This design comes from an exercise in tuning for a short achievable clock period on the open sky130 flow, not from production work. At most, simulation tests tie the RTL to the original design; equivalence was not proved. The series may have gaps, and a smaller design here may also do less where the tests do not look. The RTL of runs 2 and 3 was laid out without a check of its function. Power is estimated from default activity; no workload was simulated.

File: flow/flow/run.sh
#!/bin/bash
# The standard layout (standard.sh: ORFS with the design's SDC and
# settings), with two changes:
#  - repair_timing gets a large setup margin, so the resizer keeps shortening
#    the critical paths well past the 34 ns that the SDC asks for;
#  - the port buffers that buffer_ports inserts are buf_4 cells rather than
#    the slow delay cells it picks by default.
set -euo pipefail
bash standard.sh SETUP_SLACK_MARGIN=25 'BUFFER_PORTS_ARGS=-buffer_cell sky130_fd_sc_hd__buf_4' finish > standard_flow.log 2>&1
File: flow/standard.sh
#!/bin/bash
# synth_recipe.tcl (not shown) runs the flow's synth.tcl, then flattens the netlist and writes it again
# the make line also repeats each setting of config.mk as NAME=value (left out here)
make -C /OpenROAD-flow-scripts/flow DESIGN_CONFIG=/design/flow/config.mk WORK_HOME=/design/flow/orfs CLKGATE_MAP_FILE= SYNTH_SCRIPT=/design/flow/synth_recipe.tcl "${@:-finish}"
File: flow/config.mk
export PLATFORM = sky130hd
export DESIGN_NAME = ALU_TOP
export DESIGN_NICKNAME = ALU_TOP
export VERILOG_FILES = /design/flow/design.v
export SDC_FILE = /design/flow/constraint.sdc
export NUM_CORES = 4
export LEC_CHECK = 0
export CAP_MARGIN = 20
export CORE_MARGIN = 2
export CORE_UTILIZATION = 40
export SLEW_MARGIN = 20
File: flow/constraint.sdc
create_clock -name core_clock -period 34.0 [get_ports {CLK}]
set_input_delay 6.8000 -clock core_clock [delete_from_list [all_inputs] [get_ports {CLK}]]
set_output_delay 6.8000 -clock core_clock [all_outputs]
set_load 0.01 [all_outputs]
File: flow/design.v
module decoder (
input       wire      [1:0]   alu_fun_d,
output      reg       [3:0]   EN_Signals
);
always @(*) begin
 case (alu_fun_d)
    2'b00:  EN_Signals = 4'b1000;
    2'b01:  EN_Signals = 4'b0100;
    2'b10:  EN_Signals = 4'b0010;
    2'b11:  EN_Signals = 4'b0001;
endcase
end
endmodule
module arithmetic_u #(
    parameter WIDTH = 16)
(
  input  wire               A_EN,
  input  wire [1:0]         ALU_fun_AU,
  input  wire [WIDTH-1:0]   IN1,
  input  wire [WIDTH-1:0]   IN2,
  output reg  [WIDTH-1:0]   Arith_Out,    
  output reg                Carry_Out,
  output wire               Arith_flag,
  output wire               Div_sel
);
assign Arith_flag = A_EN;
assign Div_sel    = A_EN & (ALU_fun_AU == 2'b11);
always @(*)
begin
    Arith_Out = 0;
    Carry_Out = 0;
    if (A_EN)
      case (ALU_fun_AU)
        2'b00: {Carry_Out, Arith_Out} = IN1 + IN2;
        2'b01: Arith_Out = IN1 - IN2;
        2'b10: Arith_Out = IN1 * IN2;
        default: Arith_Out = 0;
      endcase
end
endmodule
module div_u (
  input  wire          CLK,
  input  wire          RST,
  input  wire          EN,
  input  wire [15:0]   A,
  input  wire [15:0]   B,
  output wire [15:0]   Q
);
wire [19:0] M0 = 20'd0;
wire [19:0] M1 = {{4{1'b0}}, B};
wire [19:0] M2 = {M1[18:0], 1'b0};
wire [19:0] M3 = (M1 << 2) - M1;
wire [19:0] M4 = {M2[18:0], 1'b0};
wire [19:0] M5 = (M1 << 2) + M1;
wire [19:0] M6 = {M3[18:0], 1'b0};
wire [19:0] M7 = (M1 << 3) - M1;
wire [19:0] M8 = {M4[18:0], 1'b0};
wire [19:0] M9 = (M1 << 3) + M1;
wire [19:0] M10 = {M5[18:0], 1'b0};
wire [19:0] M11 = (M1 << 3) + M3;
wire [19:0] M12 = {M6[18:0], 1'b0};
wire [19:0] M13 = (M1 << 3) + M5;
wire [19:0] M14 = {M7[18:0], 1'b0};
wire [19:0] M15 = (M1 << 4) - M1;
wire [3:0] A_s0;
wire [3:0] A_s1;
wire [3:0] A_s2;
wire [3:0] A_s3;
wire H0_1_c = (B <= 16'd15);
wire H0_2_c = (B <= 16'd7);
wire H0_3_c = (B <= 16'd5);
wire H0_4_c = (B <= 16'd3);
wire H0_5_c = (B <= 16'd3);
wire H0_6_c = (B <= 16'd2);
wire H0_7_c = (B <= 16'd2);
wire H0_8_c = (B <= 16'd1);
wire H0_9_c = (B <= 16'd1);
wire H0_10_c = (B <= 16'd1);
wire H0_11_c = (B <= 16'd1);
wire H0_12_c = (B <= 16'd1);
wire H0_13_c = (B <= 16'd1);
wire H0_14_c = (B <= 16'd1);
wire H0_15_c = (B <= 16'd1);
wire H1_1_c = (B <= 16'd255);
wire H1_2_c = (B <= 16'd127);
wire H1_3_c = (B <= 16'd85);
wire H1_4_c = (B <= 16'd63);
wire H1_5_c = (B <= 16'd51);
wire H1_6_c = (B <= 16'd42);
wire H1_7_c = (B <= 16'd36);
wire H1_8_c = (B <= 16'd31);
wire H1_9_c = (B <= 16'd28);
wire H1_10_c = (B <= 16'd25);
wire H1_11_c = (B <= 16'd23);
wire H1_12_c = (B <= 16'd21);
wire H1_13_c = (B <= 16'd19);
wire H1_14_c = (B <= 16'd18);
wire H1_15_c = (B <= 16'd17);
wire H2_1_c = (B <= 16'd4095);
wire H2_2_c = (B <= 16'd2047);
wire H2_3_c = (B <= 16'd1365);
wire H2_4_c = (B <= 16'd1023);
wire H2_5_c = (B <= 16'd819);
wire H2_6_c = (B <= 16'd682);
wire H2_7_c = (B <= 16'd585);
wire H2_8_c = (B <= 16'd511);
wire H2_9_c = (B <= 16'd455);
wire H2_10_c = (B <= 16'd409);
wire H2_11_c = (B <= 16'd372);
wire H2_12_c = (B <= 16'd341);
wire H2_13_c = (B <= 16'd315);
wire H2_14_c = (B <= 16'd292);
wire H2_15_c = (B <= 16'd273);
wire H3_2_c = (B <= 16'd32767);
wire H3_3_c = (B <= 16'd21845);
wire H3_4_c = (B <= 16'd16383);
wire H3_5_c = (B <= 16'd13107);
wire H3_6_c = (B <= 16'd10922);
wire H3_7_c = (B <= 16'd9362);
wire H3_8_c = (B <= 16'd8191);
wire H3_9_c = (B <= 16'd7281);
wire H3_10_c = (B <= 16'd6553);
wire H3_11_c = (B <= 16'd5957);
wire H3_12_c = (B <= 16'd5461);
wire H3_13_c = (B <= 16'd5041);
wire H3_14_c = (B <= 16'd4681);
wire H3_15_c = (B <= 16'd4369);
assign A_s0 = A[15:12];
assign A_s1 = A[11:8];
wire [3:0] X0 = A_s0;
wire [4:0] D0_1 = {1'b0, X0} - {1'b0, M1[3:0]};
wire T0_1 = H0_1_c & ~D0_1[4];
wire [4:0] D0_2 = {1'b0, X0} - {1'b0, M2[3:0]};
wire T0_2 = H0_2_c & ~D0_2[4];
wire [4:0] D0_3 = {1'b0, X0} - {1'b0, M3[3:0]};
wire T0_3 = H0_3_c & ~D0_3[4];
wire [4:0] D0_4 = {1'b0, X0} - {1'b0, M4[3:0]};
wire T0_4 = H0_4_c & ~D0_4[4];
wire [4:0] D0_5 = {1'b0, X0} - {1'b0, M5[3:0]};
wire T0_5 = H0_5_c & ~D0_5[4];
wire [4:0] D0_6 = {1'b0, X0} - {1'b0, M6[3:0]};
wire T0_6 = H0_6_c & ~D0_6[4];
wire [4:0] D0_7 = {1'b0, X0} - {1'b0, M7[3:0]};
wire T0_7 = H0_7_c & ~D0_7[4];
wire [4:0] D0_8 = {1'b0, X0} - {1'b0, M8[3:0]};
wire T0_8 = H0_8_c & ~D0_8[4];
wire [4:0] D0_9 = {1'b0, X0} - {1'b0, M9[3:0]};
wire T0_9 = H0_9_c & ~D0_9[4];
wire [4:0] D0_10 = {1'b0, X0} - {1'b0, M10[3:0]};
wire T0_10 = H0_10_c & ~D0_10[4];
wire [4:0] D0_11 = {1'b0, X0} - {1'b0, M11[3:0]};
wire T0_11 = H0_11_c & ~D0_11[4];
wire [4:0] D0_12 = {1'b0, X0} - {1'b0, M12[3:0]};
wire T0_12 = H0_12_c & ~D0_12[4];
wire [4:0] D0_13 = {1'b0, X0} - {1'b0, M13[3:0]};
wire T0_13 = H0_13_c & ~D0_13[4];
wire [4:0] D0_14 = {1'b0, X0} - {1'b0, M14[3:0]};
wire T0_14 = H0_14_c & ~D0_14[4];
wire [4:0] D0_15 = {1'b0, X0} - {1'b0, M15[3:0]};
wire T0_15 = H0_15_c & ~D0_15[4];
wire T0_0 = 1'b1;
wire T0_16 = 1'b0;
wire S0_0 = T0_0 & ~T0_1;
wire S0_1 = T0_1 & ~T0_2;
wire S0_2 = T0_2 & ~T0_3;
wire S0_3 = T0_3 & ~T0_4;
wire S0_4 = T0_4 & ~T0_5;
wire S0_5 = T0_5 & ~T0_6;
wire S0_6 = T0_6 & ~T0_7;
wire S0_7 = T0_7 & ~T0_8;
wire S0_8 = T0_8 & ~T0_9;
wire S0_9 = T0_9 & ~T0_10;
wire S0_10 = T0_10 & ~T0_11;
wire S0_11 = T0_11 & ~T0_12;
wire S0_12 = T0_12 & ~T0_13;
wire S0_13 = T0_13 & ~T0_14;
wire S0_14 = T0_14 & ~T0_15;
wire S0_15 = T0_15 & ~T0_16;
wire Qd0_0 = S0_1 | S0_3 | S0_5 | S0_7 | S0_9 | S0_11 | S0_13 | S0_15;
wire Qd0_1 = S0_2 | S0_3 | S0_6 | S0_7 | S0_10 | S0_11 | S0_14 | S0_15;
wire Qd0_2 = S0_4 | S0_5 | S0_6 | S0_7 | S0_12 | S0_13 | S0_14 | S0_15;
wire Qd0_3 = S0_8 | S0_9 | S0_10 | S0_11 | S0_12 | S0_13 | S0_14 | S0_15;
wire [3:0] Qd0 = {Qd0_3, Qd0_2, Qd0_1, Qd0_0};
wire [3:0] R1 = ({4{S0_0}} & X0[3:0])
    | ({4{S0_1}} & D0_1[3:0])
    | ({4{S0_2}} & D0_2[3:0])
    | ({4{S0_3}} & D0_3[3:0])
    | ({4{S0_4}} & D0_4[3:0])
    | ({4{S0_5}} & D0_5[3:0])
    | ({4{S0_6}} & D0_6[3:0])
    | ({4{S0_7}} & D0_7[3:0])
    | ({4{S0_8}} & D0_8[3:0])
    | ({4{S0_9}} & D0_9[3:0])
    | ({4{S0_10}} & D0_10[3:0])
    | ({4{S0_11}} & D0_11[3:0])
    | ({4{S0_12}} & D0_12[3:0])
    | ({4{S0_13}} & D0_13[3:0])
    | ({4{S0_14}} & D0_14[3:0])
    | ({4{S0_15}} & D0_15[3:0]);
wire [7:0] X1 = {R1, A_s1};
wire [8:0] D1_1 = {1'b0, X1} - {1'b0, M1[7:0]};
wire T1_1 = H1_1_c & ~D1_1[8];
wire [8:0] D1_2 = {1'b0, X1} - {1'b0, M2[7:0]};
wire T1_2 = H1_2_c & ~D1_2[8];
wire [8:0] D1_3 = {1'b0, X1} - {1'b0, M3[7:0]};
wire T1_3 = H1_3_c & ~D1_3[8];
wire [8:0] D1_4 = {1'b0, X1} - {1'b0, M4[7:0]};
wire T1_4 = H1_4_c & ~D1_4[8];
wire [8:0] D1_5 = {1'b0, X1} - {1'b0, M5[7:0]};
wire T1_5 = H1_5_c & ~D1_5[8];
wire [8:0] D1_6 = {1'b0, X1} - {1'b0, M6[7:0]};
wire T1_6 = H1_6_c & ~D1_6[8];
wire [8:0] D1_7 = {1'b0, X1} - {1'b0, M7[7:0]};
wire T1_7 = H1_7_c & ~D1_7[8];
wire [8:0] D1_8 = {1'b0, X1} - {1'b0, M8[7:0]};
wire T1_8 = H1_8_c & ~D1_8[8];
wire [8:0] D1_9 = {1'b0, X1} - {1'b0, M9[7:0]};
wire T1_9 = H1_9_c & ~D1_9[8];
wire [8:0] D1_10 = {1'b0, X1} - {1'b0, M10[7:0]};
wire T1_10 = H1_10_c & ~D1_10[8];
wire [8:0] D1_11 = {1'b0, X1} - {1'b0, M11[7:0]};
wire T1_11 = H1_11_c & ~D1_11[8];
wire [8:0] D1_12 = {1'b0, X1} - {1'b0, M12[7:0]};
wire T1_12 = H1_12_c & ~D1_12[8];
wire [8:0] D1_13 = {1'b0, X1} - {1'b0, M13[7:0]};
wire T1_13 = H1_13_c & ~D1_13[8];
wire [8:0] D1_14 = {1'b0, X1} - {1'b0, M14[7:0]};
wire T1_14 = H1_14_c & ~D1_14[8];
wire [8:0] D1_15 = {1'b0, X1} - {1'b0, M15[7:0]};
wire T1_15 = H1_15_c & ~D1_15[8];
wire T1_0 = 1'b1;
wire T1_16 = 1'b0;
wire S1_0 = T1_0 & ~T1_1;
wire S1_1 = T1_1 & ~T1_2;
wire S1_2 = T1_2 & ~T1_3;
wire S1_3 = T1_3 & ~T1_4;
wire S1_4 = T1_4 & ~T1_5;
wire S1_5 = T1_5 & ~T1_6;
wire S1_6 = T1_6 & ~T1_7;
wire S1_7 = T1_7 & ~T1_8;
wire S1_8 = T1_8 & ~T1_9;
wire S1_9 = T1_9 & ~T1_10;
wire S1_10 = T1_10 & ~T1_11;
wire S1_11 = T1_11 & ~T1_12;
wire S1_12 = T1_12 & ~T1_13;
wire S1_13 = T1_13 & ~T1_14;
wire S1_14 = T1_14 & ~T1_15;
wire S1_15 = T1_15 & ~T1_16;
wire Qd1_0 = S1_1 | S1_3 | S1_5 | S1_7 | S1_9 | S1_11 | S1_13 | S1_15;
wire Qd1_1 = S1_2 | S1_3 | S1_6 | S1_7 | S1_10 | S1_11 | S1_14 | S1_15;
wire Qd1_2 = S1_4 | S1_5 | S1_6 | S1_7 | S1_12 | S1_13 | S1_14 | S1_15;
wire Qd1_3 = S1_8 | S1_9 | S1_10 | S1_11 | S1_12 | S1_13 | S1_14 | S1_15;
wire [3:0] Qd1 = {Qd1_3, Qd1_2, Qd1_1, Qd1_0};
wire [7:0] R2 = ({8{S1_0}} & X1[7:0])
    | ({8{S1_1}} & D1_1[7:0])
    | ({8{S1_2}} & D1_2[7:0])
    | ({8{S1_3}} & D1_3[7:0])
    | ({8{S1_4}} & D1_4[7:0])
    | ({8{S1_5}} & D1_5[7:0])
    | ({8{S1_6}} & D1_6[7:0])
    | ({8{S1_7}} & D1_7[7:0])
    | ({8{S1_8}} & D1_8[7:0])
    | ({8{S1_9}} & D1_9[7:0])
    | ({8{S1_10}} & D1_10[7:0])
    | ({8{S1_11}} & D1_11[7:0])
    | ({8{S1_12}} & D1_12[7:0])
    | ({8{S1_13}} & D1_13[7:0])
    | ({8{S1_14}} & D1_14[7:0])
    | ({8{S1_15}} & D1_15[7:0]);
reg [7:0] r_R;
reg [7:0] r_Q;
reg [7:0] r_A;
reg [15:0] r_M1;
reg [15:0] r_M2;
reg [15:0] r_M3;
reg [15:0] r_M4;
reg [15:0] r_M5;
reg [15:0] r_M6;
reg [15:0] r_M7;
reg [15:0] r_M8;
reg [15:0] r_M9;
reg [15:0] r_M10;
reg [15:0] r_M11;
reg [15:0] r_M12;
reg [15:0] r_M13;
reg [15:0] r_M14;
reg [15:0] r_M15;
reg [0:0] r_H2_1;
reg [0:0] r_H2_2;
reg [0:0] r_H2_3;
reg [0:0] r_H2_4;
reg [0:0] r_H2_5;
reg [0:0] r_H2_6;
reg [0:0] r_H2_7;
reg [0:0] r_H2_8;
reg [0:0] r_H2_9;
reg [0:0] r_H2_10;
reg [0:0] r_H2_11;
reg [0:0] r_H2_12;
reg [0:0] r_H2_13;
reg [0:0] r_H2_14;
reg [0:0] r_H2_15;
reg [0:0] r_H3_2;
reg [0:0] r_H3_3;
reg [0:0] r_H3_4;
reg [0:0] r_H3_5;
reg [0:0] r_H3_6;
reg [0:0] r_H3_7;
reg [0:0] r_H3_8;
reg [0:0] r_H3_9;
reg [0:0] r_H3_10;
reg [0:0] r_H3_11;
reg [0:0] r_H3_12;
reg [0:0] r_H3_13;
reg [0:0] r_H3_14;
reg [0:0] r_H3_15;
reg [0:0] r_EN;
always @(posedge CLK or negedge RST)
begin
    if (!RST)
      begin
        r_R <= 8'd0;
        r_Q <= 8'd0;
        r_A <= 8'd0;
        r_M1 <= 16'd0;
        r_M2 <= 16'd0;
        r_M3 <= 16'd0;
        r_M4 <= 16'd0;
        r_M5 <= 16'd0;
        r_M6 <= 16'd0;
        r_M7 <= 16'd0;
        r_M8 <= 16'd0;
        r_M9 <= 16'd0;
        r_M10 <= 16'd0;
        r_M11 <= 16'd0;
        r_M12 <= 16'd0;
        r_M13 <= 16'd0;
        r_M14 <= 16'd0;
        r_M15 <= 16'd0;
        r_H2_1 <= 1'd0;
        r_H2_2 <= 1'd0;
        r_H2_3 <= 1'd0;
        r_H2_4 <= 1'd0;
        r_H2_5 <= 1'd0;
        r_H2_6 <= 1'd0;
        r_H2_7 <= 1'd0;
        r_H2_8 <= 1'd0;
        r_H2_9 <= 1'd0;
        r_H2_10 <= 1'd0;
        r_H2_11 <= 1'd0;
        r_H2_12 <= 1'd0;
        r_H2_13 <= 1'd0;
        r_H2_14 <= 1'd0;
        r_H2_15 <= 1'd0;
        r_H3_2 <= 1'd0;
        r_H3_3 <= 1'd0;
        r_H3_4 <= 1'd0;
        r_H3_5 <= 1'd0;
        r_H3_6 <= 1'd0;
        r_H3_7 <= 1'd0;
        r_H3_8 <= 1'd0;
        r_H3_9 <= 1'd0;
        r_H3_10 <= 1'd0;
        r_H3_11 <= 1'd0;
        r_H3_12 <= 1'd0;
        r_H3_13 <= 1'd0;
        r_H3_14 <= 1'd0;
        r_H3_15 <= 1'd0;
        r_EN <= 1'd0;
      end
    else
      begin
        r_R <= R2;
        r_Q <= {Qd0, Qd1};
        r_A <= A[7:0];
        r_M1 <= M1[15:0];
        r_M2 <= M2[15:0];
        r_M3 <= M3[15:0];
        r_M4 <= M4[15:0];
        r_M5 <= M5[15:0];
        r_M6 <= M6[15:0];
        r_M7 <= M7[15:0];
        r_M8 <= M8[15:0];
        r_M9 <= M9[15:0];
        r_M10 <= M10[15:0];
        r_M11 <= M11[15:0];
        r_M12 <= M12[15:0];
        r_M13 <= M13[15:0];
        r_M14 <= M14[15:0];
        r_M15 <= M15[15:0];
        r_H2_1 <= H2_1_c;
        r_H2_2 <= H2_2_c;
        r_H2_3 <= H2_3_c;
        r_H2_4 <= H2_4_c;
        r_H2_5 <= H2_5_c;
        r_H2_6 <= H2_6_c;
        r_H2_7 <= H2_7_c;
        r_H2_8 <= H2_8_c;
        r_H2_9 <= H2_9_c;
        r_H2_10 <= H2_10_c;
        r_H2_11 <= H2_11_c;
        r_H2_12 <= H2_12_c;
        r_H2_13 <= H2_13_c;
        r_H2_14 <= H2_14_c;
        r_H2_15 <= H2_15_c;
        r_H3_2 <= H3_2_c;
        r_H3_3 <= H3_3_c;
        r_H3_4 <= H3_4_c;
        r_H3_5 <= H3_5_c;
        r_H3_6 <= H3_6_c;
        r_H3_7 <= H3_7_c;
        r_H3_8 <= H3_8_c;
        r_H3_9 <= H3_9_c;
        r_H3_10 <= H3_10_c;
        r_H3_11 <= H3_11_c;
        r_H3_12 <= H3_12_c;
        r_H3_13 <= H3_13_c;
        r_H3_14 <= H3_14_c;
        r_H3_15 <= H3_15_c;
        r_EN <= EN;
      end
end
assign A_s2 = r_A[7:4];
assign A_s3 = r_A[3:0];
wire [11:0] X2 = {r_R, A_s2};
wire [12:0] D2_1 = {1'b0, X2} - {1'b0, r_M1[11:0]};
wire T2_1 = r_H2_1 & ~D2_1[12];
wire [12:0] D2_2 = {1'b0, X2} - {1'b0, r_M2[11:0]};
wire T2_2 = r_H2_2 & ~D2_2[12];
wire [12:0] D2_3 = {1'b0, X2} - {1'b0, r_M3[11:0]};
wire T2_3 = r_H2_3 & ~D2_3[12];
wire [12:0] D2_4 = {1'b0, X2} - {1'b0, r_M4[11:0]};
wire T2_4 = r_H2_4 & ~D2_4[12];
wire [12:0] D2_5 = {1'b0, X2} - {1'b0, r_M5[11:0]};
wire T2_5 = r_H2_5 & ~D2_5[12];
wire [12:0] D2_6 = {1'b0, X2} - {1'b0, r_M6[11:0]};
wire T2_6 = r_H2_6 & ~D2_6[12];
wire [12:0] D2_7 = {1'b0, X2} - {1'b0, r_M7[11:0]};
wire T2_7 = r_H2_7 & ~D2_7[12];
wire [12:0] D2_8 = {1'b0, X2} - {1'b0, r_M8[11:0]};
wire T2_8 = r_H2_8 & ~D2_8[12];
wire [12:0] D2_9 = {1'b0, X2} - {1'b0, r_M9[11:0]};
wire T2_9 = r_H2_9 & ~D2_9[12];
wire [12:0] D2_10 = {1'b0, X2} - {1'b0, r_M10[11:0]};
wire T2_10 = r_H2_10 & ~D2_10[12];
wire [12:0] D2_11 = {1'b0, X2} - {1'b0, r_M11[11:0]};
wire T2_11 = r_H2_11 & ~D2_11[12];
wire [12:0] D2_12 = {1'b0, X2} - {1'b0, r_M12[11:0]};
wire T2_12 = r_H2_12 & ~D2_12[12];
wire [12:0] D2_13 = {1'b0, X2} - {1'b0, r_M13[11:0]};
wire T2_13 = r_H2_13 & ~D2_13[12];
wire [12:0] D2_14 = {1'b0, X2} - {1'b0, r_M14[11:0]};
wire T2_14 = r_H2_14 & ~D2_14[12];
wire [12:0] D2_15 = {1'b0, X2} - {1'b0, r_M15[11:0]};
wire T2_15 = r_H2_15 & ~D2_15[12];
wire T2_0 = 1'b1;
wire T2_16 = 1'b0;
wire S2_0 = T2_0 & ~T2_1;
wire S2_1 = T2_1 & ~T2_2;
wire S2_2 = T2_2 & ~T2_3;
wire S2_3 = T2_3 & ~T2_4;
wire S2_4 = T2_4 & ~T2_5;
wire S2_5 = T2_5 & ~T2_6;
wire S2_6 = T2_6 & ~T2_7;
wire S2_7 = T2_7 & ~T2_8;
wire S2_8 = T2_8 & ~T2_9;
wire S2_9 = T2_9 & ~T2_10;
wire S2_10 = T2_10 & ~T2_11;
wire S2_11 = T2_11 & ~T2_12;
wire S2_12 = T2_12 & ~T2_13;
wire S2_13 = T2_13 & ~T2_14;
wire S2_14 = T2_14 & ~T2_15;
wire S2_15 = T2_15 & ~T2_16;
wire Qd2_0 = S2_1 | S2_3 | S2_5 | S2_7 | S2_9 | S2_11 | S2_13 | S2_15;
wire Qd2_1 = S2_2 | S2_3 | S2_6 | S2_7 | S2_10 | S2_11 | S2_14 | S2_15;
wire Qd2_2 = S2_4 | S2_5 | S2_6 | S2_7 | S2_12 | S2_13 | S2_14 | S2_15;
wire Qd2_3 = S2_8 | S2_9 | S2_10 | S2_11 | S2_12 | S2_13 | S2_14 | S2_15;
wire [3:0] Qd2 = {Qd2_3, Qd2_2, Qd2_1, Qd2_0};
wire [11:0] R3 = ({12{S2_0}} & X2[11:0])
    | ({12{S2_1}} & D2_1[11:0])
    | ({12{S2_2}} & D2_2[11:0])
    | ({12{S2_3}} & D2_3[11:0])
    | ({12{S2_4}} & D2_4[11:0])
    | ({12{S2_5}} & D2_5[11:0])
    | ({12{S2_6}} & D2_6[11:0])
    | ({12{S2_7}} & D2_7[11:0])
    | ({12{S2_8}} & D2_8[11:0])
    | ({12{S2_9}} & D2_9[11:0])
    | ({12{S2_10}} & D2_10[11:0])
    | ({12{S2_11}} & D2_11[11:0])
    | ({12{S2_12}} & D2_12[11:0])
    | ({12{S2_13}} & D2_13[11:0])
    | ({12{S2_14}} & D2_14[11:0])
    | ({12{S2_15}} & D2_15[11:0]);
wire [15:0] X3 = {R3, A_s3};
wire [16:0] D3_1 = {1'b0, X3} - {1'b0, r_M1[15:0]};
wire T3_1 = ~D3_1[16];
wire [16:0] D3_2 = {1'b0, X3} - {1'b0, r_M2[15:0]};
wire T3_2 = r_H3_2 & ~D3_2[16];
wire [16:0] D3_3 = {1'b0, X3} - {1'b0, r_M3[15:0]};
wire T3_3 = r_H3_3 & ~D3_3[16];
wire [16:0] D3_4 = {1'b0, X3} - {1'b0, r_M4[15:0]};
wire T3_4 = r_H3_4 & ~D3_4[16];
wire [16:0] D3_5 = {1'b0, X3} - {1'b0, r_M5[15:0]};
wire T3_5 = r_H3_5 & ~D3_5[16];
wire [16:0] D3_6 = {1'b0, X3} - {1'b0, r_M6[15:0]};
wire T3_6 = r_H3_6 & ~D3_6[16];
wire [16:0] D3_7 = {1'b0, X3} - {1'b0, r_M7[15:0]};
wire T3_7 = r_H3_7 & ~D3_7[16];
wire [16:0] D3_8 = {1'b0, X3} - {1'b0, r_M8[15:0]};
wire T3_8 = r_H3_8 & ~D3_8[16];
wire [16:0] D3_9 = {1'b0, X3} - {1'b0, r_M9[15:0]};
wire T3_9 = r_H3_9 & ~D3_9[16];
wire [16:0] D3_10 = {1'b0, X3} - {1'b0, r_M10[15:0]};
wire T3_10 = r_H3_10 & ~D3_10[16];
wire [16:0] D3_11 = {1'b0, X3} - {1'b0, r_M11[15:0]};
wire T3_11 = r_H3_11 & ~D3_11[16];
wire [16:0] D3_12 = {1'b0, X3} - {1'b0, r_M12[15:0]};
wire T3_12 = r_H3_12 & ~D3_12[16];
wire [16:0] D3_13 = {1'b0, X3} - {1'b0, r_M13[15:0]};
wire T3_13 = r_H3_13 & ~D3_13[16];
wire [16:0] D3_14 = {1'b0, X3} - {1'b0, r_M14[15:0]};
wire T3_14 = r_H3_14 & ~D3_14[16];
wire [16:0] D3_15 = {1'b0, X3} - {1'b0, r_M15[15:0]};
wire T3_15 = r_H3_15 & ~D3_15[16];
wire T3_0 = 1'b1;
wire T3_16 = 1'b0;
wire S3_0 = T3_0 & ~T3_1;
wire S3_1 = T3_1 & ~T3_2;
wire S3_2 = T3_2 & ~T3_3;
wire S3_3 = T3_3 & ~T3_4;
wire S3_4 = T3_4 & ~T3_5;
wire S3_5 = T3_5 & ~T3_6;
wire S3_6 = T3_6 & ~T3_7;
wire S3_7 = T3_7 & ~T3_8;
wire S3_8 = T3_8 & ~T3_9;
wire S3_9 = T3_9 & ~T3_10;
wire S3_10 = T3_10 & ~T3_11;
wire S3_11 = T3_11 & ~T3_12;
wire S3_12 = T3_12 & ~T3_13;
wire S3_13 = T3_13 & ~T3_14;
wire S3_14 = T3_14 & ~T3_15;
wire S3_15 = T3_15 & ~T3_16;
wire Qd3_0 = S3_1 | S3_3 | S3_5 | S3_7 | S3_9 | S3_11 | S3_13 | S3_15;
wire Qd3_1 = S3_2 | S3_3 | S3_6 | S3_7 | S3_10 | S3_11 | S3_14 | S3_15;
wire Qd3_2 = S3_4 | S3_5 | S3_6 | S3_7 | S3_12 | S3_13 | S3_14 | S3_15;
wire Qd3_3 = S3_8 | S3_9 | S3_10 | S3_11 | S3_12 | S3_13 | S3_14 | S3_15;
wire [3:0] Qd3 = {Qd3_3, Qd3_2, Qd3_1, Qd3_0};
assign Q = {16{r_EN}} & {r_Q, Qd2, Qd3};
endmodule
module logic_u # (
    parameter WIDTH=16)
(
  input    wire                  CLK,
  input    wire                  L_EN,
  input    wire   [1:0]          ALU_fun_LU,
  input    wire   [WIDTH-1 :0]   IN1, 
  input    wire   [WIDTH-1 :0]   IN2, 
  output   reg    [WIDTH-1 :0]   Logic_Out,                 
  output   reg                   Logic_flag
);
always @(*) 
begin
    if (L_EN)
      begin
        Logic_flag = 1 ;
        case (ALU_fun_LU)
          2'b00:  Logic_Out             =   IN1 & IN2;
          2'b01:  Logic_Out             =   IN1 | IN2;
          2'b10:  Logic_Out             = ~(IN1 & IN2);
          2'b11:  Logic_Out             = ~(IN1 | IN2);
        endcase  
      end
    else
      begin
      Logic_Out  = 0; 
      Logic_flag = 0;
      end
end
endmodule
module cmp_u # (
    parameter   WIDTH =16)
(
  input    wire                  CLK,
  input    wire                  C_EN,
  input    wire   [1:0]          ALU_fun_CU,
  input    wire   [WIDTH-1 :0]   IN1, 
  input    wire   [WIDTH-1 :0]   IN2, 
  output   reg    [WIDTH-1 :0]   CMP_Out,                  
  output   reg                   CMP_flag
);
always @(*) 
begin
    if (C_EN)
      begin
     CMP_flag = 1 ;
        case (ALU_fun_CU)
          2'b00:  CMP_Out       = 0;
          2'b01:  CMP_Out       =(IN1==IN2)? 'd1:0;
          2'b10:  CMP_Out       =(IN1>IN2)?  'd2:0;
          2'b11:  CMP_Out       =(IN1<IN2)?  'd3:0;
        endcase  
      end
    else
      begin
     CMP_Out  = 0; 
     CMP_flag = 0;
      end
end
endmodule
module shift_u# (
    parameter   WIDTH =16)
(
  input    wire                  CLK,
  input    wire                  S_EN,
  input    wire   [1:0]          ALU_fun_SU,
  input    wire   [WIDTH-1 :0]   IN1, 
  input    wire   [WIDTH-1 :0]   IN2, 
  output   reg    [WIDTH-1 :0]   SHIFT_Out,                  
  output   reg                   SHIFT_Flag
);
always @(*) 
begin
    if (S_EN)
      begin
     SHIFT_Flag = 1 ;
        case (ALU_fun_SU)
          2'b00:  SHIFT_Out       = IN1 >>1;
          2'b01:  SHIFT_Out       = IN1 <<1;
          2'b10:  SHIFT_Out       = IN2 >>1;
          2'b11:  SHIFT_Out       = IN2 <<1;
        endcase  
      end
    else
      begin
     SHIFT_Out   = 0; 
     SHIFT_Flag = 0;
      end
end
endmodule
module ALU_TOP #(
parameter WIDTH =16)
(
  input    wire                       CLK,RST,
  input    wire       [3:0]           ALU_FUN,
  input    wire       [WIDTH-1:0]     A,B,
  output   wire       [WIDTH-1:0]     Arith_Out,
  output   reg        [WIDTH-1:0]     Logic_Out,
  output   reg        [WIDTH-1:0]     CMP_Out,
  output   reg        [WIDTH-1:0]     SHIFT_Out,
  output   reg                        Carry_Out,
  output   reg        [3:0]           flags_reg
);
wire    [3:0] EN_D_out ;   
wire   [WIDTH-1:0]  Arith_Out_c,Logic_Out_c;
wire   [WIDTH-1:0]  CMP_Out_c,SHIFT_Out_c;
wire                Arith_F_c,Logic_F_c,Carry_Out_c;
wire                CMP_F_c,SHIFT_F_c;
wire   [3:0]        flags_c;
wire                Div_sel_c;
wire   [WIDTH-1:0]  Div_Q;
reg    [WIDTH-1:0]  Arith_r;    
assign  flags_c = {SHIFT_F_c,CMP_F_c,Logic_F_c,Arith_F_c} ;
assign  Arith_Out = Arith_r | Div_Q ;
always @(posedge CLK or negedge RST )
begin
    if (!RST)
     begin
        Arith_r   <= 0;
        Carry_Out <= 0;
        Logic_Out <= 0;
        CMP_Out   <= 0;
        SHIFT_Out <= 0;
        flags_reg <= 0;
     end
    else
     begin
        Arith_r   <= Arith_Out_c;
        Carry_Out <= Carry_Out_c;
        Logic_Out <= Logic_Out_c;
        CMP_Out   <= CMP_Out_c;
        SHIFT_Out <= SHIFT_Out_c;
        flags_reg <= flags_c;
     end
end
decoder d_U (
.alu_fun_d(ALU_FUN[3:2]),
.EN_Signals(EN_D_out)
);
arithmetic_u A_U (
.IN1(A),
.IN2(B),
.A_EN(EN_D_out[3]),
.ALU_fun_AU(ALU_FUN[1:0]),
.Arith_Out(Arith_Out_c),
.Carry_Out(Carry_Out_c),
.Arith_flag(Arith_F_c),
.Div_sel(Div_sel_c)
);
div_u D_U (
.CLK(CLK),
.RST(RST),
.EN(Div_sel_c),
.A(A),
.B(B),
.Q(Div_Q)
);
logic_u L_U (
.IN1(A),
.IN2(B),
.CLK(CLK),
.L_EN(EN_D_out[2]),
.ALU_fun_LU(ALU_FUN[1:0]),
.Logic_Out(Logic_Out_c),
.Logic_flag(Logic_F_c)
);
cmp_u C_U (
.IN1(A),
.IN2(B),
.CLK(CLK),
.C_EN(EN_D_out[1]),
.ALU_fun_CU(ALU_FUN[1:0]),
.CMP_Out(CMP_Out_c),
.CMP_flag(CMP_F_c)
);
shift_u S_U (
.IN1(A),
.IN2(B),
.CLK(CLK),
.S_EN(EN_D_out[0]),
.ALU_fun_SU(ALU_FUN[1:0]),
.SHIFT_Out(SHIFT_Out_c),
.SHIFT_Flag(SHIFT_F_c)
);
endmodule
Figure 1. Routed metal per tile (run 1).
Scale bar: 100 um. 30 x 30 tiles, from black (low) to pale yellow (high), scaled to the fullest tile. Values are wire area over tile area, all layers added.
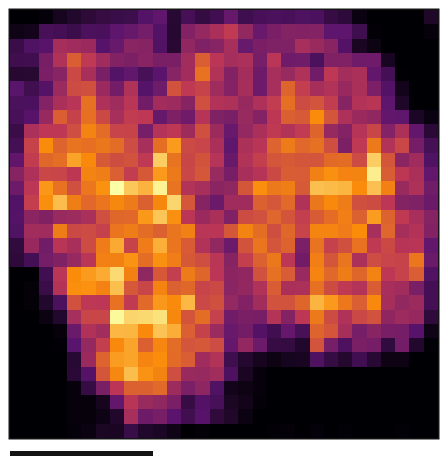
fullest tile	0.81
emptiest ninth of the die	south-east
mean over tiles	0.31
nearly empty tiles	16%
tiles over half the peak	36%
WL/cell: 27.7 um
DRT Wirelength: 161000 um
GRT Total Usage: 34.8%
routed vias: 36000

Figure 2. A small window of the routed layout (run 1).
Scale bar: 10 um. Region (137, 197) to (162, 222) um. Cells in gray, sequential cells in the stronger gray; small squares are vias.
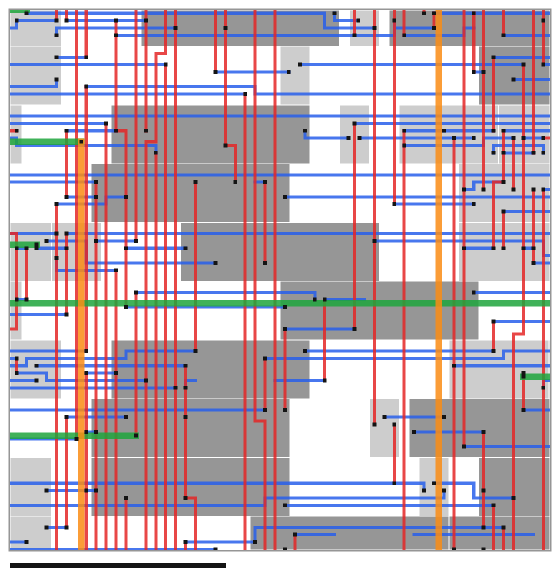
layer	color
M3	green
M2	red
M1	blue
M4	orange
sequential cells in the window	12
netlist names of flops here include	D_U.r_M7 (2)
most frequent	dfrtp_1 (12), inv_1 (3), ha_1 (3)
cells with their middle in the window	28

Figure 3. I/O pins on the die edge (run 1).
Scale bar: 100 um. Pins as bars across the die edge, other pins in gray.
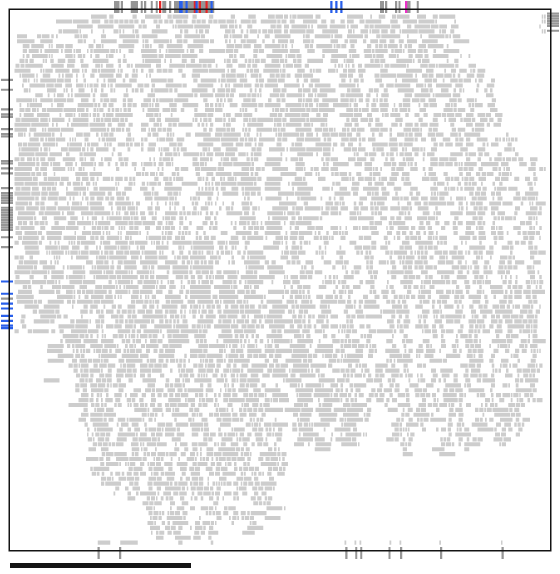
port	color	pins	direction	edge
CLK	magenta	1	input	north
Arith_Out	blue	16	output	8 north, 8 west
flags_reg	red	4	output	north
all pins by edge	52 north, 39 west, 9 south, 7 east

Figure 4. Wires after detailed routing (run 1).
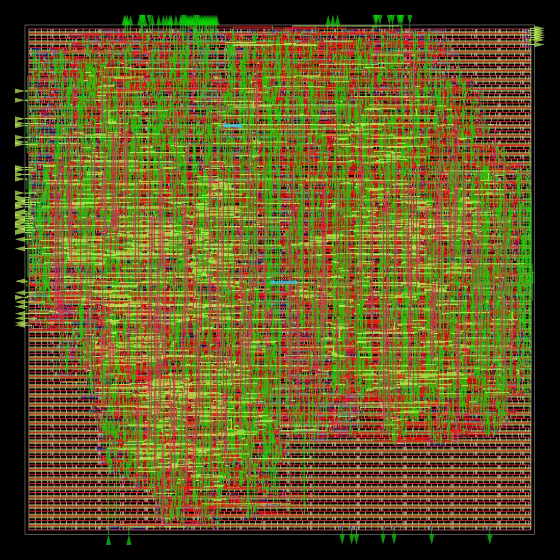
Metal-1 WL: 63000 um
routed wl met3: 13500 um
highest routed metal layer: met5

==> summary.txt, run 1 <==
Logic synthesis
  – Mux cell area share after synthesis: 1.31%
  – Top FF cell, synth: dfrtp_1
  – Adder-cell share of the synthesized area: 29.9%
  – Synth warnings: 7
  – Post-synthesis compound-gate area fraction: 22.7%
  – Mapped cell area: 34800 um^2
  – Async set-reset flop share out of synthesis: 100%
  – Top-count cell post-synth: ha_1
  – Post-synth top area cell: ha_1
  – Largest family of logic cells by synthesized area: adder cells
  – XOR/XNOR share of the synthesized area: 8.54%
  – Number of synthesized flops with an enable pin: 0
  – Seq/Total Area, Yosys: 15.8%
  – Most frequent cells after synthesis: ha_1 (660), inv_1 (406), nor2_1 (332), a21oi_1 (293), nand2_1 (239)
  – Syn Inst Count: 4176
  – Synth unique cells: 98
  – Synthesized area per cell: 8.32 um^2
  – Register bit count reported by yosys: 220
  – Share of the synthesized area in the top cell type: 23.8%
  – Post-Synth Simple-Gate Area: 15.8%

Power and ir drop
  – Static leakage: 0.0212 uW
  – Max VDD drop: 0.110 mV
  – Pwr dens: 51.1 nW/um^2

GRT
  – Pin count of the biggest net entering global routing: 105
  – First-pass GRT wire length: 231000 um
  – Total grt overflow: 0
  – Initial antenna violation count: 5
  – Number of global-route vias before repair: 35000

Timing
  – Max Fclk: 77.2 MHz
  – Fin Setup TNS: 0 ps
  – Period minus WS final: 12950 ps
  – Max-slew headroom: 36.4%
  – Slew Viols, Final: 0
  – Worst Tran Pin Value: 954 ps
  – Final worst slack: 21050 ps
  – Final setup fails: 0
  – Unrepaired setup endpoints after global routing: true
  – Tcrit/Tclk final: 38.1%
  – Final Hold Slack: 6200 ps

Floorplan
  – Die W: 299 um
  – Standard-cell rows: 108
  – Top Ports: 107
  – Die Span Y: 299 um
  – Core Region: 86500 um^2
  – Initial Util: 40.2%
  – Full die area: 89300 um^2

Critical path
  – Arr. time, crit path: 6150 ps
  – Crit end category: output pin
  – WS Path Type: flip-flop to output pin
  – Critical path required time: 27200 ps
  – Max FO, Critical Path: 6
  – Setup crit start kind: flip-flop

Final layout
  – Multi-input gate area: 31600 um^2
  – Sequential cell area: 5530 um^2
  – Antenna cells: 0
  – Layout cell share with drive strength beyond 1: 28.4%
  – Net count, final: 5452
  – Post-route cell area: 46700 um^2

Placement
  – Placed cell area: 37900 um^2
  – PortBufs: 92
  – Routability congestion estimate: 1.01
  – Worst slack at placement: 19730 ps
  – Hpwl dp: 115000 um

Clock network
  – H-tree depth: 1
  – Clock-pin transition on the worst setup and hold timing paths: 60 ps
  – CTS Sinks: 220
  – CTS buffer count: 28
  – Clock buffer depth: 3
  – CTS tree: yes
  – Root Buffer: clkbuf_16
  – Hold buffer count at CTS: 0

Route
  – Drt first pass iters: 6
  – Drt via density: 6.18
  – Wire length on met2: 70800 um
  – Post-route DRC: 0
  – Starting DRC count in detailed routing: 3761

Job
  – Maxcap violations: 0

Worst hold path
  – Hold WC Path Type: input port to asynchronous set/reset pin

Outcome
  – Status: complete, no violations
==> run 1: layer usage <==
metal	vias up	GRT usage (%)
met1	17400	43.3
met5	-	0
met2	2049	55.1
met3	634	5.67
met4	4	24.0
li1	15900	-
==> run 1: final cells by class <==
cell class / count / share of cell area (%)
repair buffers: 540 / 11.6
clock buffers: 32 / 1.57
multi-input cells: 3440 / 67.6
flip-flops and latches: 220 / 11.8
clock inverters: 20 / 0.479
well taps: 1155 / 3.09
repair inverters: 1 / 0.0187
inverters: 417 / 3.85
==> run 1: per-stage QoR <==
stage	util [%]	power [uW]	instances
2_1_floorplan	-	1330	4189
3_3_place_gp	43.8	1710	5356
3_5_place_dp	43.8	1720	5356
4_1_cts	51.7	2240	5716
5_1_grt	54.0	2520	5825
6_report	54.0	2390	5825
==> run 1: where the power goes <==
part / switching (uW) / internal (uW)
clock network: 136 / 180
registers: 20.5 / 302
logic: 981 / 766
==> run 1: worst max-delay path: stages (launching register included) <==
cell and delay (ps):
dfrtp_1 370, clkinvlp_4 240, ha_1 350, or2_2 330
o221ai_1 470, a21oi_1 210, nand4_1 210, a31oi_1 130
xnor2_1 320, o22ai_1 150, a211oi_1 450, nand3_4 160
buf_6 170, ha_1 310, nand4_1 220, nor3_1 280
a21oi_2 120, buf_4 140, buf_4 130, a21oi_2 230
o2111ai_4 200, a21o_1 230, buf_6 120
==> run 1: cell families (layout without fill, tap and decap cells) <==
logic type | Yosys count | count (layout)
compound gates | 1178 | 1178
flops | 220 | 220
other cells | 1 | 14
xor+xnor | 336 | 336
buf+inv | 530 | 1010
mux | 28 | 28
simple gates | 1117 | 1118
fa+ha+maj | 766 | 766
==> run 1: worst paths after layout <==
path,slack [ps],end,start,cells past startpoint
worst max-delay path,21050,Arith_Out[3],D_U.r_M1[2],22
worst min-delay path,6200,D_U.r_M3[14],RST,1
max in group asynchronous,25770,D_U.r_R[1],RST,4
min in group core_clock,6400,flags_reg[2],ALU_FUN[2],2
==> run 1: repair_timing <==
item                       4_1_cts  5_1_grt
setup endpoints to repair       86       60
setup buffers                  295      107
gates cloned                    13        1
resized for setup              642      235
pin swaps                      271      227
==> run 1: layout by cell type (no fill, tap or decap), drive strengths merged, types with 23 or more instances in the layout <==
cell type,synthesis,layout
ha,660,660
buf,37,531
inv,410,387
nor2,332,332
a21oi,293,293
nand2,240,240
dfrtp,220,220
xnor2,219,219
o21ai,219,219
a21o,119,119
xor2,115,115
nor3,109,109
fa,106,106
o21a,84,84
nand3,68,68
nor2b,65,65
nand2b,62,62
o21bai,54,54
a211oi,50,50
or2,45,45
nand4,36,36
clkbuf,76,33
a31oi,32,32
clkinvlp,0,31
and3,31,31
a22oi,30,30
or3,26,26
o31ai,26,26
nor4,26,26
o22ai,23,23
and2,23,23
Figure 5. Met2 routing (run 1).
Scale bar: 100 um.
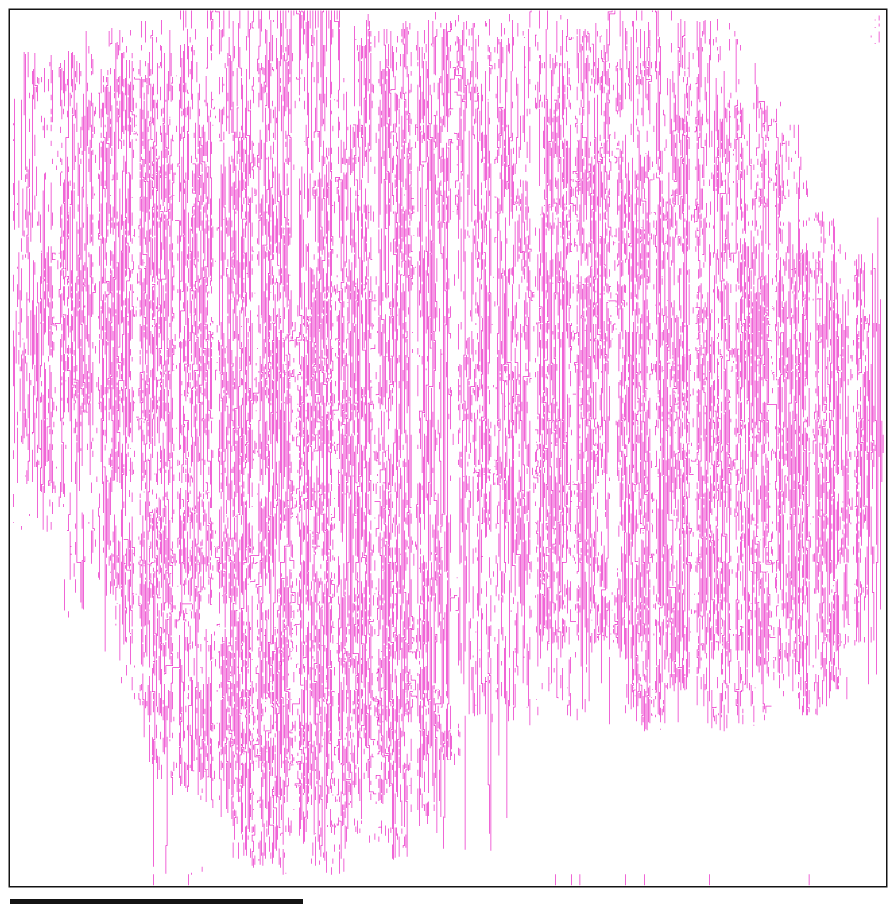

==> run 2, diff against run 1 <==
--- a/flow/design.v
+++ b/flow/design.v
@@ -159,7 +159,7 @@
 wire [4:0] D0_15 = {1'b0, X0} - {1'b0, M15[3:0]};
 wire T0_15 = H0_15_c & ~D0_15[4];
-wire T0_0 = 1'b1;
-wire T0_16 = 1'b0;
-wire S0_0 = T0_0 & ~T0_1;
+wire S0_t0 = 1'b1;
+wire S0_t16 = 1'b0;
+wire S0_0 = S0_t0 & ~T0_1;
 wire S0_1 = T0_1 & ~T0_2;
 wire S0_2 = T0_2 & ~T0_3;
@@ -176,5 +176,5 @@
 wire S0_13 = T0_13 & ~T0_14;
 wire S0_14 = T0_14 & ~T0_15;
-wire S0_15 = T0_15 & ~T0_16;
+wire S0_15 = T0_15 & ~S0_t16;
 wire Qd0_0 = S0_1 | S0_3 | S0_5 | S0_7 | S0_9 | S0_11 | S0_13 | S0_15;
 wire Qd0_1 = S0_2 | S0_3 | S0_6 | S0_7 | S0_10 | S0_11 | S0_14 | S0_15;
@@ -229,7 +229,7 @@
 wire [8:0] D1_15 = {1'b0, X1} - {1'b0, M15[7:0]};
 wire T1_15 = H1_15_c & ~D1_15[8];
-wire T1_0 = 1'b1;
-wire T1_16 = 1'b0;
-wire S1_0 = T1_0 & ~T1_1;
+wire S1_t0 = 1'b1;
+wire S1_t16 = 1'b0;
+wire S1_0 = S1_t0 & ~T1_1;
 wire S1_1 = T1_1 & ~T1_2;
 wire S1_2 = T1_2 & ~T1_3;
@@ -246,5 +246,5 @@
 wire S1_13 = T1_13 & ~T1_14;
 wire S1_14 = T1_14 & ~T1_15;
-wire S1_15 = T1_15 & ~T1_16;
+wire S1_15 = T1_15 & ~S1_t16;
 wire Qd1_0 = S1_1 | S1_3 | S1_5 | S1_7 | S1_9 | S1_11 | S1_13 | S1_15;
 wire Qd1_1 = S1_2 | S1_3 | S1_6 | S1_7 | S1_10 | S1_11 | S1_14 | S1_15;
@@ -454,7 +454,7 @@
 wire [12:0] D2_15 = {1'b0, X2} - {1'b0, r_M15[11:0]};
 wire T2_15 = r_H2_15 & ~D2_15[12];
-wire T2_0 = 1'b1;
-wire T2_16 = 1'b0;
-wire S2_0 = T2_0 & ~T2_1;
+wire S2_t0 = 1'b1;
+wire S2_t16 = 1'b0;
+wire S2_0 = S2_t0 & ~T2_1;
 wire S2_1 = T2_1 & ~T2_2;
 wire S2_2 = T2_2 & ~T2_3;
@@ -471,5 +471,5 @@
 wire S2_13 = T2_13 & ~T2_14;
 wire S2_14 = T2_14 & ~T2_15;
-wire S2_15 = T2_15 & ~T2_16;
+wire S2_15 = T2_15 & ~S2_t16;
 wire Qd2_0 = S2_1 | S2_3 | S2_5 | S2_7 | S2_9 | S2_11 | S2_13 | S2_15;
 wire Qd2_1 = S2_2 | S2_3 | S2_6 | S2_7 | S2_10 | S2_11 | S2_14 | S2_15;
@@ -524,7 +524,7 @@
 wire [16:0] D3_15 = {1'b0, X3} - {1'b0, r_M15[15:0]};
 wire T3_15 = r_H3_15 & ~D3_15[16];
-wire T3_0 = 1'b1;
-wire T3_16 = 1'b0;
-wire S3_0 = T3_0 & ~T3_1;
+wire S3_t0 = 1'b1;
+wire S3_t16 = 1'b0;
+wire S3_0 = S3_t0 & ~T3_1;
 wire S3_1 = T3_1 & ~T3_2;
 wire S3_2 = T3_2 & ~T3_3;
@@ -541,5 +541,5 @@
 wire S3_13 = T3_13 & ~T3_14;
 wire S3_14 = T3_14 & ~T3_15;
-wire S3_15 = T3_15 & ~T3_16;
+wire S3_15 = T3_15 & ~S3_t16;
 wire Qd3_0 = S3_1 | S3_3 | S3_5 | S3_7 | S3_9 | S3_11 | S3_13 | S3_15;
 wire Qd3_1 = S3_2 | S3_3 | S3_6 | S3_7 | S3_10 | S3_11 | S3_14 | S3_15;
==> flow/flow/run.sh (replaced) <==
#!/bin/bash
# The standard layout (standard.sh: ORFS with the design's SDC and
# settings), with two changes:
#  - ADDER_MAP_FILE is empty, so Yosys does not hard-map adders to the slow
#    fa/ha cells and ABC maps all of the arithmetic for delay;
#  - repair_timing gets a large setup margin, so the resizer keeps shortening
#    the critical paths well past the 34 ns that the SDC asks for.
set -euo pipefail
bash standard.sh ADDER_MAP_FILE= SETUP_SLACK_MARGIN=25  finish > standard_flow.log 2>&1
Figure 6. Met2 routing (run 2).
Scale bar: 100 um.
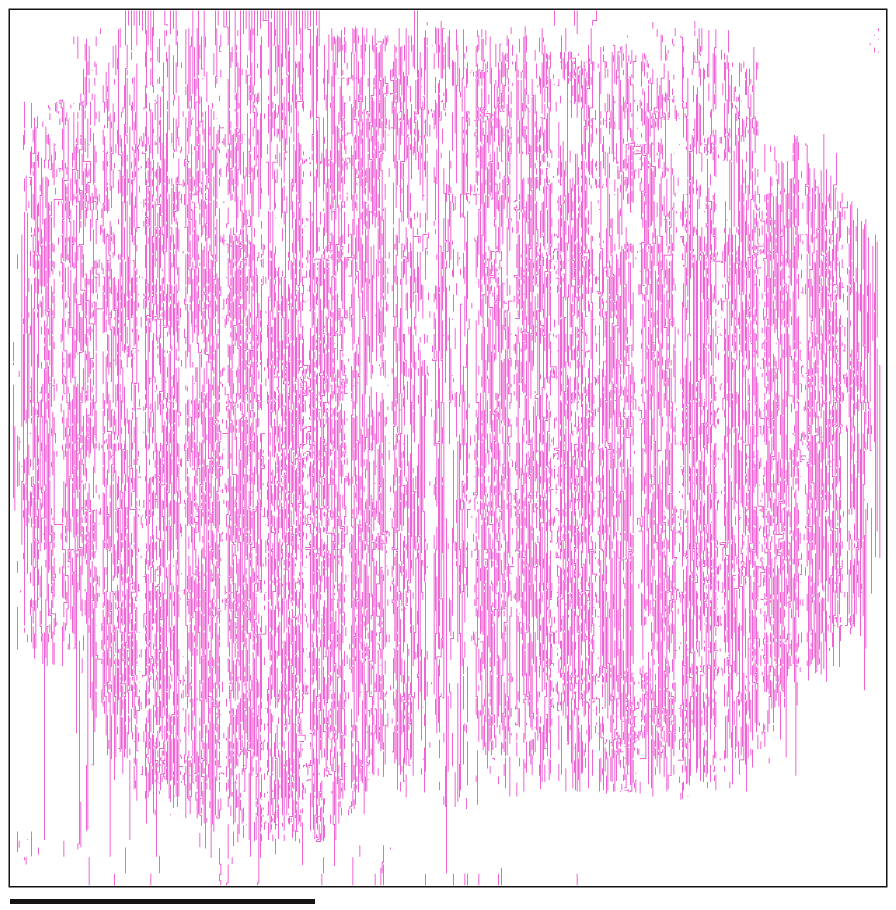
share of all routed wire	44%
longest straight run	118 um
main direction	vertical

Figure 7. I/O pins on the die edge (run 2).
Scale bar: 100 um. Pins as bars across the die edge, other pins in gray.
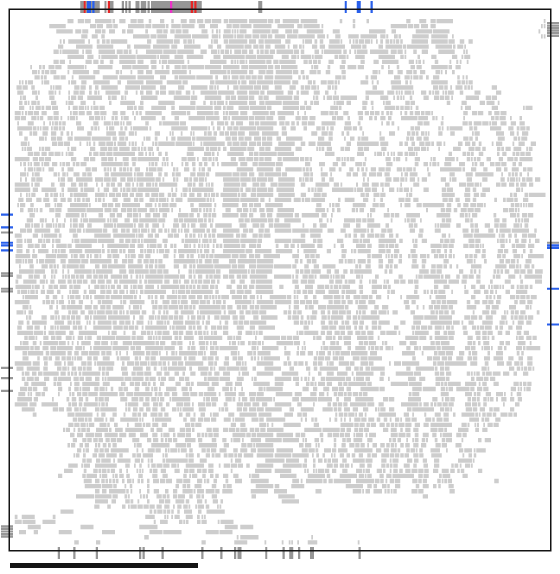
port	color	pins	direction	edge
CLK	magenta	1	input	north
Arith_Out	blue	16	output	7 north, 5 west, 4 east
flags_reg	red	4	output	north
Die W: 287 um
Die Span Y: 287 um
PortBufs: 92

Figure 8. Wires after detailed routing (run 2).
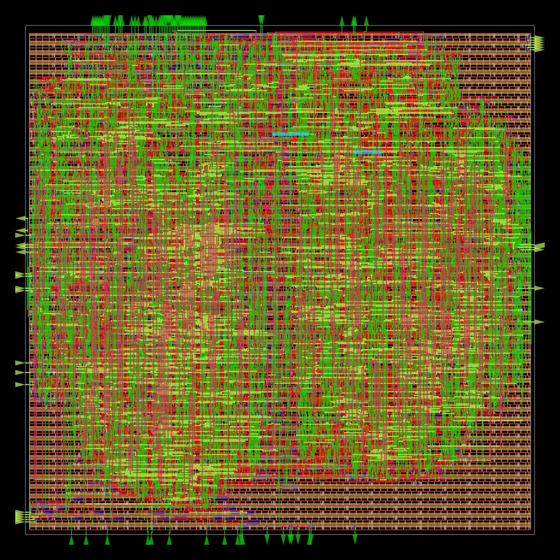
WL/cell: 29.7 um
routed vias: 38100
DRT Wirelength: 172000 um
routed wl met3: 17000 um

==> run 2 against run 1 <==
  * Sequential share of layout area rose by 0.45 points
  * Setup slack worse by 120 ps
  * Largest cell class unchanged
  * Synthesized cell count rose by 1.9%
  * Critical path depth grew 6
  * Critical path type unchanged
  * Sequential power up 13%
  * Clock-buffer cell count down 1
  * Critical endpoint is now Arith_Out[1]
  * Still clean
  * Clock power is 6.3% lower
  * Final cell count shrank 0.43%
==> summary.txt, run 2 <==
Outcome
  – Status: complete, no violations

GRT
  – Pin count of the biggest net entering global routing: 89 (-15%)
  – First-pass GRT wire length: 246000 um (+6.8%)
  – GRT Total Usage: 40.2% (+5.5 points)
  – Initial antenna violation count: 7 (+2)
  – Number of global-route vias before repair: 36000 (+3.0%)
  – Total grt overflow: 0 (unchanged)

Critical path
  – WS Path Type: flip-flop to output pin
  – Arr. time, crit path: 6280 ps (+130 ps)
  – Critical path required time: 27200 ps (about the same)
  – Max FO, Critical Path: 7 (+1)
  – Slowest CP cell: dfrtp_2
  – Crit end category: output pin
  – Setup crit start kind: flip-flop
  – Crit path buf inv count: 10 (+5)
  – Slowest stage delay, CP: 480 ps (about the same)
  – Delay-heaviest family, CP: compound AO/OA/AOI/OAI gates

Logic synthesis
  – Syn Inst Count: 4254 (+1.9%)
  – Register bit count reported by yosys: 220 (unchanged)
  – Synthesized area per cell: 7.55 um^2 (-9.3%)
  – Largest family of logic cells by synthesized area: compound AO/OA/AOI/OAI gates
  – Share of the synthesized area in the top cell type: 17.1% (-6.6 points)
  – Seq/Total Area, Yosys: 17.1% (+1.3 points)
  – Synth warnings: 7 (unchanged)
  – Post-Synth Simple-Gate Area: 20.5% (+4.7 points)
  – Synth unique cells: 119 (+21%)
  – Top-count cell post-synth: xnor2_1
  – XOR/XNOR share of the synthesized area: 19.2% (+11 points)
  – Most frequent cells after synthesis: xnor2_1 (501), nand2_1 (428), nor2_1 (348), maj3_1 (288), a21oi_1 (248)
  – Post-synthesis compound-gate area fraction: 24.4% (+1.7 points)
  – Mux cell area share after synthesis: 1.36% (+0.053 points)
  – Async set-reset flop share out of synthesis: 100% (unchanged)
  – Adder-cell share of the synthesized area: 10.5% (-19 points)
  – Top FF cell, synth: dfrtp_1
  – Top area cells in the synthesized netlist: dfrtp_1 (17%), xnor2_1 (14%), maj3_1 (9.0%)
  – Mapped cell area: 32100 um^2 (-7.6%)
  – Number of synthesized flops with an enable pin: 0 (unchanged)
  – Post-synth top area cell: dfrtp_1

Floorplan
  – Full die area: 82600 um^2 (-7.5%)
  – Initial Util: 40.5% (+0.34 points)
  – Top Ports: 107 (unchanged)
  – Core Region: 79300 um^2 (-8.4%)
  – Standard-cell rows: 103 (-4.6%)

Power and ir drop
  – PnR Total Power: 2000 uW (-16%)
  – Max VDD drop: 0.0584 mV (-47%)
  – Static leakage: 0.0178 uW (-16%)
  – Pwr dens: 44.2 nW/um^2 (-13%)

Timing
  – Final setup fails: 0 (unchanged)
  – Max-slew headroom: 14.3% (-22 points)
  – Period minus WS final: 13080 ps (+121 ps)
  – Final Hold Fails: 0
  – Fin Setup TNS: 0 ps (unchanged)
  – Unrepaired setup endpoints after global routing: true
  – Slew Viols, Final: 0 (unchanged)
  – Worst Tran Pin Value: 1270 ps (+321 ps)
  – Tcrit/Tclk final: 38.5% (+0.36 points)
  – Max Fclk: 76.5 MHz (-0.92%)
  – Final worst slack: 20920 ps (-121 ps)

Clock network
  – CTS Sinks: 220 (unchanged)
  – CTS buffer count: 25 (-11%)
  – Clock buffer depth: 3 (unchanged)
  – Root Buffer: clkbuf_16
  – H-tree depth: 1 (unchanged)
  – Clock-pin transition on the worst setup and hold timing paths: 60 ps (about the same)
  – CTS tree: yes

Placement
  – Worst slack at placement: 19710 ps (-14.7 ps)
  – Hpwl dp: 111000 um (-3.1%)
  – Routability congestion estimate: 1.05 (+3.6%)

Final layout
  – Layout area overhead: 40.6%
  – Net count, final: 4762 (-13%)
  – Fill cells: 7006
  – Fin util: 57.0% (+3.0 points)
  – Most frequent cells in the layout: buf_4 (491), xnor2_1 (450), nand2_1 (394)
  – Layout cell share with drive strength beyond 1: 32.7% (+4.3 points)
  – Multi-input gate area: 28500 um^2 (-9.8%)
  – Commonest non-fill, non-tap cell in the layout: buf_4
  – Sequential cell area: 5550 um^2 (+0.36%)

Route
  – Post-route DRC: 0 (unchanged)
  – Starting DRC count in detailed routing: 4527 (+20%)
  – Drt via density: 6.57 (+6.3%)
  – Drt first pass iters: 8 (+2)
  – Routed Antenna Nets: 0

Worst hold path
  – Hold WC Path Type: input port to asynchronous set/reset pin

Job
  – Maxcap violations: 0 (unchanged)
==> run 2: cell count changes after synthesis, sizes merged, moves of 62 or more <==
cell,before,now
nand2,240,429
inv,410,156
buf,37,168
fa,106,0
ha,660,0
clkbuf,76,175
xnor2,219,504
a21o,119,48
o21a,84,22
maj3,0,333
==> run 2: final timing paths <==
path	from	endpoint	slack [ps]	cells after the start
max in group asynchronous	RST	D_U.r_M1[1]	25660	3
min in group core_clock	B[1]	D_U.r_M1[1]	6560	1
max	D_U.r_R[4]	Arith_Out[1]	20920	28
min	RST	SHIFT_Out[7]	6210	1
==> run 2: area by class of cell <==
cell class                 instances  share of cell area (%)
multi-input combinational       3540                    63.0
timing repair buffer             766                    18.1
sequential                       220                    12.3
tap                             1050                    2.91
inverter                         169                    1.61
clock buffer                      31                    1.50
clock inverter                    15                   0.427
antenna                            7                  0.0388
timing repair inverter             2                  0.0332
==> run 2: logic make-up (layout without fill, tap and decap cells) <==
logic type | after synthesis | after routing
compound gates | 1136 | 1138
xor+xnor | 657 | 658
fa+ha+maj | 333 | 333
buf+inv | 512 | 983
flops | 220 | 220
mux | 26 | 26
other cells | 1 | 21
simple gates | 1369 | 1371
==> run 2: through the flow <==
step	hold WS [ps]	area (um^2)	instances
final	6210	45200	5800
after global routing	6280	45200	5793
after CTS	6230	43400	5678
after detailed placement	6850	34200	5161
after global placement	6860	34200	5161
after floorplan	6500	33100	4267
==> run 2: where the power goes <==
group | internal, uW | total, uW | switching (uW)
logic | 601 | 1340 | 736
clock network | 167 | 296 | 129
registers | 297 | 364 | 67.2
total | 1060 | 2000 | 932
==> run 2: layer usage <==
metal	track usage, %	up-vias	share of wire (%)	wire [um]
met2	63.7	2670	44	75700
met5	0	-	0.019	32
met1	47.7	18300	36	61400
li1	-	16200	-	-
met3	7.53	928	9.9	17000
met4	32.3	4	11	18200
==> run 2: what timing repair did <==
item	CTS	global route
setup endpoints to repair	118	86
gates cloned	52	2
endpoints found under the hold margin	0	0
pin swaps	334	209
gates resized for setup	932	179
hold buffers	0	0
buffers inserted	419	113
Figure 9. A small window of the routed layout (run 2).
Scale bar: 10 um. Region (131, 189) to (156, 214) um. Cells in gray, sequential cells in the stronger gray; small squares are vias.
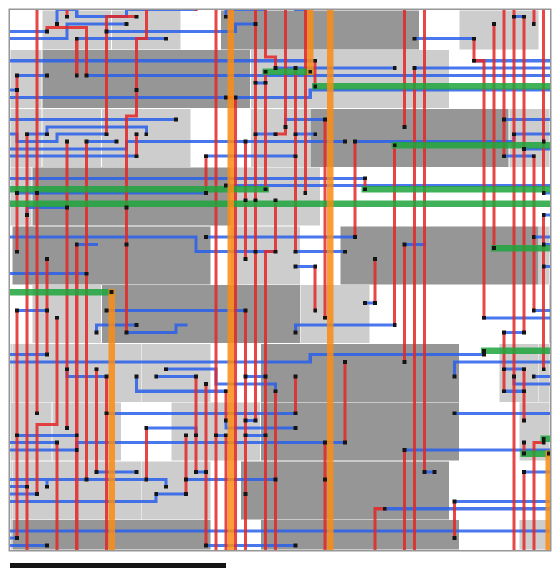

==> run 3, diff against run 2 <==
--- a/flow/design.v
+++ b/flow/design.v
@@ -49,18 +49,32 @@
 wire [19:0] M0 = 20'd0;
 wire [19:0] M1 = {{4{1'b0}}, B};
-wire [19:0] M2 = {M1[18:0], 1'b0};
-wire [19:0] M3 = (M1 << 2) - M1;
-wire [19:0] M4 = {M2[18:0], 1'b0};
-wire [19:0] M5 = (M1 << 2) + M1;
-wire [19:0] M6 = {M3[18:0], 1'b0};
-wire [19:0] M7 = (M1 << 3) - M1;
-wire [19:0] M8 = {M4[18:0], 1'b0};
-wire [19:0] M9 = (M1 << 3) + M1;
-wire [19:0] M10 = {M5[18:0], 1'b0};
-wire [19:0] M11 = (M1 << 3) + M3;
-wire [19:0] M12 = {M6[18:0], 1'b0};
-wire [19:0] M13 = (M1 << 3) + M5;
-wire [19:0] M14 = {M7[18:0], 1'b0};
-wire [19:0] M15 = (M1 << 4) - M1;
+wire [19:0] M2;
+wire [19:0] M3;
+wire [19:0] M4;
+wire [19:0] M5;
+wire [19:0] M6;
+wire [19:0] M7;
+wire [19:0] M8;
+wire [19:0] M9;
+wire [19:0] M10;
+wire [19:0] M11;
+wire [19:0] M12;
+wire [19:0] M13;
+wire [19:0] M14;
+wire [19:0] M15;
+assign M2 = {M1[18:0], 1'b0};
+assign M3 = (M1 << 2) - M1;
+assign M4 = {M2[18:0], 1'b0};
+assign M5 = M1 + (M1 << 2);
+assign M6 = {M3[18:0], 1'b0};
+assign M7 = (M1 << 3) - M1;
+assign M8 = {M4[18:0], 1'b0};
+assign M9 = M1 + (M1 << 3);
+assign M10 = {M5[18:0], 1'b0};
+assign M11 = (M3 << 2) - M1;
+assign M12 = {M6[18:0], 1'b0};
+assign M13 = M1 + (M3 << 2);
+assign M14 = {M7[18:0], 1'b0};
+assign M15 = (M1 << 4) - M1;
 wire [3:0] A_s0;
 wire [3:0] A_s1;
@@ -272,17 +286,10 @@
 reg [7:0] r_A;
 reg [15:0] r_M1;
-reg [15:0] r_M2;
 reg [15:0] r_M3;
-reg [15:0] r_M4;
 reg [15:0] r_M5;
-reg [15:0] r_M6;
 reg [15:0] r_M7;
-reg [15:0] r_M8;
 reg [15:0] r_M9;
-reg [15:0] r_M10;
 reg [15:0] r_M11;
-reg [15:0] r_M12;
 reg [15:0] r_M13;
-reg [15:0] r_M14;
 reg [15:0] r_M15;
 reg [0:0] r_H2_1;
@@ -324,17 +331,10 @@
         r_A <= 8'd0;
         r_M1 <= 16'd0;
-        r_M2 <= 16'd0;
         r_M3 <= 16'd0;
-        r_M4 <= 16'd0;
         r_M5 <= 16'd0;
-        r_M6 <= 16'd0;
         r_M7 <= 16'd0;
-        r_M8 <= 16'd0;
         r_M9 <= 16'd0;
-        r_M10 <= 16'd0;
         r_M11 <= 16'd0;
-        r_M12 <= 16'd0;
         r_M13 <= 16'd0;
-        r_M14 <= 16'd0;
         r_M15 <= 16'd0;
         r_H2_1 <= 1'd0;
@@ -375,17 +375,10 @@
         r_A <= A[7:0];
         r_M1 <= M1[15:0];
-        r_M2 <= M2[15:0];
         r_M3 <= M3[15:0];
-        r_M4 <= M4[15:0];
         r_M5 <= M5[15:0];
-        r_M6 <= M6[15:0];
         r_M7 <= M7[15:0];
-        r_M8 <= M8[15:0];
         r_M9 <= M9[15:0];
-        r_M10 <= M10[15:0];
         r_M11 <= M11[15:0];
-        r_M12 <= M12[15:0];
         r_M13 <= M13[15:0];
-        r_M14 <= M14[15:0];
         r_M15 <= M15[15:0];
         r_H2_1 <= H2_1_c;
@@ -421,4 +414,11 @@
       end
 end
+wire [15:0] r_M2 = {r_M1, 1'd0};
+wire [15:0] r_M4 = {r_M1, 2'd0};
+wire [15:0] r_M6 = {r_M3, 1'd0};
+wire [15:0] r_M8 = {r_M1, 3'd0};
+wire [15:0] r_M10 = {r_M5, 1'd0};
+wire [15:0] r_M12 = {r_M3, 2'd0};
+wire [15:0] r_M14 = {r_M7, 1'd0};
 assign A_s2 = r_A[7:4];
 assign A_s3 = r_A[3:0];
==> flow/flow/run.sh (replaced) <==
#!/bin/bash
# The standard layout (standard.sh: ORFS with the design's SDC and
# settings), with two changes:
#  - (adders mapped as usual)
#    fa/ha cells and ABC maps all of the arithmetic for delay;
#  - repair_timing gets a large setup margin, so the resizer keeps shortening
#    the critical paths well past the 34 ns that the SDC asks for.
set -euo pipefail
bash standard.sh SETUP_SLACK_MARGIN=22 finish > standard_flow.log 2>&1
--- a/flow/config.mk
+++ b/flow/config.mk
@@ -9,3 +9,4 @@
 export CORE_MARGIN = 2
 export CORE_UTILIZATION = 40
+export PLACE_DENSITY = 0.8
 export SLEW_MARGIN = 20
Figure 10. A small window of the routed layout (run 3).
Scale bar: 10 um. Region (137, 197) to (162, 222) um. Cells in gray, sequential cells in the stronger gray; small squares are vias.
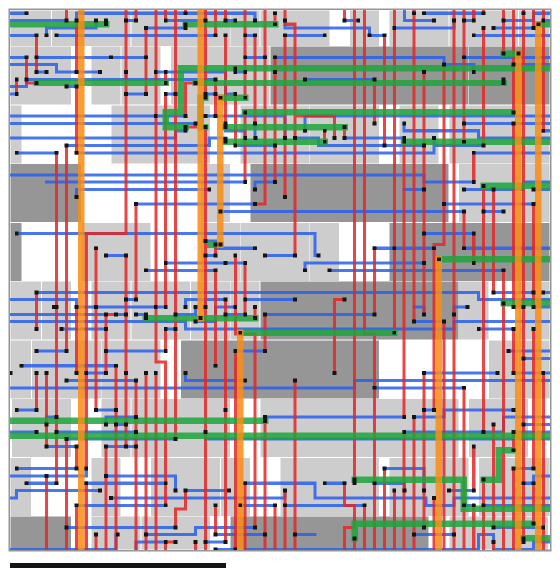
layer	color
M4	orange
M2	red
M3	green
M1	blue
netlist names of flops here include	D_U.r_M7 (3), D_U.r_M9 (2)
sequential cells in the window	6
cells with their middle in the window	54
most frequent	inv_1 (10), ha_1 (8), dfrtp_1 (6)

Figure 11. Routed metal per tile (run 3).
Scale bar: 100 um. 30 x 30 tiles, from black (low) to pale yellow (high), scaled to the fullest tile. Values are wire area over tile area, all layers added.
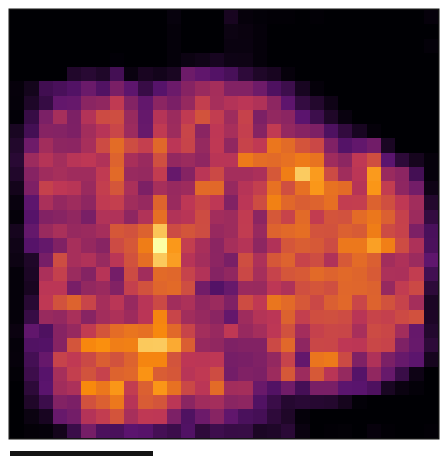
emptiest ninth of the die	north-east
fullest tile	0.97
tiles over half the peak	30%
mean over tiles	0.32
nearly empty tiles	22%
DRT Wirelength: 160000 um
WL/cell: 28.1 um
GRT Total Usage: 34.3%
routed vias: 36300

==> run 3 against run 2 <==
  * Total power rose by 7.6%
  * Critical endpoint is now Arith_Out[0]
  * Critical path depth decreased by 8
  * Still clean
  * Maximum frequency down 0.83%
  * Sequential power down 13%
  * Non-clock buffer count is 386 lower
  * First-iteration DRC count shrank 0.20%
  * Clock-buffer cell count is 3 higher
  * Via count is 4.8% lower
  * Core utilization fell by 8.3 points
==> summary.txt, run 3 <==
Outcome
  – Status: complete, no violations

Critical path
  – WS Path Type: flip-flop to output pin
  – Arr. time, crit path: 6390 ps (+110 ps)
  – Delay-heaviest family, CP: compound AO/OA/AOI/OAI gates
  – Slowest stage delay, CP: 530 ps (+50 ps)
  – Setup crit start kind: flip-flop
  – Max FO, Critical Path: 5 (-2)
  – Critical-path cell list: clkinvlp_4 -> ha_1 -> nor2b_2 -> o311a_1 -> o41ai_1 -> o21ai_0 -> nor4_1 -> nor3_1 -> xor2_1 -> a22oi_2 -> nand3_4 -> ha_1 -> nand4_1 -> nor3_1 -> o311ai_0 -> a21oi_1 -> or3_4 -> a211oi_2 -> a21oi_2 -> buf_4
  – Slowest CP cell: o41ai_1
  – Critical path required time: 27200 ps (about the same)
  – Crit path buf inv count: 2 (-8)
  – Crit end category: output pin

Logic synthesis
  – Post-synth top area cell: ha_1
  – Seq/Total Area, Yosys: 15.8% (-1.3 points)
  – Synth warnings: 7 (unchanged)
  – Top-count cell post-synth: ha_1
  – Syn Inst Count: 4215 (-0.92%)
  – Synth unique cells: 108 (-9.2%)
  – Share of the synthesized area in the top cell type: 23.6% (+6.5 points)
  – Mapped cell area: 34800 um^2 (+8.4%)
  – Register bit count reported by yosys: 220 (unchanged)
  – Top area cells in the synthesized netlist: ha_1 (24%), dfrtp_1 (16%), fa_1 (6.0%)
  – Async set-reset flop share out of synthesis: 100% (unchanged)
  – Most frequent cells after synthesis: ha_1 (658), inv_1 (420), nor2_1 (351), a21oi_1 (322), nand2_1 (250)
  – Number of synthesized flops with an enable pin: 0 (unchanged)
  – Synthesized area per cell: 8.26 um^2 (+9.4%)
  – Top FF cell, synth: dfrtp_1

Route
  – Post-route DRC: 0 (unchanged)
  – Starting DRC count in detailed routing: 4518 (-0.20%)
  – Drt first pass iters: 9 (+1)
  – Routed Antenna Nets: 0 (unchanged)
  – Drt via density: 6.36 (-3.2%)

Floorplan
  – Die W: 299 um (+4.0%)
  – Initial Util: 40.3% (-0.28 points)
  – Full die area: 89400 um^2 (+8.2%)
  – Die Span Y: 299 um (+4.0%)
  – Core Region: 86500 um^2 (+9.1%)
  – Top Ports: 107 (unchanged)
  – Standard-cell rows: 108 (+4.9%)

Final layout
  – Net count, final: 5318 (+12%)
  – Commonest non-fill, non-tap cell in the layout: ha_1
  – Layout cell share with drive strength beyond 1: 15.8% (-17 points)
  – Layout area overhead: 21.1%
  – Most frequent cells in the layout: ha_1 (625), inv_1 (384), nor2_1 (334)
  – Finished Layout Cells: 5701 (-1.7%)

Timing
  – Unrepaired setup endpoints after global routing: true
  – Tcrit/Tclk final: 38.8% (+0.32 points)
  – Period minus WS final: 13180 ps (+110 ps)
  – Max-slew headroom: 27.2% (+13 points)
  – Worst Tran Pin Value: 1080 ps (-190 ps)
  – Max Fclk: 75.8 MHz (-0.83%)
  – Final Hold Slack: 6210 ps (+3.21 ps)
  – Final setup fails: 0 (unchanged)
  – Fin Setup TNS: 0 ps (unchanged)
  – Final Hold Fails: 0 (unchanged)
  – Slew Viols, Final: 0 (unchanged)

Power and ir drop
  – P_sw: 1080 uW (+16%)
  – Clock power frac: 12.7% (-2.1 points)
  – Max VDD drop: 0.0734 mV (+26%)
  – Pwr dens: 51.0 nW/um^2 (+15%)
  – Seq pwr share: 14.8% (-3.4 points)
  – Sw frac: 50.3% (+3.6 points)
  – Combinational share of power: 72.4% (+5.5 points)
  – PnR Total Power: 2150 uW (+7.6%)
  – Internal power: 1070 uW (+0.26%)
  – Static leakage: 0.0194 uW (+8.6%)

Clock network
  – CTS tree: yes
  – Clock buffer depth: 3 (unchanged)
  – Root Buffer: clkbuf_16
  – Clock-pin transition on the worst setup and hold timing paths: 70 ps (about the same)
  – CTS buffer count: 24 (-4.0%)
  – H-tree depth: 1 (unchanged)
  – CTS Sinks: 220 (unchanged)

GRT
  – Number of global-route vias before repair: 34700 (-3.8%)
  – Pin count of the biggest net entering global routing: 87 (-2.2%)
  – Total grt overflow: 0 (unchanged)
  – Initial antenna violation count: 8 (+1)
  – First-pass GRT wire length: 229000 um (-6.9%)

Placement
  – Routability congestion estimate: 1.05 (+0.22%)
  – PortBufs: 92 (unchanged)
  – Cells after DPL: 5432 (+5.3%)
  – Hpwl dp: 116000 um (+4.2%)

Worst hold path
  – Hold WC Path Type: input port to asynchronous set/reset pin

Job
  – Maxcap violations: 0 (unchanged)
Figure 12. I/O pins on the die edge (run 3).
Scale bar: 100 um. Pins as bars across the die edge, other pins in gray.
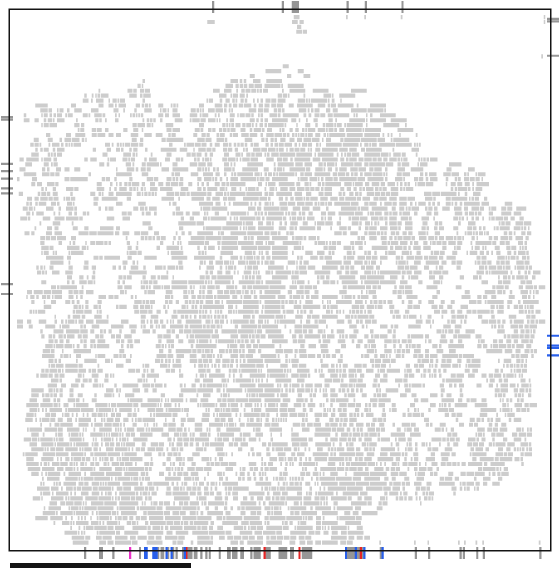
port	color	pins	direction	edge
CLK	magenta	1	input	south
flags_reg	red	4	output	south
Arith_Out	blue	16	output	12 south, 4 east

-- run 3: path summary, 6_finish.rpt --
check                             from           end  slack [ps]  cells after the start
max                        D_U.r_M1[1]  Arith_Out[0]       20820                     20
min                                RST    D_U.r_Q[4]        6210                      1
max in group asynchronous          RST   D_U.r_M1[8]       26170                      2
min in group core_clock           A[3]    D_U.r_A[3]        6630                      1
-- run 3: final cells by class --
class	count	area, um^2
well taps	1155	1450
diodes	12	30.0
clock buffers	34	689
fillers	8118	44300
inverters	430	1740
clock inverters	9	96.3
repair buffers	380	3790
flip-flops and latches	220	5520
multi-input cells	3461	28900
-- run 3: layer usage --
metal	vias up	wire, um	track usage, %
met1	17300	60800	42.6
met4	8	15300	25.1
met5	-	58	0
li1	15800	-	-
met2	2392	68000	52.7
met3	807	16200	7.26
-- run 3: power groups by stage --
stage | clock network [uW] | logic [uW] | registers (uW)
floorplan | 0 | 900 | 318
global placement | 0 | 1290 | 319
detailed placement | 0 | 1300 | 321
CTS | 272 | 1410 | 318
global route | 282 | 1650 | 322
finish | 274 | 1560 | 318
-- run 3: logic make-up (layout without fill, tap and decap cells) --
kind of cell / count (synthesis) / in the layout / share of synthesized area (%)
XOR/XNOR: 319 / 319 / 8.02
AO/OA/AOI/OAI: 1209 / 1209 / 23.2
multiplexers: 26 / 26 / 1.25
AND/OR/NAND/NOR: 1129 / 1130 / 15.8
buffers and inverters: 548 / 853 / 6.21
flip-flops: 220 / 220 / 15.8
other: 1 / 26 / 0.0108
adder cells (fa/ha/maj): 763 / 763 / 29.7
-- run 3: timing repair --
item,in CTS,in global routing
setup buffers,145,56
setup endpoints to repair,24,21
gates resized for setup,370,150
hold buffers,0,0
gates cloned,8,5
pin swaps,85,65
-- run 3: per-stage QoR --
stage	area [um^2]	util [%]	setup WS (ps)
2_1_floorplan	34900	-	21980
3_3_place_gp	37300	43.1	19150
3_5_place_dp	37300	43.1	19080
4_1_cts	41000	47.4	21220
5_1_grt	42100	48.7	20760
6_report	42200	48.7	20820
Figure 13. Wires after detailed routing (run 3).
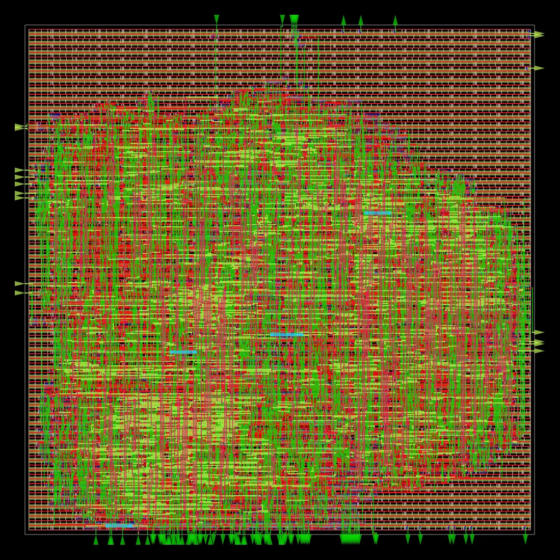

## Run 4: large edit since run 3, in outline
flow/design.v: 735 -> 1947 lines; modules unchanged: 4
  arithmetic_u: edited, 27 -> 28 lines
  mul_u: new, 18 lines
  div_u: edited, 510 -> 1694 lines
  ALU_TOP: edited, 95 -> 104 lines
==> module mul_u as of run 4 <==
module mul_u (
  input  wire          CLK,
  input  wire          RST,
  input  wire          EN,
  input  wire [15:0]   A,
  input  wire [15:0]   B,
  output wire [15:0]   P
);
reg [15:0] r_P;
always @(posedge CLK or negedge RST)
begin
    if (!RST)
        r_P <= 16'd0;
    else
        r_P <= EN ? A * B : 16'd0;
end
assign P = r_P;
endmodule
==> module ALU_TOP as of run 4 <==
module ALU_TOP #(
parameter WIDTH =16)
(
  input    wire                       CLK,RST,
  input    wire       [3:0]           ALU_FUN,
  input    wire       [WIDTH-1:0]     A,B,
  output   wire       [WIDTH-1:0]     Arith_Out,
  output   reg        [WIDTH-1:0]     Logic_Out,
  output   reg        [WIDTH-1:0]     CMP_Out,
  output   reg        [WIDTH-1:0]     SHIFT_Out,
  output   reg                        Carry_Out,
  output   reg        [3:0]           flags_reg
);
wire    [3:0] EN_D_out ;   
wire   [WIDTH-1:0]  Arith_Out_c,Logic_Out_c;
wire   [WIDTH-1:0]  CMP_Out_c,SHIFT_Out_c;
wire                Arith_F_c,Logic_F_c,Carry_Out_c;
wire                CMP_F_c,SHIFT_F_c;
wire   [3:0]        flags_c;
wire                Div_sel_c,Mul_sel_c;
wire   [WIDTH-1:0]  Div_Q,Mul_P;
reg    [WIDTH-1:0]  Arith_r;    
assign  flags_c = {SHIFT_F_c,CMP_F_c,Logic_F_c,Arith_F_c} ;
assign  Arith_Out = Arith_r | Div_Q | Mul_P ;
always @(posedge CLK or negedge RST )
begin
    if (!RST)
     begin
        Arith_r   <= 0;
        Carry_Out <= 0;
        Logic_Out <= 0;
        CMP_Out   <= 0;
        SHIFT_Out <= 0;
        flags_reg <= 0;
     end
    else
     begin
        Arith_r   <= Arith_Out_c;
        Carry_Out <= Carry_Out_c;
        Logic_Out <= Logic_Out_c;
        CMP_Out   <= CMP_Out_c;
        SHIFT_Out <= SHIFT_Out_c;
        flags_reg <= flags_c;
     end
end
decoder d_U (
.alu_fun_d(ALU_FUN[3:2]),
.EN_Signals(EN_D_out)
);
arithmetic_u A_U (
.IN1(A),
.IN2(B),
.A_EN(EN_D_out[3]),
.ALU_fun_AU(ALU_FUN[1:0]),
.Arith_Out(Arith_Out_c),
.Carry_Out(Carry_Out_c),
.Arith_flag(Arith_F_c),
.Div_sel(Div_sel_c),
.Mul_sel(Mul_sel_c)
);
mul_u M_U (
.CLK(CLK),
.RST(RST),
.EN(Mul_sel_c),
.A(A),
.B(B),
.P(Mul_P)
);
div_u D_U (
.CLK(CLK),
.RST(RST),
.EN(Div_sel_c),
.A(A),
.B(B),
.Q(Div_Q)
);
logic_u L_U (
.IN1(A),
.IN2(B),
.CLK(CLK),
.L_EN(EN_D_out[2]),
.ALU_fun_LU(ALU_FUN[1:0]),
.Logic_Out(Logic_Out_c),
.Logic_flag(Logic_F_c)
);
cmp_u C_U (
.IN1(A),
.IN2(B),
.CLK(CLK),
.C_EN(EN_D_out[1]),
.ALU_fun_CU(ALU_FUN[1:0]),
.CMP_Out(CMP_Out_c),
.CMP_flag(CMP_F_c)
);
shift_u S_U (
.IN1(A),
.IN2(B),
.CLK(CLK),
.S_EN(EN_D_out[0]),
.ALU_fun_SU(ALU_FUN[1:0]),
.SHIFT_Out(SHIFT_Out_c),
.SHIFT_Flag(SHIFT_F_c)
);
endmodule
==> module arithmetic_u as of run 4 <==
module arithmetic_u #(
    parameter WIDTH = 16)
(
  input  wire               A_EN,
  input  wire [1:0]         ALU_fun_AU,
  input  wire [WIDTH-1:0]   IN1,
  input  wire [WIDTH-1:0]   IN2,
  output reg  [WIDTH-1:0]   Arith_Out,    
  output reg                Carry_Out,
  output wire               Arith_flag,
  output wire               Div_sel,
  output wire               Mul_sel
);
assign Arith_flag = A_EN;
assign Div_sel    = A_EN & (ALU_fun_AU == 2'b11);
assign Mul_sel    = A_EN & (ALU_fun_AU == 2'b10);
always @(*)
begin
    Arith_Out = 0;
    Carry_Out = 0;
    if (A_EN)
      case (ALU_fun_AU)
        2'b00: {Carry_Out, Arith_Out} = IN1 + IN2;
        2'b01: Arith_Out = IN1 - IN2;
        default: Arith_Out = 0;
      endcase
end
endmodule
==> flow/flow/run.sh (replaced) <==
#!/bin/bash
# The standard layout (standard.sh: ORFS with the design's SDC and
# settings), with two changes:
#  - repair_timing gets a large setup margin, so the resizer keeps shortening
#    the critical paths well past the 34 ns that the SDC asks for;
#  - the port buffers that buffer_ports inserts are buf_4 cells rather than
#    the slow delay cells it picks by default.
set -euo pipefail
bash standard.sh SETUP_SLACK_MARGIN=25 'BUFFER_PORTS_ARGS=-buffer_cell sky130_fd_sc_hd__buf_4' finish > standard_flow.log 2>&1
--- a/flow/config.mk
+++ b/flow/config.mk
@@ -9,4 +9,3 @@
 export CORE_MARGIN = 2
 export CORE_UTILIZATION = 40
-export PLACE_DENSITY = 0.8
 export SLEW_MARGIN = 20
Figure 14. Wires after detailed routing (run 4).
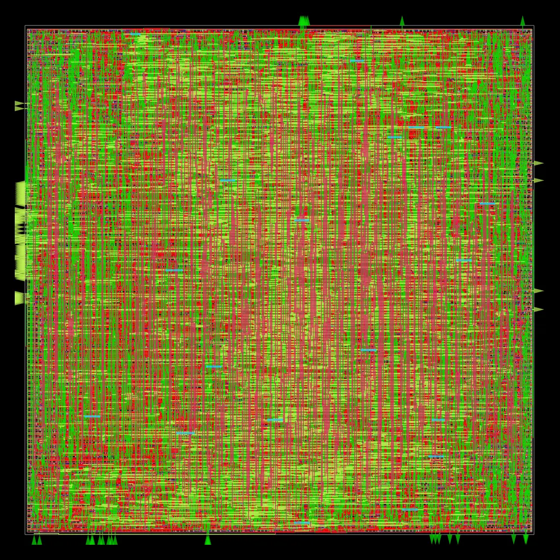
GRT Total Usage: 49.2%
routed wl met3: 84900 um

Figure 15. Routed metal per tile (run 4).
Scale bar: 200 um. 26 x 26 tiles, from black (low) to pale yellow (high), scaled to the fullest tile. Values are wire area over tile area, all layers added.
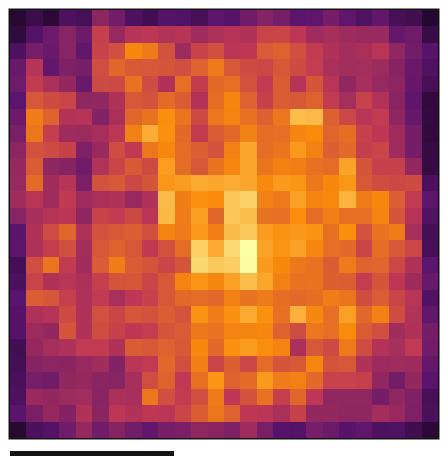
densest ninth of the die	center
tiles over half the peak	58%
mean over tiles	0.47
WL/cell: 39.8 um
routed vias: 113000

Figure 16. I/O pins on the die edge (run 4).
Scale bar: 200 um. Pins as bars across the die edge, other pins in gray.
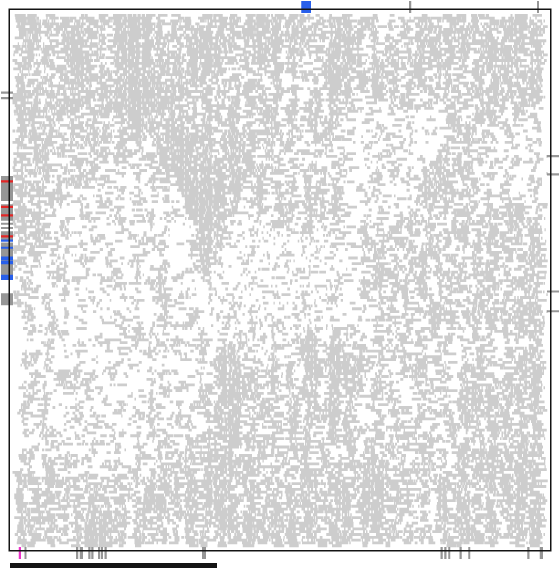
port	color	pins	direction	edge
flags_reg	red	4	output	west
Arith_Out	blue	16	output	9 west, 7 north
CLK	magenta	1	input	south
Die Span Y: 521 um
Die W: 521 um

==> run 4 against run 3 <==
  * Maximum frequency up 8.6%
  * Total power rose to 4.5 times the previous value
  * Sequential share of layout area up 2.8 points
  * Critical path type unchanged
  * Largest cell class unchanged
==> summary.txt, run 4 <==
Critical path
  – Max FO, Critical Path: 6 (+1)
  – Crit end category: output pin
  – Arr. time, crit path: 5340 ps (-1050 ps)
  – WS Path Type: flip-flop to output pin
  – Critical path required time: 27200 ps (about the same)
  – Setup crit start kind: flip-flop

Outcome
  – Status: complete, no violations

Route
  – Routed Antenna Nets: 0 (unchanged)
  – Drt via density: 6.46 (+1.6%)
  – Drt first pass iters: 7 (-2)
  – Post-route DRC: 0 (unchanged)
  – Starting DRC count in detailed routing: 13200 (+190%)
  – DRT Wirelength: 698000 um (+330%)

Power and ir drop
  – Clock power frac: 15.9% (+3.2 points)
  – Sw frac: 47.2% (-3.1 points)
  – P_sw: 4600 uW (+330%)
  – PnR Total Power: 9730 uW (+350%)
  – Max VDD drop: 0.230 mV (+210%)
  – Pwr dens: 64.8 nW/um^2 (+27%)
  – Internal power: 5140 uW (+380%)
  – Static leakage: 0.0691 uW (+260%)
  – Combinational share of power: 67.3% (-5.1 points)
  – Seq pwr share: 16.8% (+2.0 points)

Timing
  – Period minus WS final: 12140 ps (-1040 ps)
  – Slew Viols, Final: 0 (unchanged)
  – Max Fclk: 82.3 MHz (+8.6%)
  – Unrepaired setup endpoints after global routing: true
  – Max-slew headroom: 17.5% (-9.8 points)
  – Worst Tran Pin Value: 1230 ps (+148 ps)
  – Final Hold Fails: 0 (unchanged)
  – Fin Setup TNS: 0 ps (unchanged)
  – Final setup fails: 0 (unchanged)
  – Tcrit/Tclk final: 35.7% (-3.1 points)

GRT
  – Number of global-route vias before repair: 108000 (+210%)
  – First-pass GRT wire length: 915000 um (+300%)
  – Total grt overflow: 0 (unchanged)
  – Pin count of the biggest net entering global routing: 120 (+38%)
  – Initial antenna violation count: 96 (+88)

Clock network
  – H-tree depth: 4 (+3)
  – Clock buffer depth: 4 (+1)
  – CTS tree: yes
  – Root Buffer: clkbuf_16
  – CTS buffer count: 137 (+470%)
  – CTS Sinks: 954 (+330%)
  – Clock-pin transition on the worst setup and hold timing paths: 60 ps (about the same)

Floorplan
  – Standard-cell rows: 189 (+75%)
  – Full die area: 271000 um^2 (+200%)
  – Top Ports: 107 (unchanged)
  – Core Region: 265000 um^2 (+210%)
  – Initial Util: 40.2% (about the same)

Logic synthesis
  – Synthesized area per cell: 8.66 um^2 (+4.8%)
  – Top-count cell post-synth: ha_1
  – Number of synthesized flops with an enable pin: 0 (unchanged)
  – Register bit count reported by yosys: 954 (+330%)
  – Mapped cell area: 107000 um^2 (+210%)
  – Top FF cell, synth: dfrtp_1
  – Async set-reset flop share out of synthesis: 100% (unchanged)
  – Synth warnings: 8 (+1)
  – Seq/Total Area, Yosys: 22.4% (+6.6 points)
  – Post-synth top area cell: ha_1
  – Most frequent cells after synthesis: ha_1 (2386), inv_1 (1405), a21oi_1 (1065), dfrtp_1 (954), nor2_1 (870)
  – Synth unique cells: 100 (-7.4%)
  – Syn Inst Count: 12300 (+190%)
  – Top area cells in the synthesized netlist: ha_1 (28%), dfrtp_1 (22%), xnor2_1 (5.5%)
  – Share of the synthesized area in the top cell type: 28.0% (+4.3 points)

Final layout
  – Most frequent cells in the layout: ha_1 (1975), inv_1 (1250), buf_4 (975)
  – Layout cell share with drive strength beyond 1: 29.7% (+14 points)
  – Fill cells: 22700 (+180%)
  – Net count, final: 16400 (+210%)
  – Commonest non-fill, non-tap cell in the layout: ha_1
  – Finished Layout Cells: 17500 (+210%)
  – Layout area overhead: 40.8%

Worst hold path
  – Hold WC Path Type: input port to asynchronous set/reset pin

Job
  – Maxcap violations: 0 (unchanged)

Placement
  – Cells after DPL: 16000 (+190%)
  – Routability congestion estimate: 1.11 (+5.4%)
  – PortBufs: 92 (unchanged)
  – Hpwl dp: 497000 um (+330%)
-- run 4: changes by cell type after synthesis, sizes merged, moves of 176 or more --
| cell | change |
|---|---|
| a21o | +176 |
| a21oi | +741 |
| dfrtp | +734 |
| ha | +1728 |
| inv | +980 |
| nand2 | +353 |
| nor2 | +516 |
| o21ai | +404 |
| o21bai | +180 |
| xnor2 | +440 |
-- run 4: timing repair --
item,4_1_cts,5_1_grt
endpoints found under the setup margin,1015,702
pin swaps,619,596
resized for setup,2139,963
setup buffers,813,360
hold buffers,0,0
gates cloned,43,7
-- run 4: worst max-delay path by stage --
stage | to | depth (start not counted) | start
global placement | D_U.r_R[7] | 25 | B[2]
CTS | Arith_Out[1] | 13 | D_U.r_A[4]
finish | Arith_Out[1] | 14 | D_U.r_A[6]
detailed placement | D_U.r_R[6] | 26 | B[2]
global route | Arith_Out[5] | 12 | D_U.r_R[1]
floorplan | D_U.r_R[0] | 25 | B[1]
-- run 4: critical path, stage by stage, from the launching register on --
cell and delay, ps:
dfrtp_4 600, buf_16 210, buf_16 150, ha_1 320
clkinvlp_4 300, nor4_4 850, o22ai_4 280, a311oi_4 310
buf_12 190, a211o_1 160, nor3_4 60, nor3b_1 160
and4b_1 300, a31oi_4 330, buf_6 170
-- run 4: cell families (layout without fill, tap and decap cells) --
group	after synthesis	count (layout)	share of synthesized area (%)
buffers and inverters	1696	3271	6.05
flip-flops	954	954	22.4
AO/OA/AOI/OAI	3379	3379	20.4
AND/OR/NAND/NOR	2847	2847	13.0
other	1	75	0.00351
multiplexers	49	49	0.635
XOR/XNOR	901	901	7.44
adder cells (fa/ha/maj)	2500	2500	30.1
-- run 4: power groups by stage --
stage / combinational, uW / sequential, uW / clock, uW
CTS: 5840 / 1630 / 1540
detailed placement: 4950 / 1660 / 0
global placement: 4840 / 1660 / 0
floorplan: 3330 / 1620 / 0
global route: 6920 / 1670 / 1590
finish: 6550 / 1630 / 1550
-- run 4: area by class of cell --
cell class | count | area, um^2 | area share [%]
Multi-Input combinational cell | 9690 | 93000 | 61.9
Tap cell | 3533 | 4420 | 2.94
Timing Repair inverter | 3 | 33.8 | 0.0225
Sequential cell | 954 | 23900 | 15.9
Antenna cell | 61 | 153 | 0.102
Inverter | 1411 | 5790 | 3.85
Timing Repair Buffer | 1620 | 18400 | 12.2
Clock buffer | 190 | 3950 | 2.63
Clock inverter | 47 | 636 | 0.423
-- run 4: per-layer routing --
metal  wire length (um)  vias to the layer above  global-route usage [%]
met1             259000                    56000                    59.8
li1                   -                    47200                       -
met3              84900                     2452                    16.5
met5                253                        -                       0
met4              76300                       38                    42.7
met2             277000                     7520                    69.4
-- run 4: metrics by stage --
step / utilization, % / setup slack (ps) / hold WS, ps / area (um^2)
floorplan: - / 21070 / 6500 / 114000
global placement: 44.7 / 19040 / 6850 / 119000
detailed placement: 44.8 / 18970 / 6860 / 119000
finish: 56.6 / 21860 / 5860 / 150000
CTS: 53.6 / 22030 / 5970 / 142000
global route: 56.6 / 21990 / 5910 / 150000
Figure 17. A small window of the routed layout (run 4).
Scale bar: 10 um. Region (248, 352) to (273, 377) um. Cells in gray, sequential cells in the stronger gray; small squares are vias.
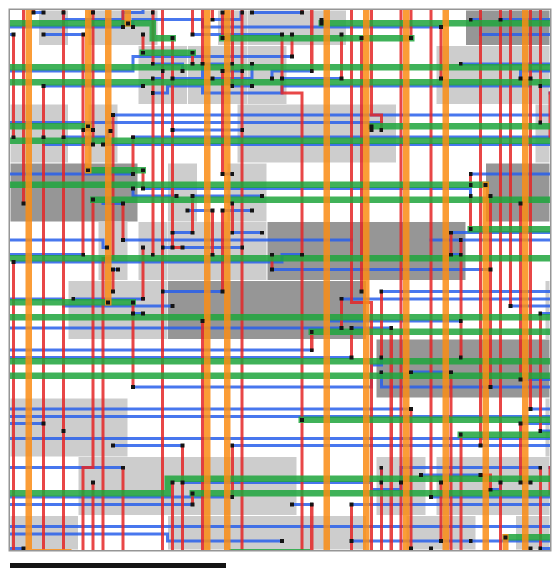

==> run 5: too many edits to list; what changed since run 4 <==
flow/design.v: 1947 -> 1947 lines; modules unchanged: 7
  div_u: edited, 1694 -> 1694 lines
Figure 18. A small window of the routed layout (run 5).
Scale bar: 10 um. Region (245, 347) to (270, 372) um. Cells in gray, sequential cells in the stronger gray; small squares are vias.
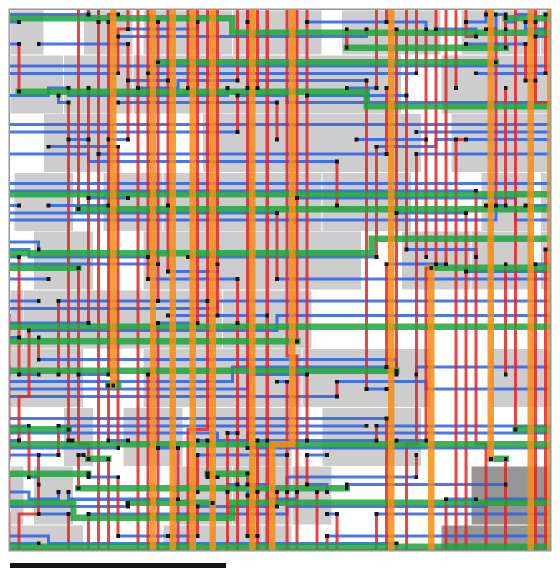
layer	color
M2	red
M4	orange
M1	blue
M3	green
cells with their middle in the window	34
sequential cells in the window	0
most frequent	buf_4 (4), buf_6 (3)

Figure 19. Met2 routing (run 5).
Scale bar: 200 um.
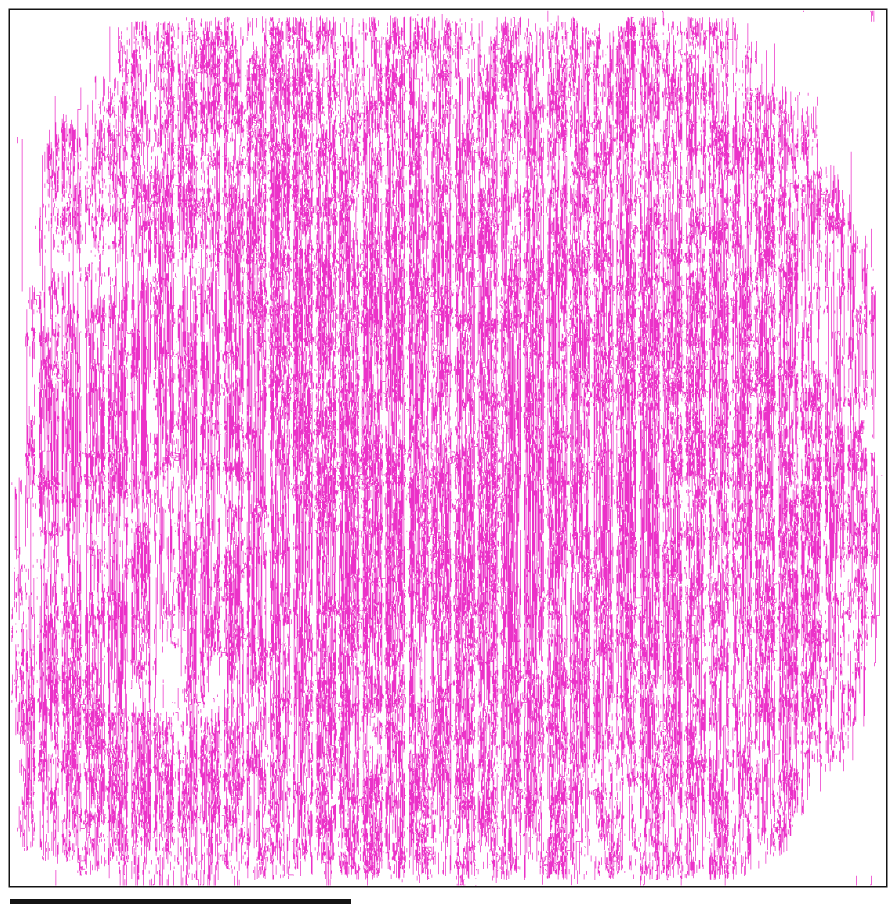
main direction	vertical
longest straight run	247 um

Figure 20. Wires after detailed routing (run 5).
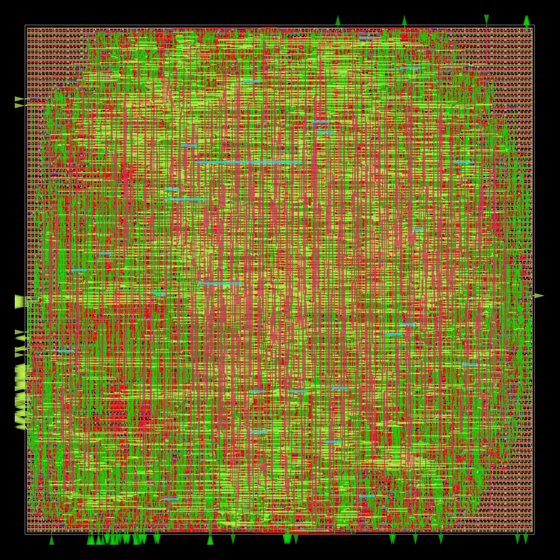
GRT Total Usage: 44.8%
WL/cell: 36.9 um
DRT Wirelength: 620000 um
routed wl met3: 76500 um
wire length on met2: 247000 um

==> run 5 against run 4 <==
  * Via count shrank 4.5%
  * Die area shrank 2.4%
  * Maximum frequency shrank 0.81%
  * Highest routed layer unchanged
  * Clock-buffer cell count shrank 32
  * Synthesized cell count shrank 3.7%
  * Core utilization shrank 1.0 points
  * Largest cell class unchanged
  * Hold slack lost 5.9 ps
  * Non-clock buffer count shrank 112
  * Design area shrank 4.1%
  * Combinational power shrank 6.4%
  * Still clean on timing, DRC and antenna
  * Total power shrank 5.8%
  * Global-route usage shrank 4.4 points
==> summary.txt, run 5 <==
Route
  – Starting DRC count in detailed routing: 13200 (+0.30%)
  – Routed vias: 108000 (-4.5%)
  – Post-route DRC: 0 (unchanged)
  – Drt via density: 6.43 (-0.54%)
  – Routed Antenna Nets: 0 (unchanged)
  – Drt first pass iters: 9 (+2)

Logic synthesis
  – Number of synthesized flops with an enable pin: 0 (unchanged)
  – Syn Inst Count: 11900 (-3.7%)
  – Most frequent cells after synthesis: ha_1 (2337), inv_1 (1358), a21oi_1 (1021), dfrtp_1 (954), nor2_1 (764)
  – Async set-reset flop share out of synthesis: 100% (unchanged)
  – Register bit count reported by yosys: 954 (unchanged)
  – Top-count cell post-synth: ha_1
  – Top FF cell, synth: dfrtp_1
  – Top area cells in the synthesized netlist: ha_1 (28%), dfrtp_1 (23%), xnor2_1 (5.1%)
  – Share of the synthesized area in the top cell type: 28.1% (+0.11 points)
  – Synth unique cells: 107 (+7.0%)
  – Seq/Total Area, Yosys: 22.9% (+0.56 points)
  – Mapped cell area: 104000 um^2 (-2.4%)
  – Synth warnings: 8 (unchanged)
  – Synthesized area per cell: 8.77 um^2 (+1.3%)
  – Post-synth top area cell: ha_1

Power and ir drop
  – Clock power frac: 15.3% (-0.6 points)
  – Sw frac: 46.7% (-0.47 points)
  – P_sw: 4290 uW (-6.8%)
  – Pwr dens: 63.6 nW/um^2 (-1.8%)
  – Max VDD drop: 0.116 mV (-50%)
  – Internal power: 4880 uW (-5.0%)
  – Static leakage: 0.0670 uW (-3.0%)
  – Seq pwr share: 17.8% (+1.0 points)
  – Combinational share of power: 66.9% (-0.4 points)

Timing
  – Period minus WS final: 12240 ps (+99.6 ps)
  – Final Hold Fails: 0 (unchanged)
  – Fin Setup TNS: 0 ps (unchanged)
  – Final Hold Slack: 5860 ps (-5.92 ps)
  – Tcrit/Tclk final: 36.0% (+0.29 points)
  – Max-slew headroom: 5.77% (-12 points)
  – Max Fclk: 81.7 MHz (-0.81%)
  – Unrepaired setup endpoints after global routing: true
  – Worst Tran Pin Value: 1410 ps (+181 ps)
  – Final worst slack: 21760 ps (-99.6 ps)
  – Final setup fails: 0 (unchanged)
  – Slew Viols, Final: 0 (unchanged)

GRT
  – Total grt overflow: 0 (unchanged)
  – Initial antenna violation count: 88 (-8.3%)
  – Number of global-route vias before repair: 103000 (-4.4%)
  – First-pass GRT wire length: 827000 um (-9.6%)
  – Pin count of the biggest net entering global routing: 117 (-2.5%)

Final layout
  – Net count, final: 15800 (-3.6%)
  – Layout area overhead: 38.4%
  – Post-route cell area: 144000 um^2 (-4.1%)
  – Finished Layout Cells: 16800 (-4.0%)
  – Commonest non-fill, non-tap cell in the layout: ha_1
  – Most frequent cells in the layout: ha_1 (1956), inv_1 (1220), buf_4 (972)
  – Layout cell share with drive strength beyond 1: 28.7% (-1.0 points)

Clock network
  – CTS buffer count: 121 (-12%)
  – Clock buffer depth: 3 (-1)
  – H-tree depth: 3 (-1)
  – CTS Sinks: 954 (unchanged)
  – CTS tree: yes
  – Clock-pin transition on the worst setup and hold timing paths: 60 ps (about the same)
  – Root Buffer: clkbuf_16

Placement
  – Routability congestion estimate: 1.11 (+0.35%)
  – Placed cell area: 114000 um^2 (-3.6%)
  – Worst slack at placement: 18250 ps (-722 ps)
  – Hpwl dp: 427000 um (-14%)
  – PortBufs: 92 (unchanged)
  – Cells after DPL: 15400 (-3.7%)

Critical path
  – Slowest stage delay, CP: 580 ps (-270 ps)
  – WS Path Type: flip-flop to output pin
  – Critical-path cell list: buf_16 -> buf_16 -> ha_4 -> a31oi_2 -> o21ai_1 -> a31oi_2 -> o22ai_4 -> a311oi_4 -> buf_12 -> buf_4 -> nor4_4 -> nand4b_1 -> nor4_4 -> a41oi_4 -> buf_6
  – Critical path required time: 27200 ps (about the same)
  – Slowest CP cell: dfrtp_4
  – Crit end category: output pin
  – Setup crit start kind: flip-flop
  – Arr. time, crit path: 5440 ps (+100 ps)
  – Max FO, Critical Path: 12 (+6)

Outcome
  – Status: complete, no violations

Worst hold path
  – Hold WC Path Type: input port to asynchronous set/reset pin

Floorplan
  – Standard-cell rows: 187 (-1.1%)
  – Core Region: 259000 um^2 (-2.3%)
  – Top Ports: 107 (unchanged)
  – Die Span Y: 514 um (-1.2%)
  – Initial Util: 40.2% (-0.065 points)
  – Die W: 514 um (-1.2%)
  – Full die area: 264000 um^2 (-2.4%)

Job
  – Maxcap violations: 0 (unchanged)
## run 5: cell types whose count changed after synthesis, sizes merged, moves of 38 or more
cell,before,now
a21o,281,359
nand4,167,129
xnor2,670,607
nor2,870,765
o21ai,647,583
clkbuf,245,193
ha,2386,2337
a21oi,1065,1021
inv,1407,1361
## run 5: cell type report
cell class / count / area [um^2]
Timing Repair inverter: 5 / 58.8
Clock inverter: 54 / 701
Inverter: 1367 / 5540
Timing Repair Buffer: 1508 / 16800
Fill cell: 22300 / 115000
Multi-Input combinational cell: 9321 / 89400
Clock buffer: 158 / 3400
Tap cell: 3402 / 4260
Sequential cell: 954 / 23900
Antenna cell: 35 / 87.6
## run 5: per-stage QoR
stage | utilization, % | total power [uW]
floorplan | - | 4760
global placement | 44.1 | 6090
detailed placement | 44.2 | 6220
CTS | 52.5 | 8440
global route | 55.6 | 9640
finish | 55.6 | 9170
## run 5: per-layer routing
layer	global-route usage (%)	wire length (um)	vias to the layer above
li1	-	-	45500
met1	55.2	233000	53300
met2	62.9	247000	6883
met3	14.8	76500	2282
met4	37.4	64100	53
met5	0	496	-
## run 5: worst max-delay path: cells and delay by family (launching register included)
family / cells / cell delay, ps
and+or+nand+nor: 3 / 1240
DFF: 1 / 580
AOI/OAI and AO/OA: 6 / 1520
buffers and inverters: 5 / 930
adders and majority gates: 1 / 280
## run 5: worst paths after layout
kind | from | to | slack (ps)
min in group core_clock | A[3] | D_U.r_A[3] | 6160
max | D_U.r_A[5] | Arith_Out[0] | 21760
min | RST | Logic_Out[8] | 5860
max in group asynchronous | RST | D_U.r_M107[12] | 25310
## run 5: repair_timing
| item | in CTS | in global routing |
|---|---|---|
| endpoints found under the setup margin | 857 | 641 |
| gates resized for setup | 2055 | 956 |
| hold buffers | 0 | 0 |
| cloned | 37 | 7 |
| setup buffers | 731 | 387 |
| pin swaps | 539 | 645 |
| endpoints found under the hold margin | 0 | 0 |
## run 5: kinds of logic (layout without fill, tap and decap cells)
family	count (synthesis)	after routing	share of synthesized area, %
other	1	49	0.00360
AOI/OAI and AO/OA	3315	3315	20.7
adders and majority gates	2451	2451	30.3
DFF	954	954	22.9
buffers and inverters	1609	3092	5.93
and+or+nand+nor	2657	2659	12.4
xor gates and xnor gates	842	842	7.16
muxes	40	40	0.568
## run 5: power groups by stage
stage	clock (uW)	combinational, uW	sequential, uW
final	1410	6130	1630
after detailed placement	0	4560	1660
after global routing	1450	6530	1660
after global placement	0	4430	1650
after floorplan	0	3140	1620
after CTS	1400	5420	1630

separate check: timing with driven ports:
The flow's constraints put no driver on any port. The routed layouts listed below were extracted and timed again, unchanged, in two steps.
Step 1 sets driving cells, clkbuf_16 on the clock port and buf_2 on the other inputs (assumed; they add their load-dependent delay and slew).
Step 2 adds t to the input delays and takes it off the output delays; t is the mean of the earliest and latest rising clock arrival at the registers after step 1. Input paths then give back, and output paths get back, about the clock's delay inside the block.
Slacks: no drivers / after step 1 / after step 2; pairs: no drivers / after step 1.
run	t, ns	slack for setup (ns)	hold slack, ns	worst setup path at the end
run 1	0.651	21.046 / 20.986 / 21.637	6.199 / 6.187 / 6.837	register to output
run 2	0.619	20.925 / 20.872 / 21.491	6.210 / 6.217 / 6.836	register to output
run 3	0.609	20.815 / 20.753 / 21.362	6.213 / 6.203 / 6.812	register to output
run 4	0.962	21.855 / 21.758 / 21.094	5.862 / 5.828 / 6.790	input to register
run 5	0.968	21.755 / 21.648 / 20.851	5.856 / 5.816 / 6.785	input to register
After both steps every run listed still meets setup and hold. The setup slack of run 5, which loses most, moves by -0.107 ns with the drivers and by -0.904 ns with both steps.
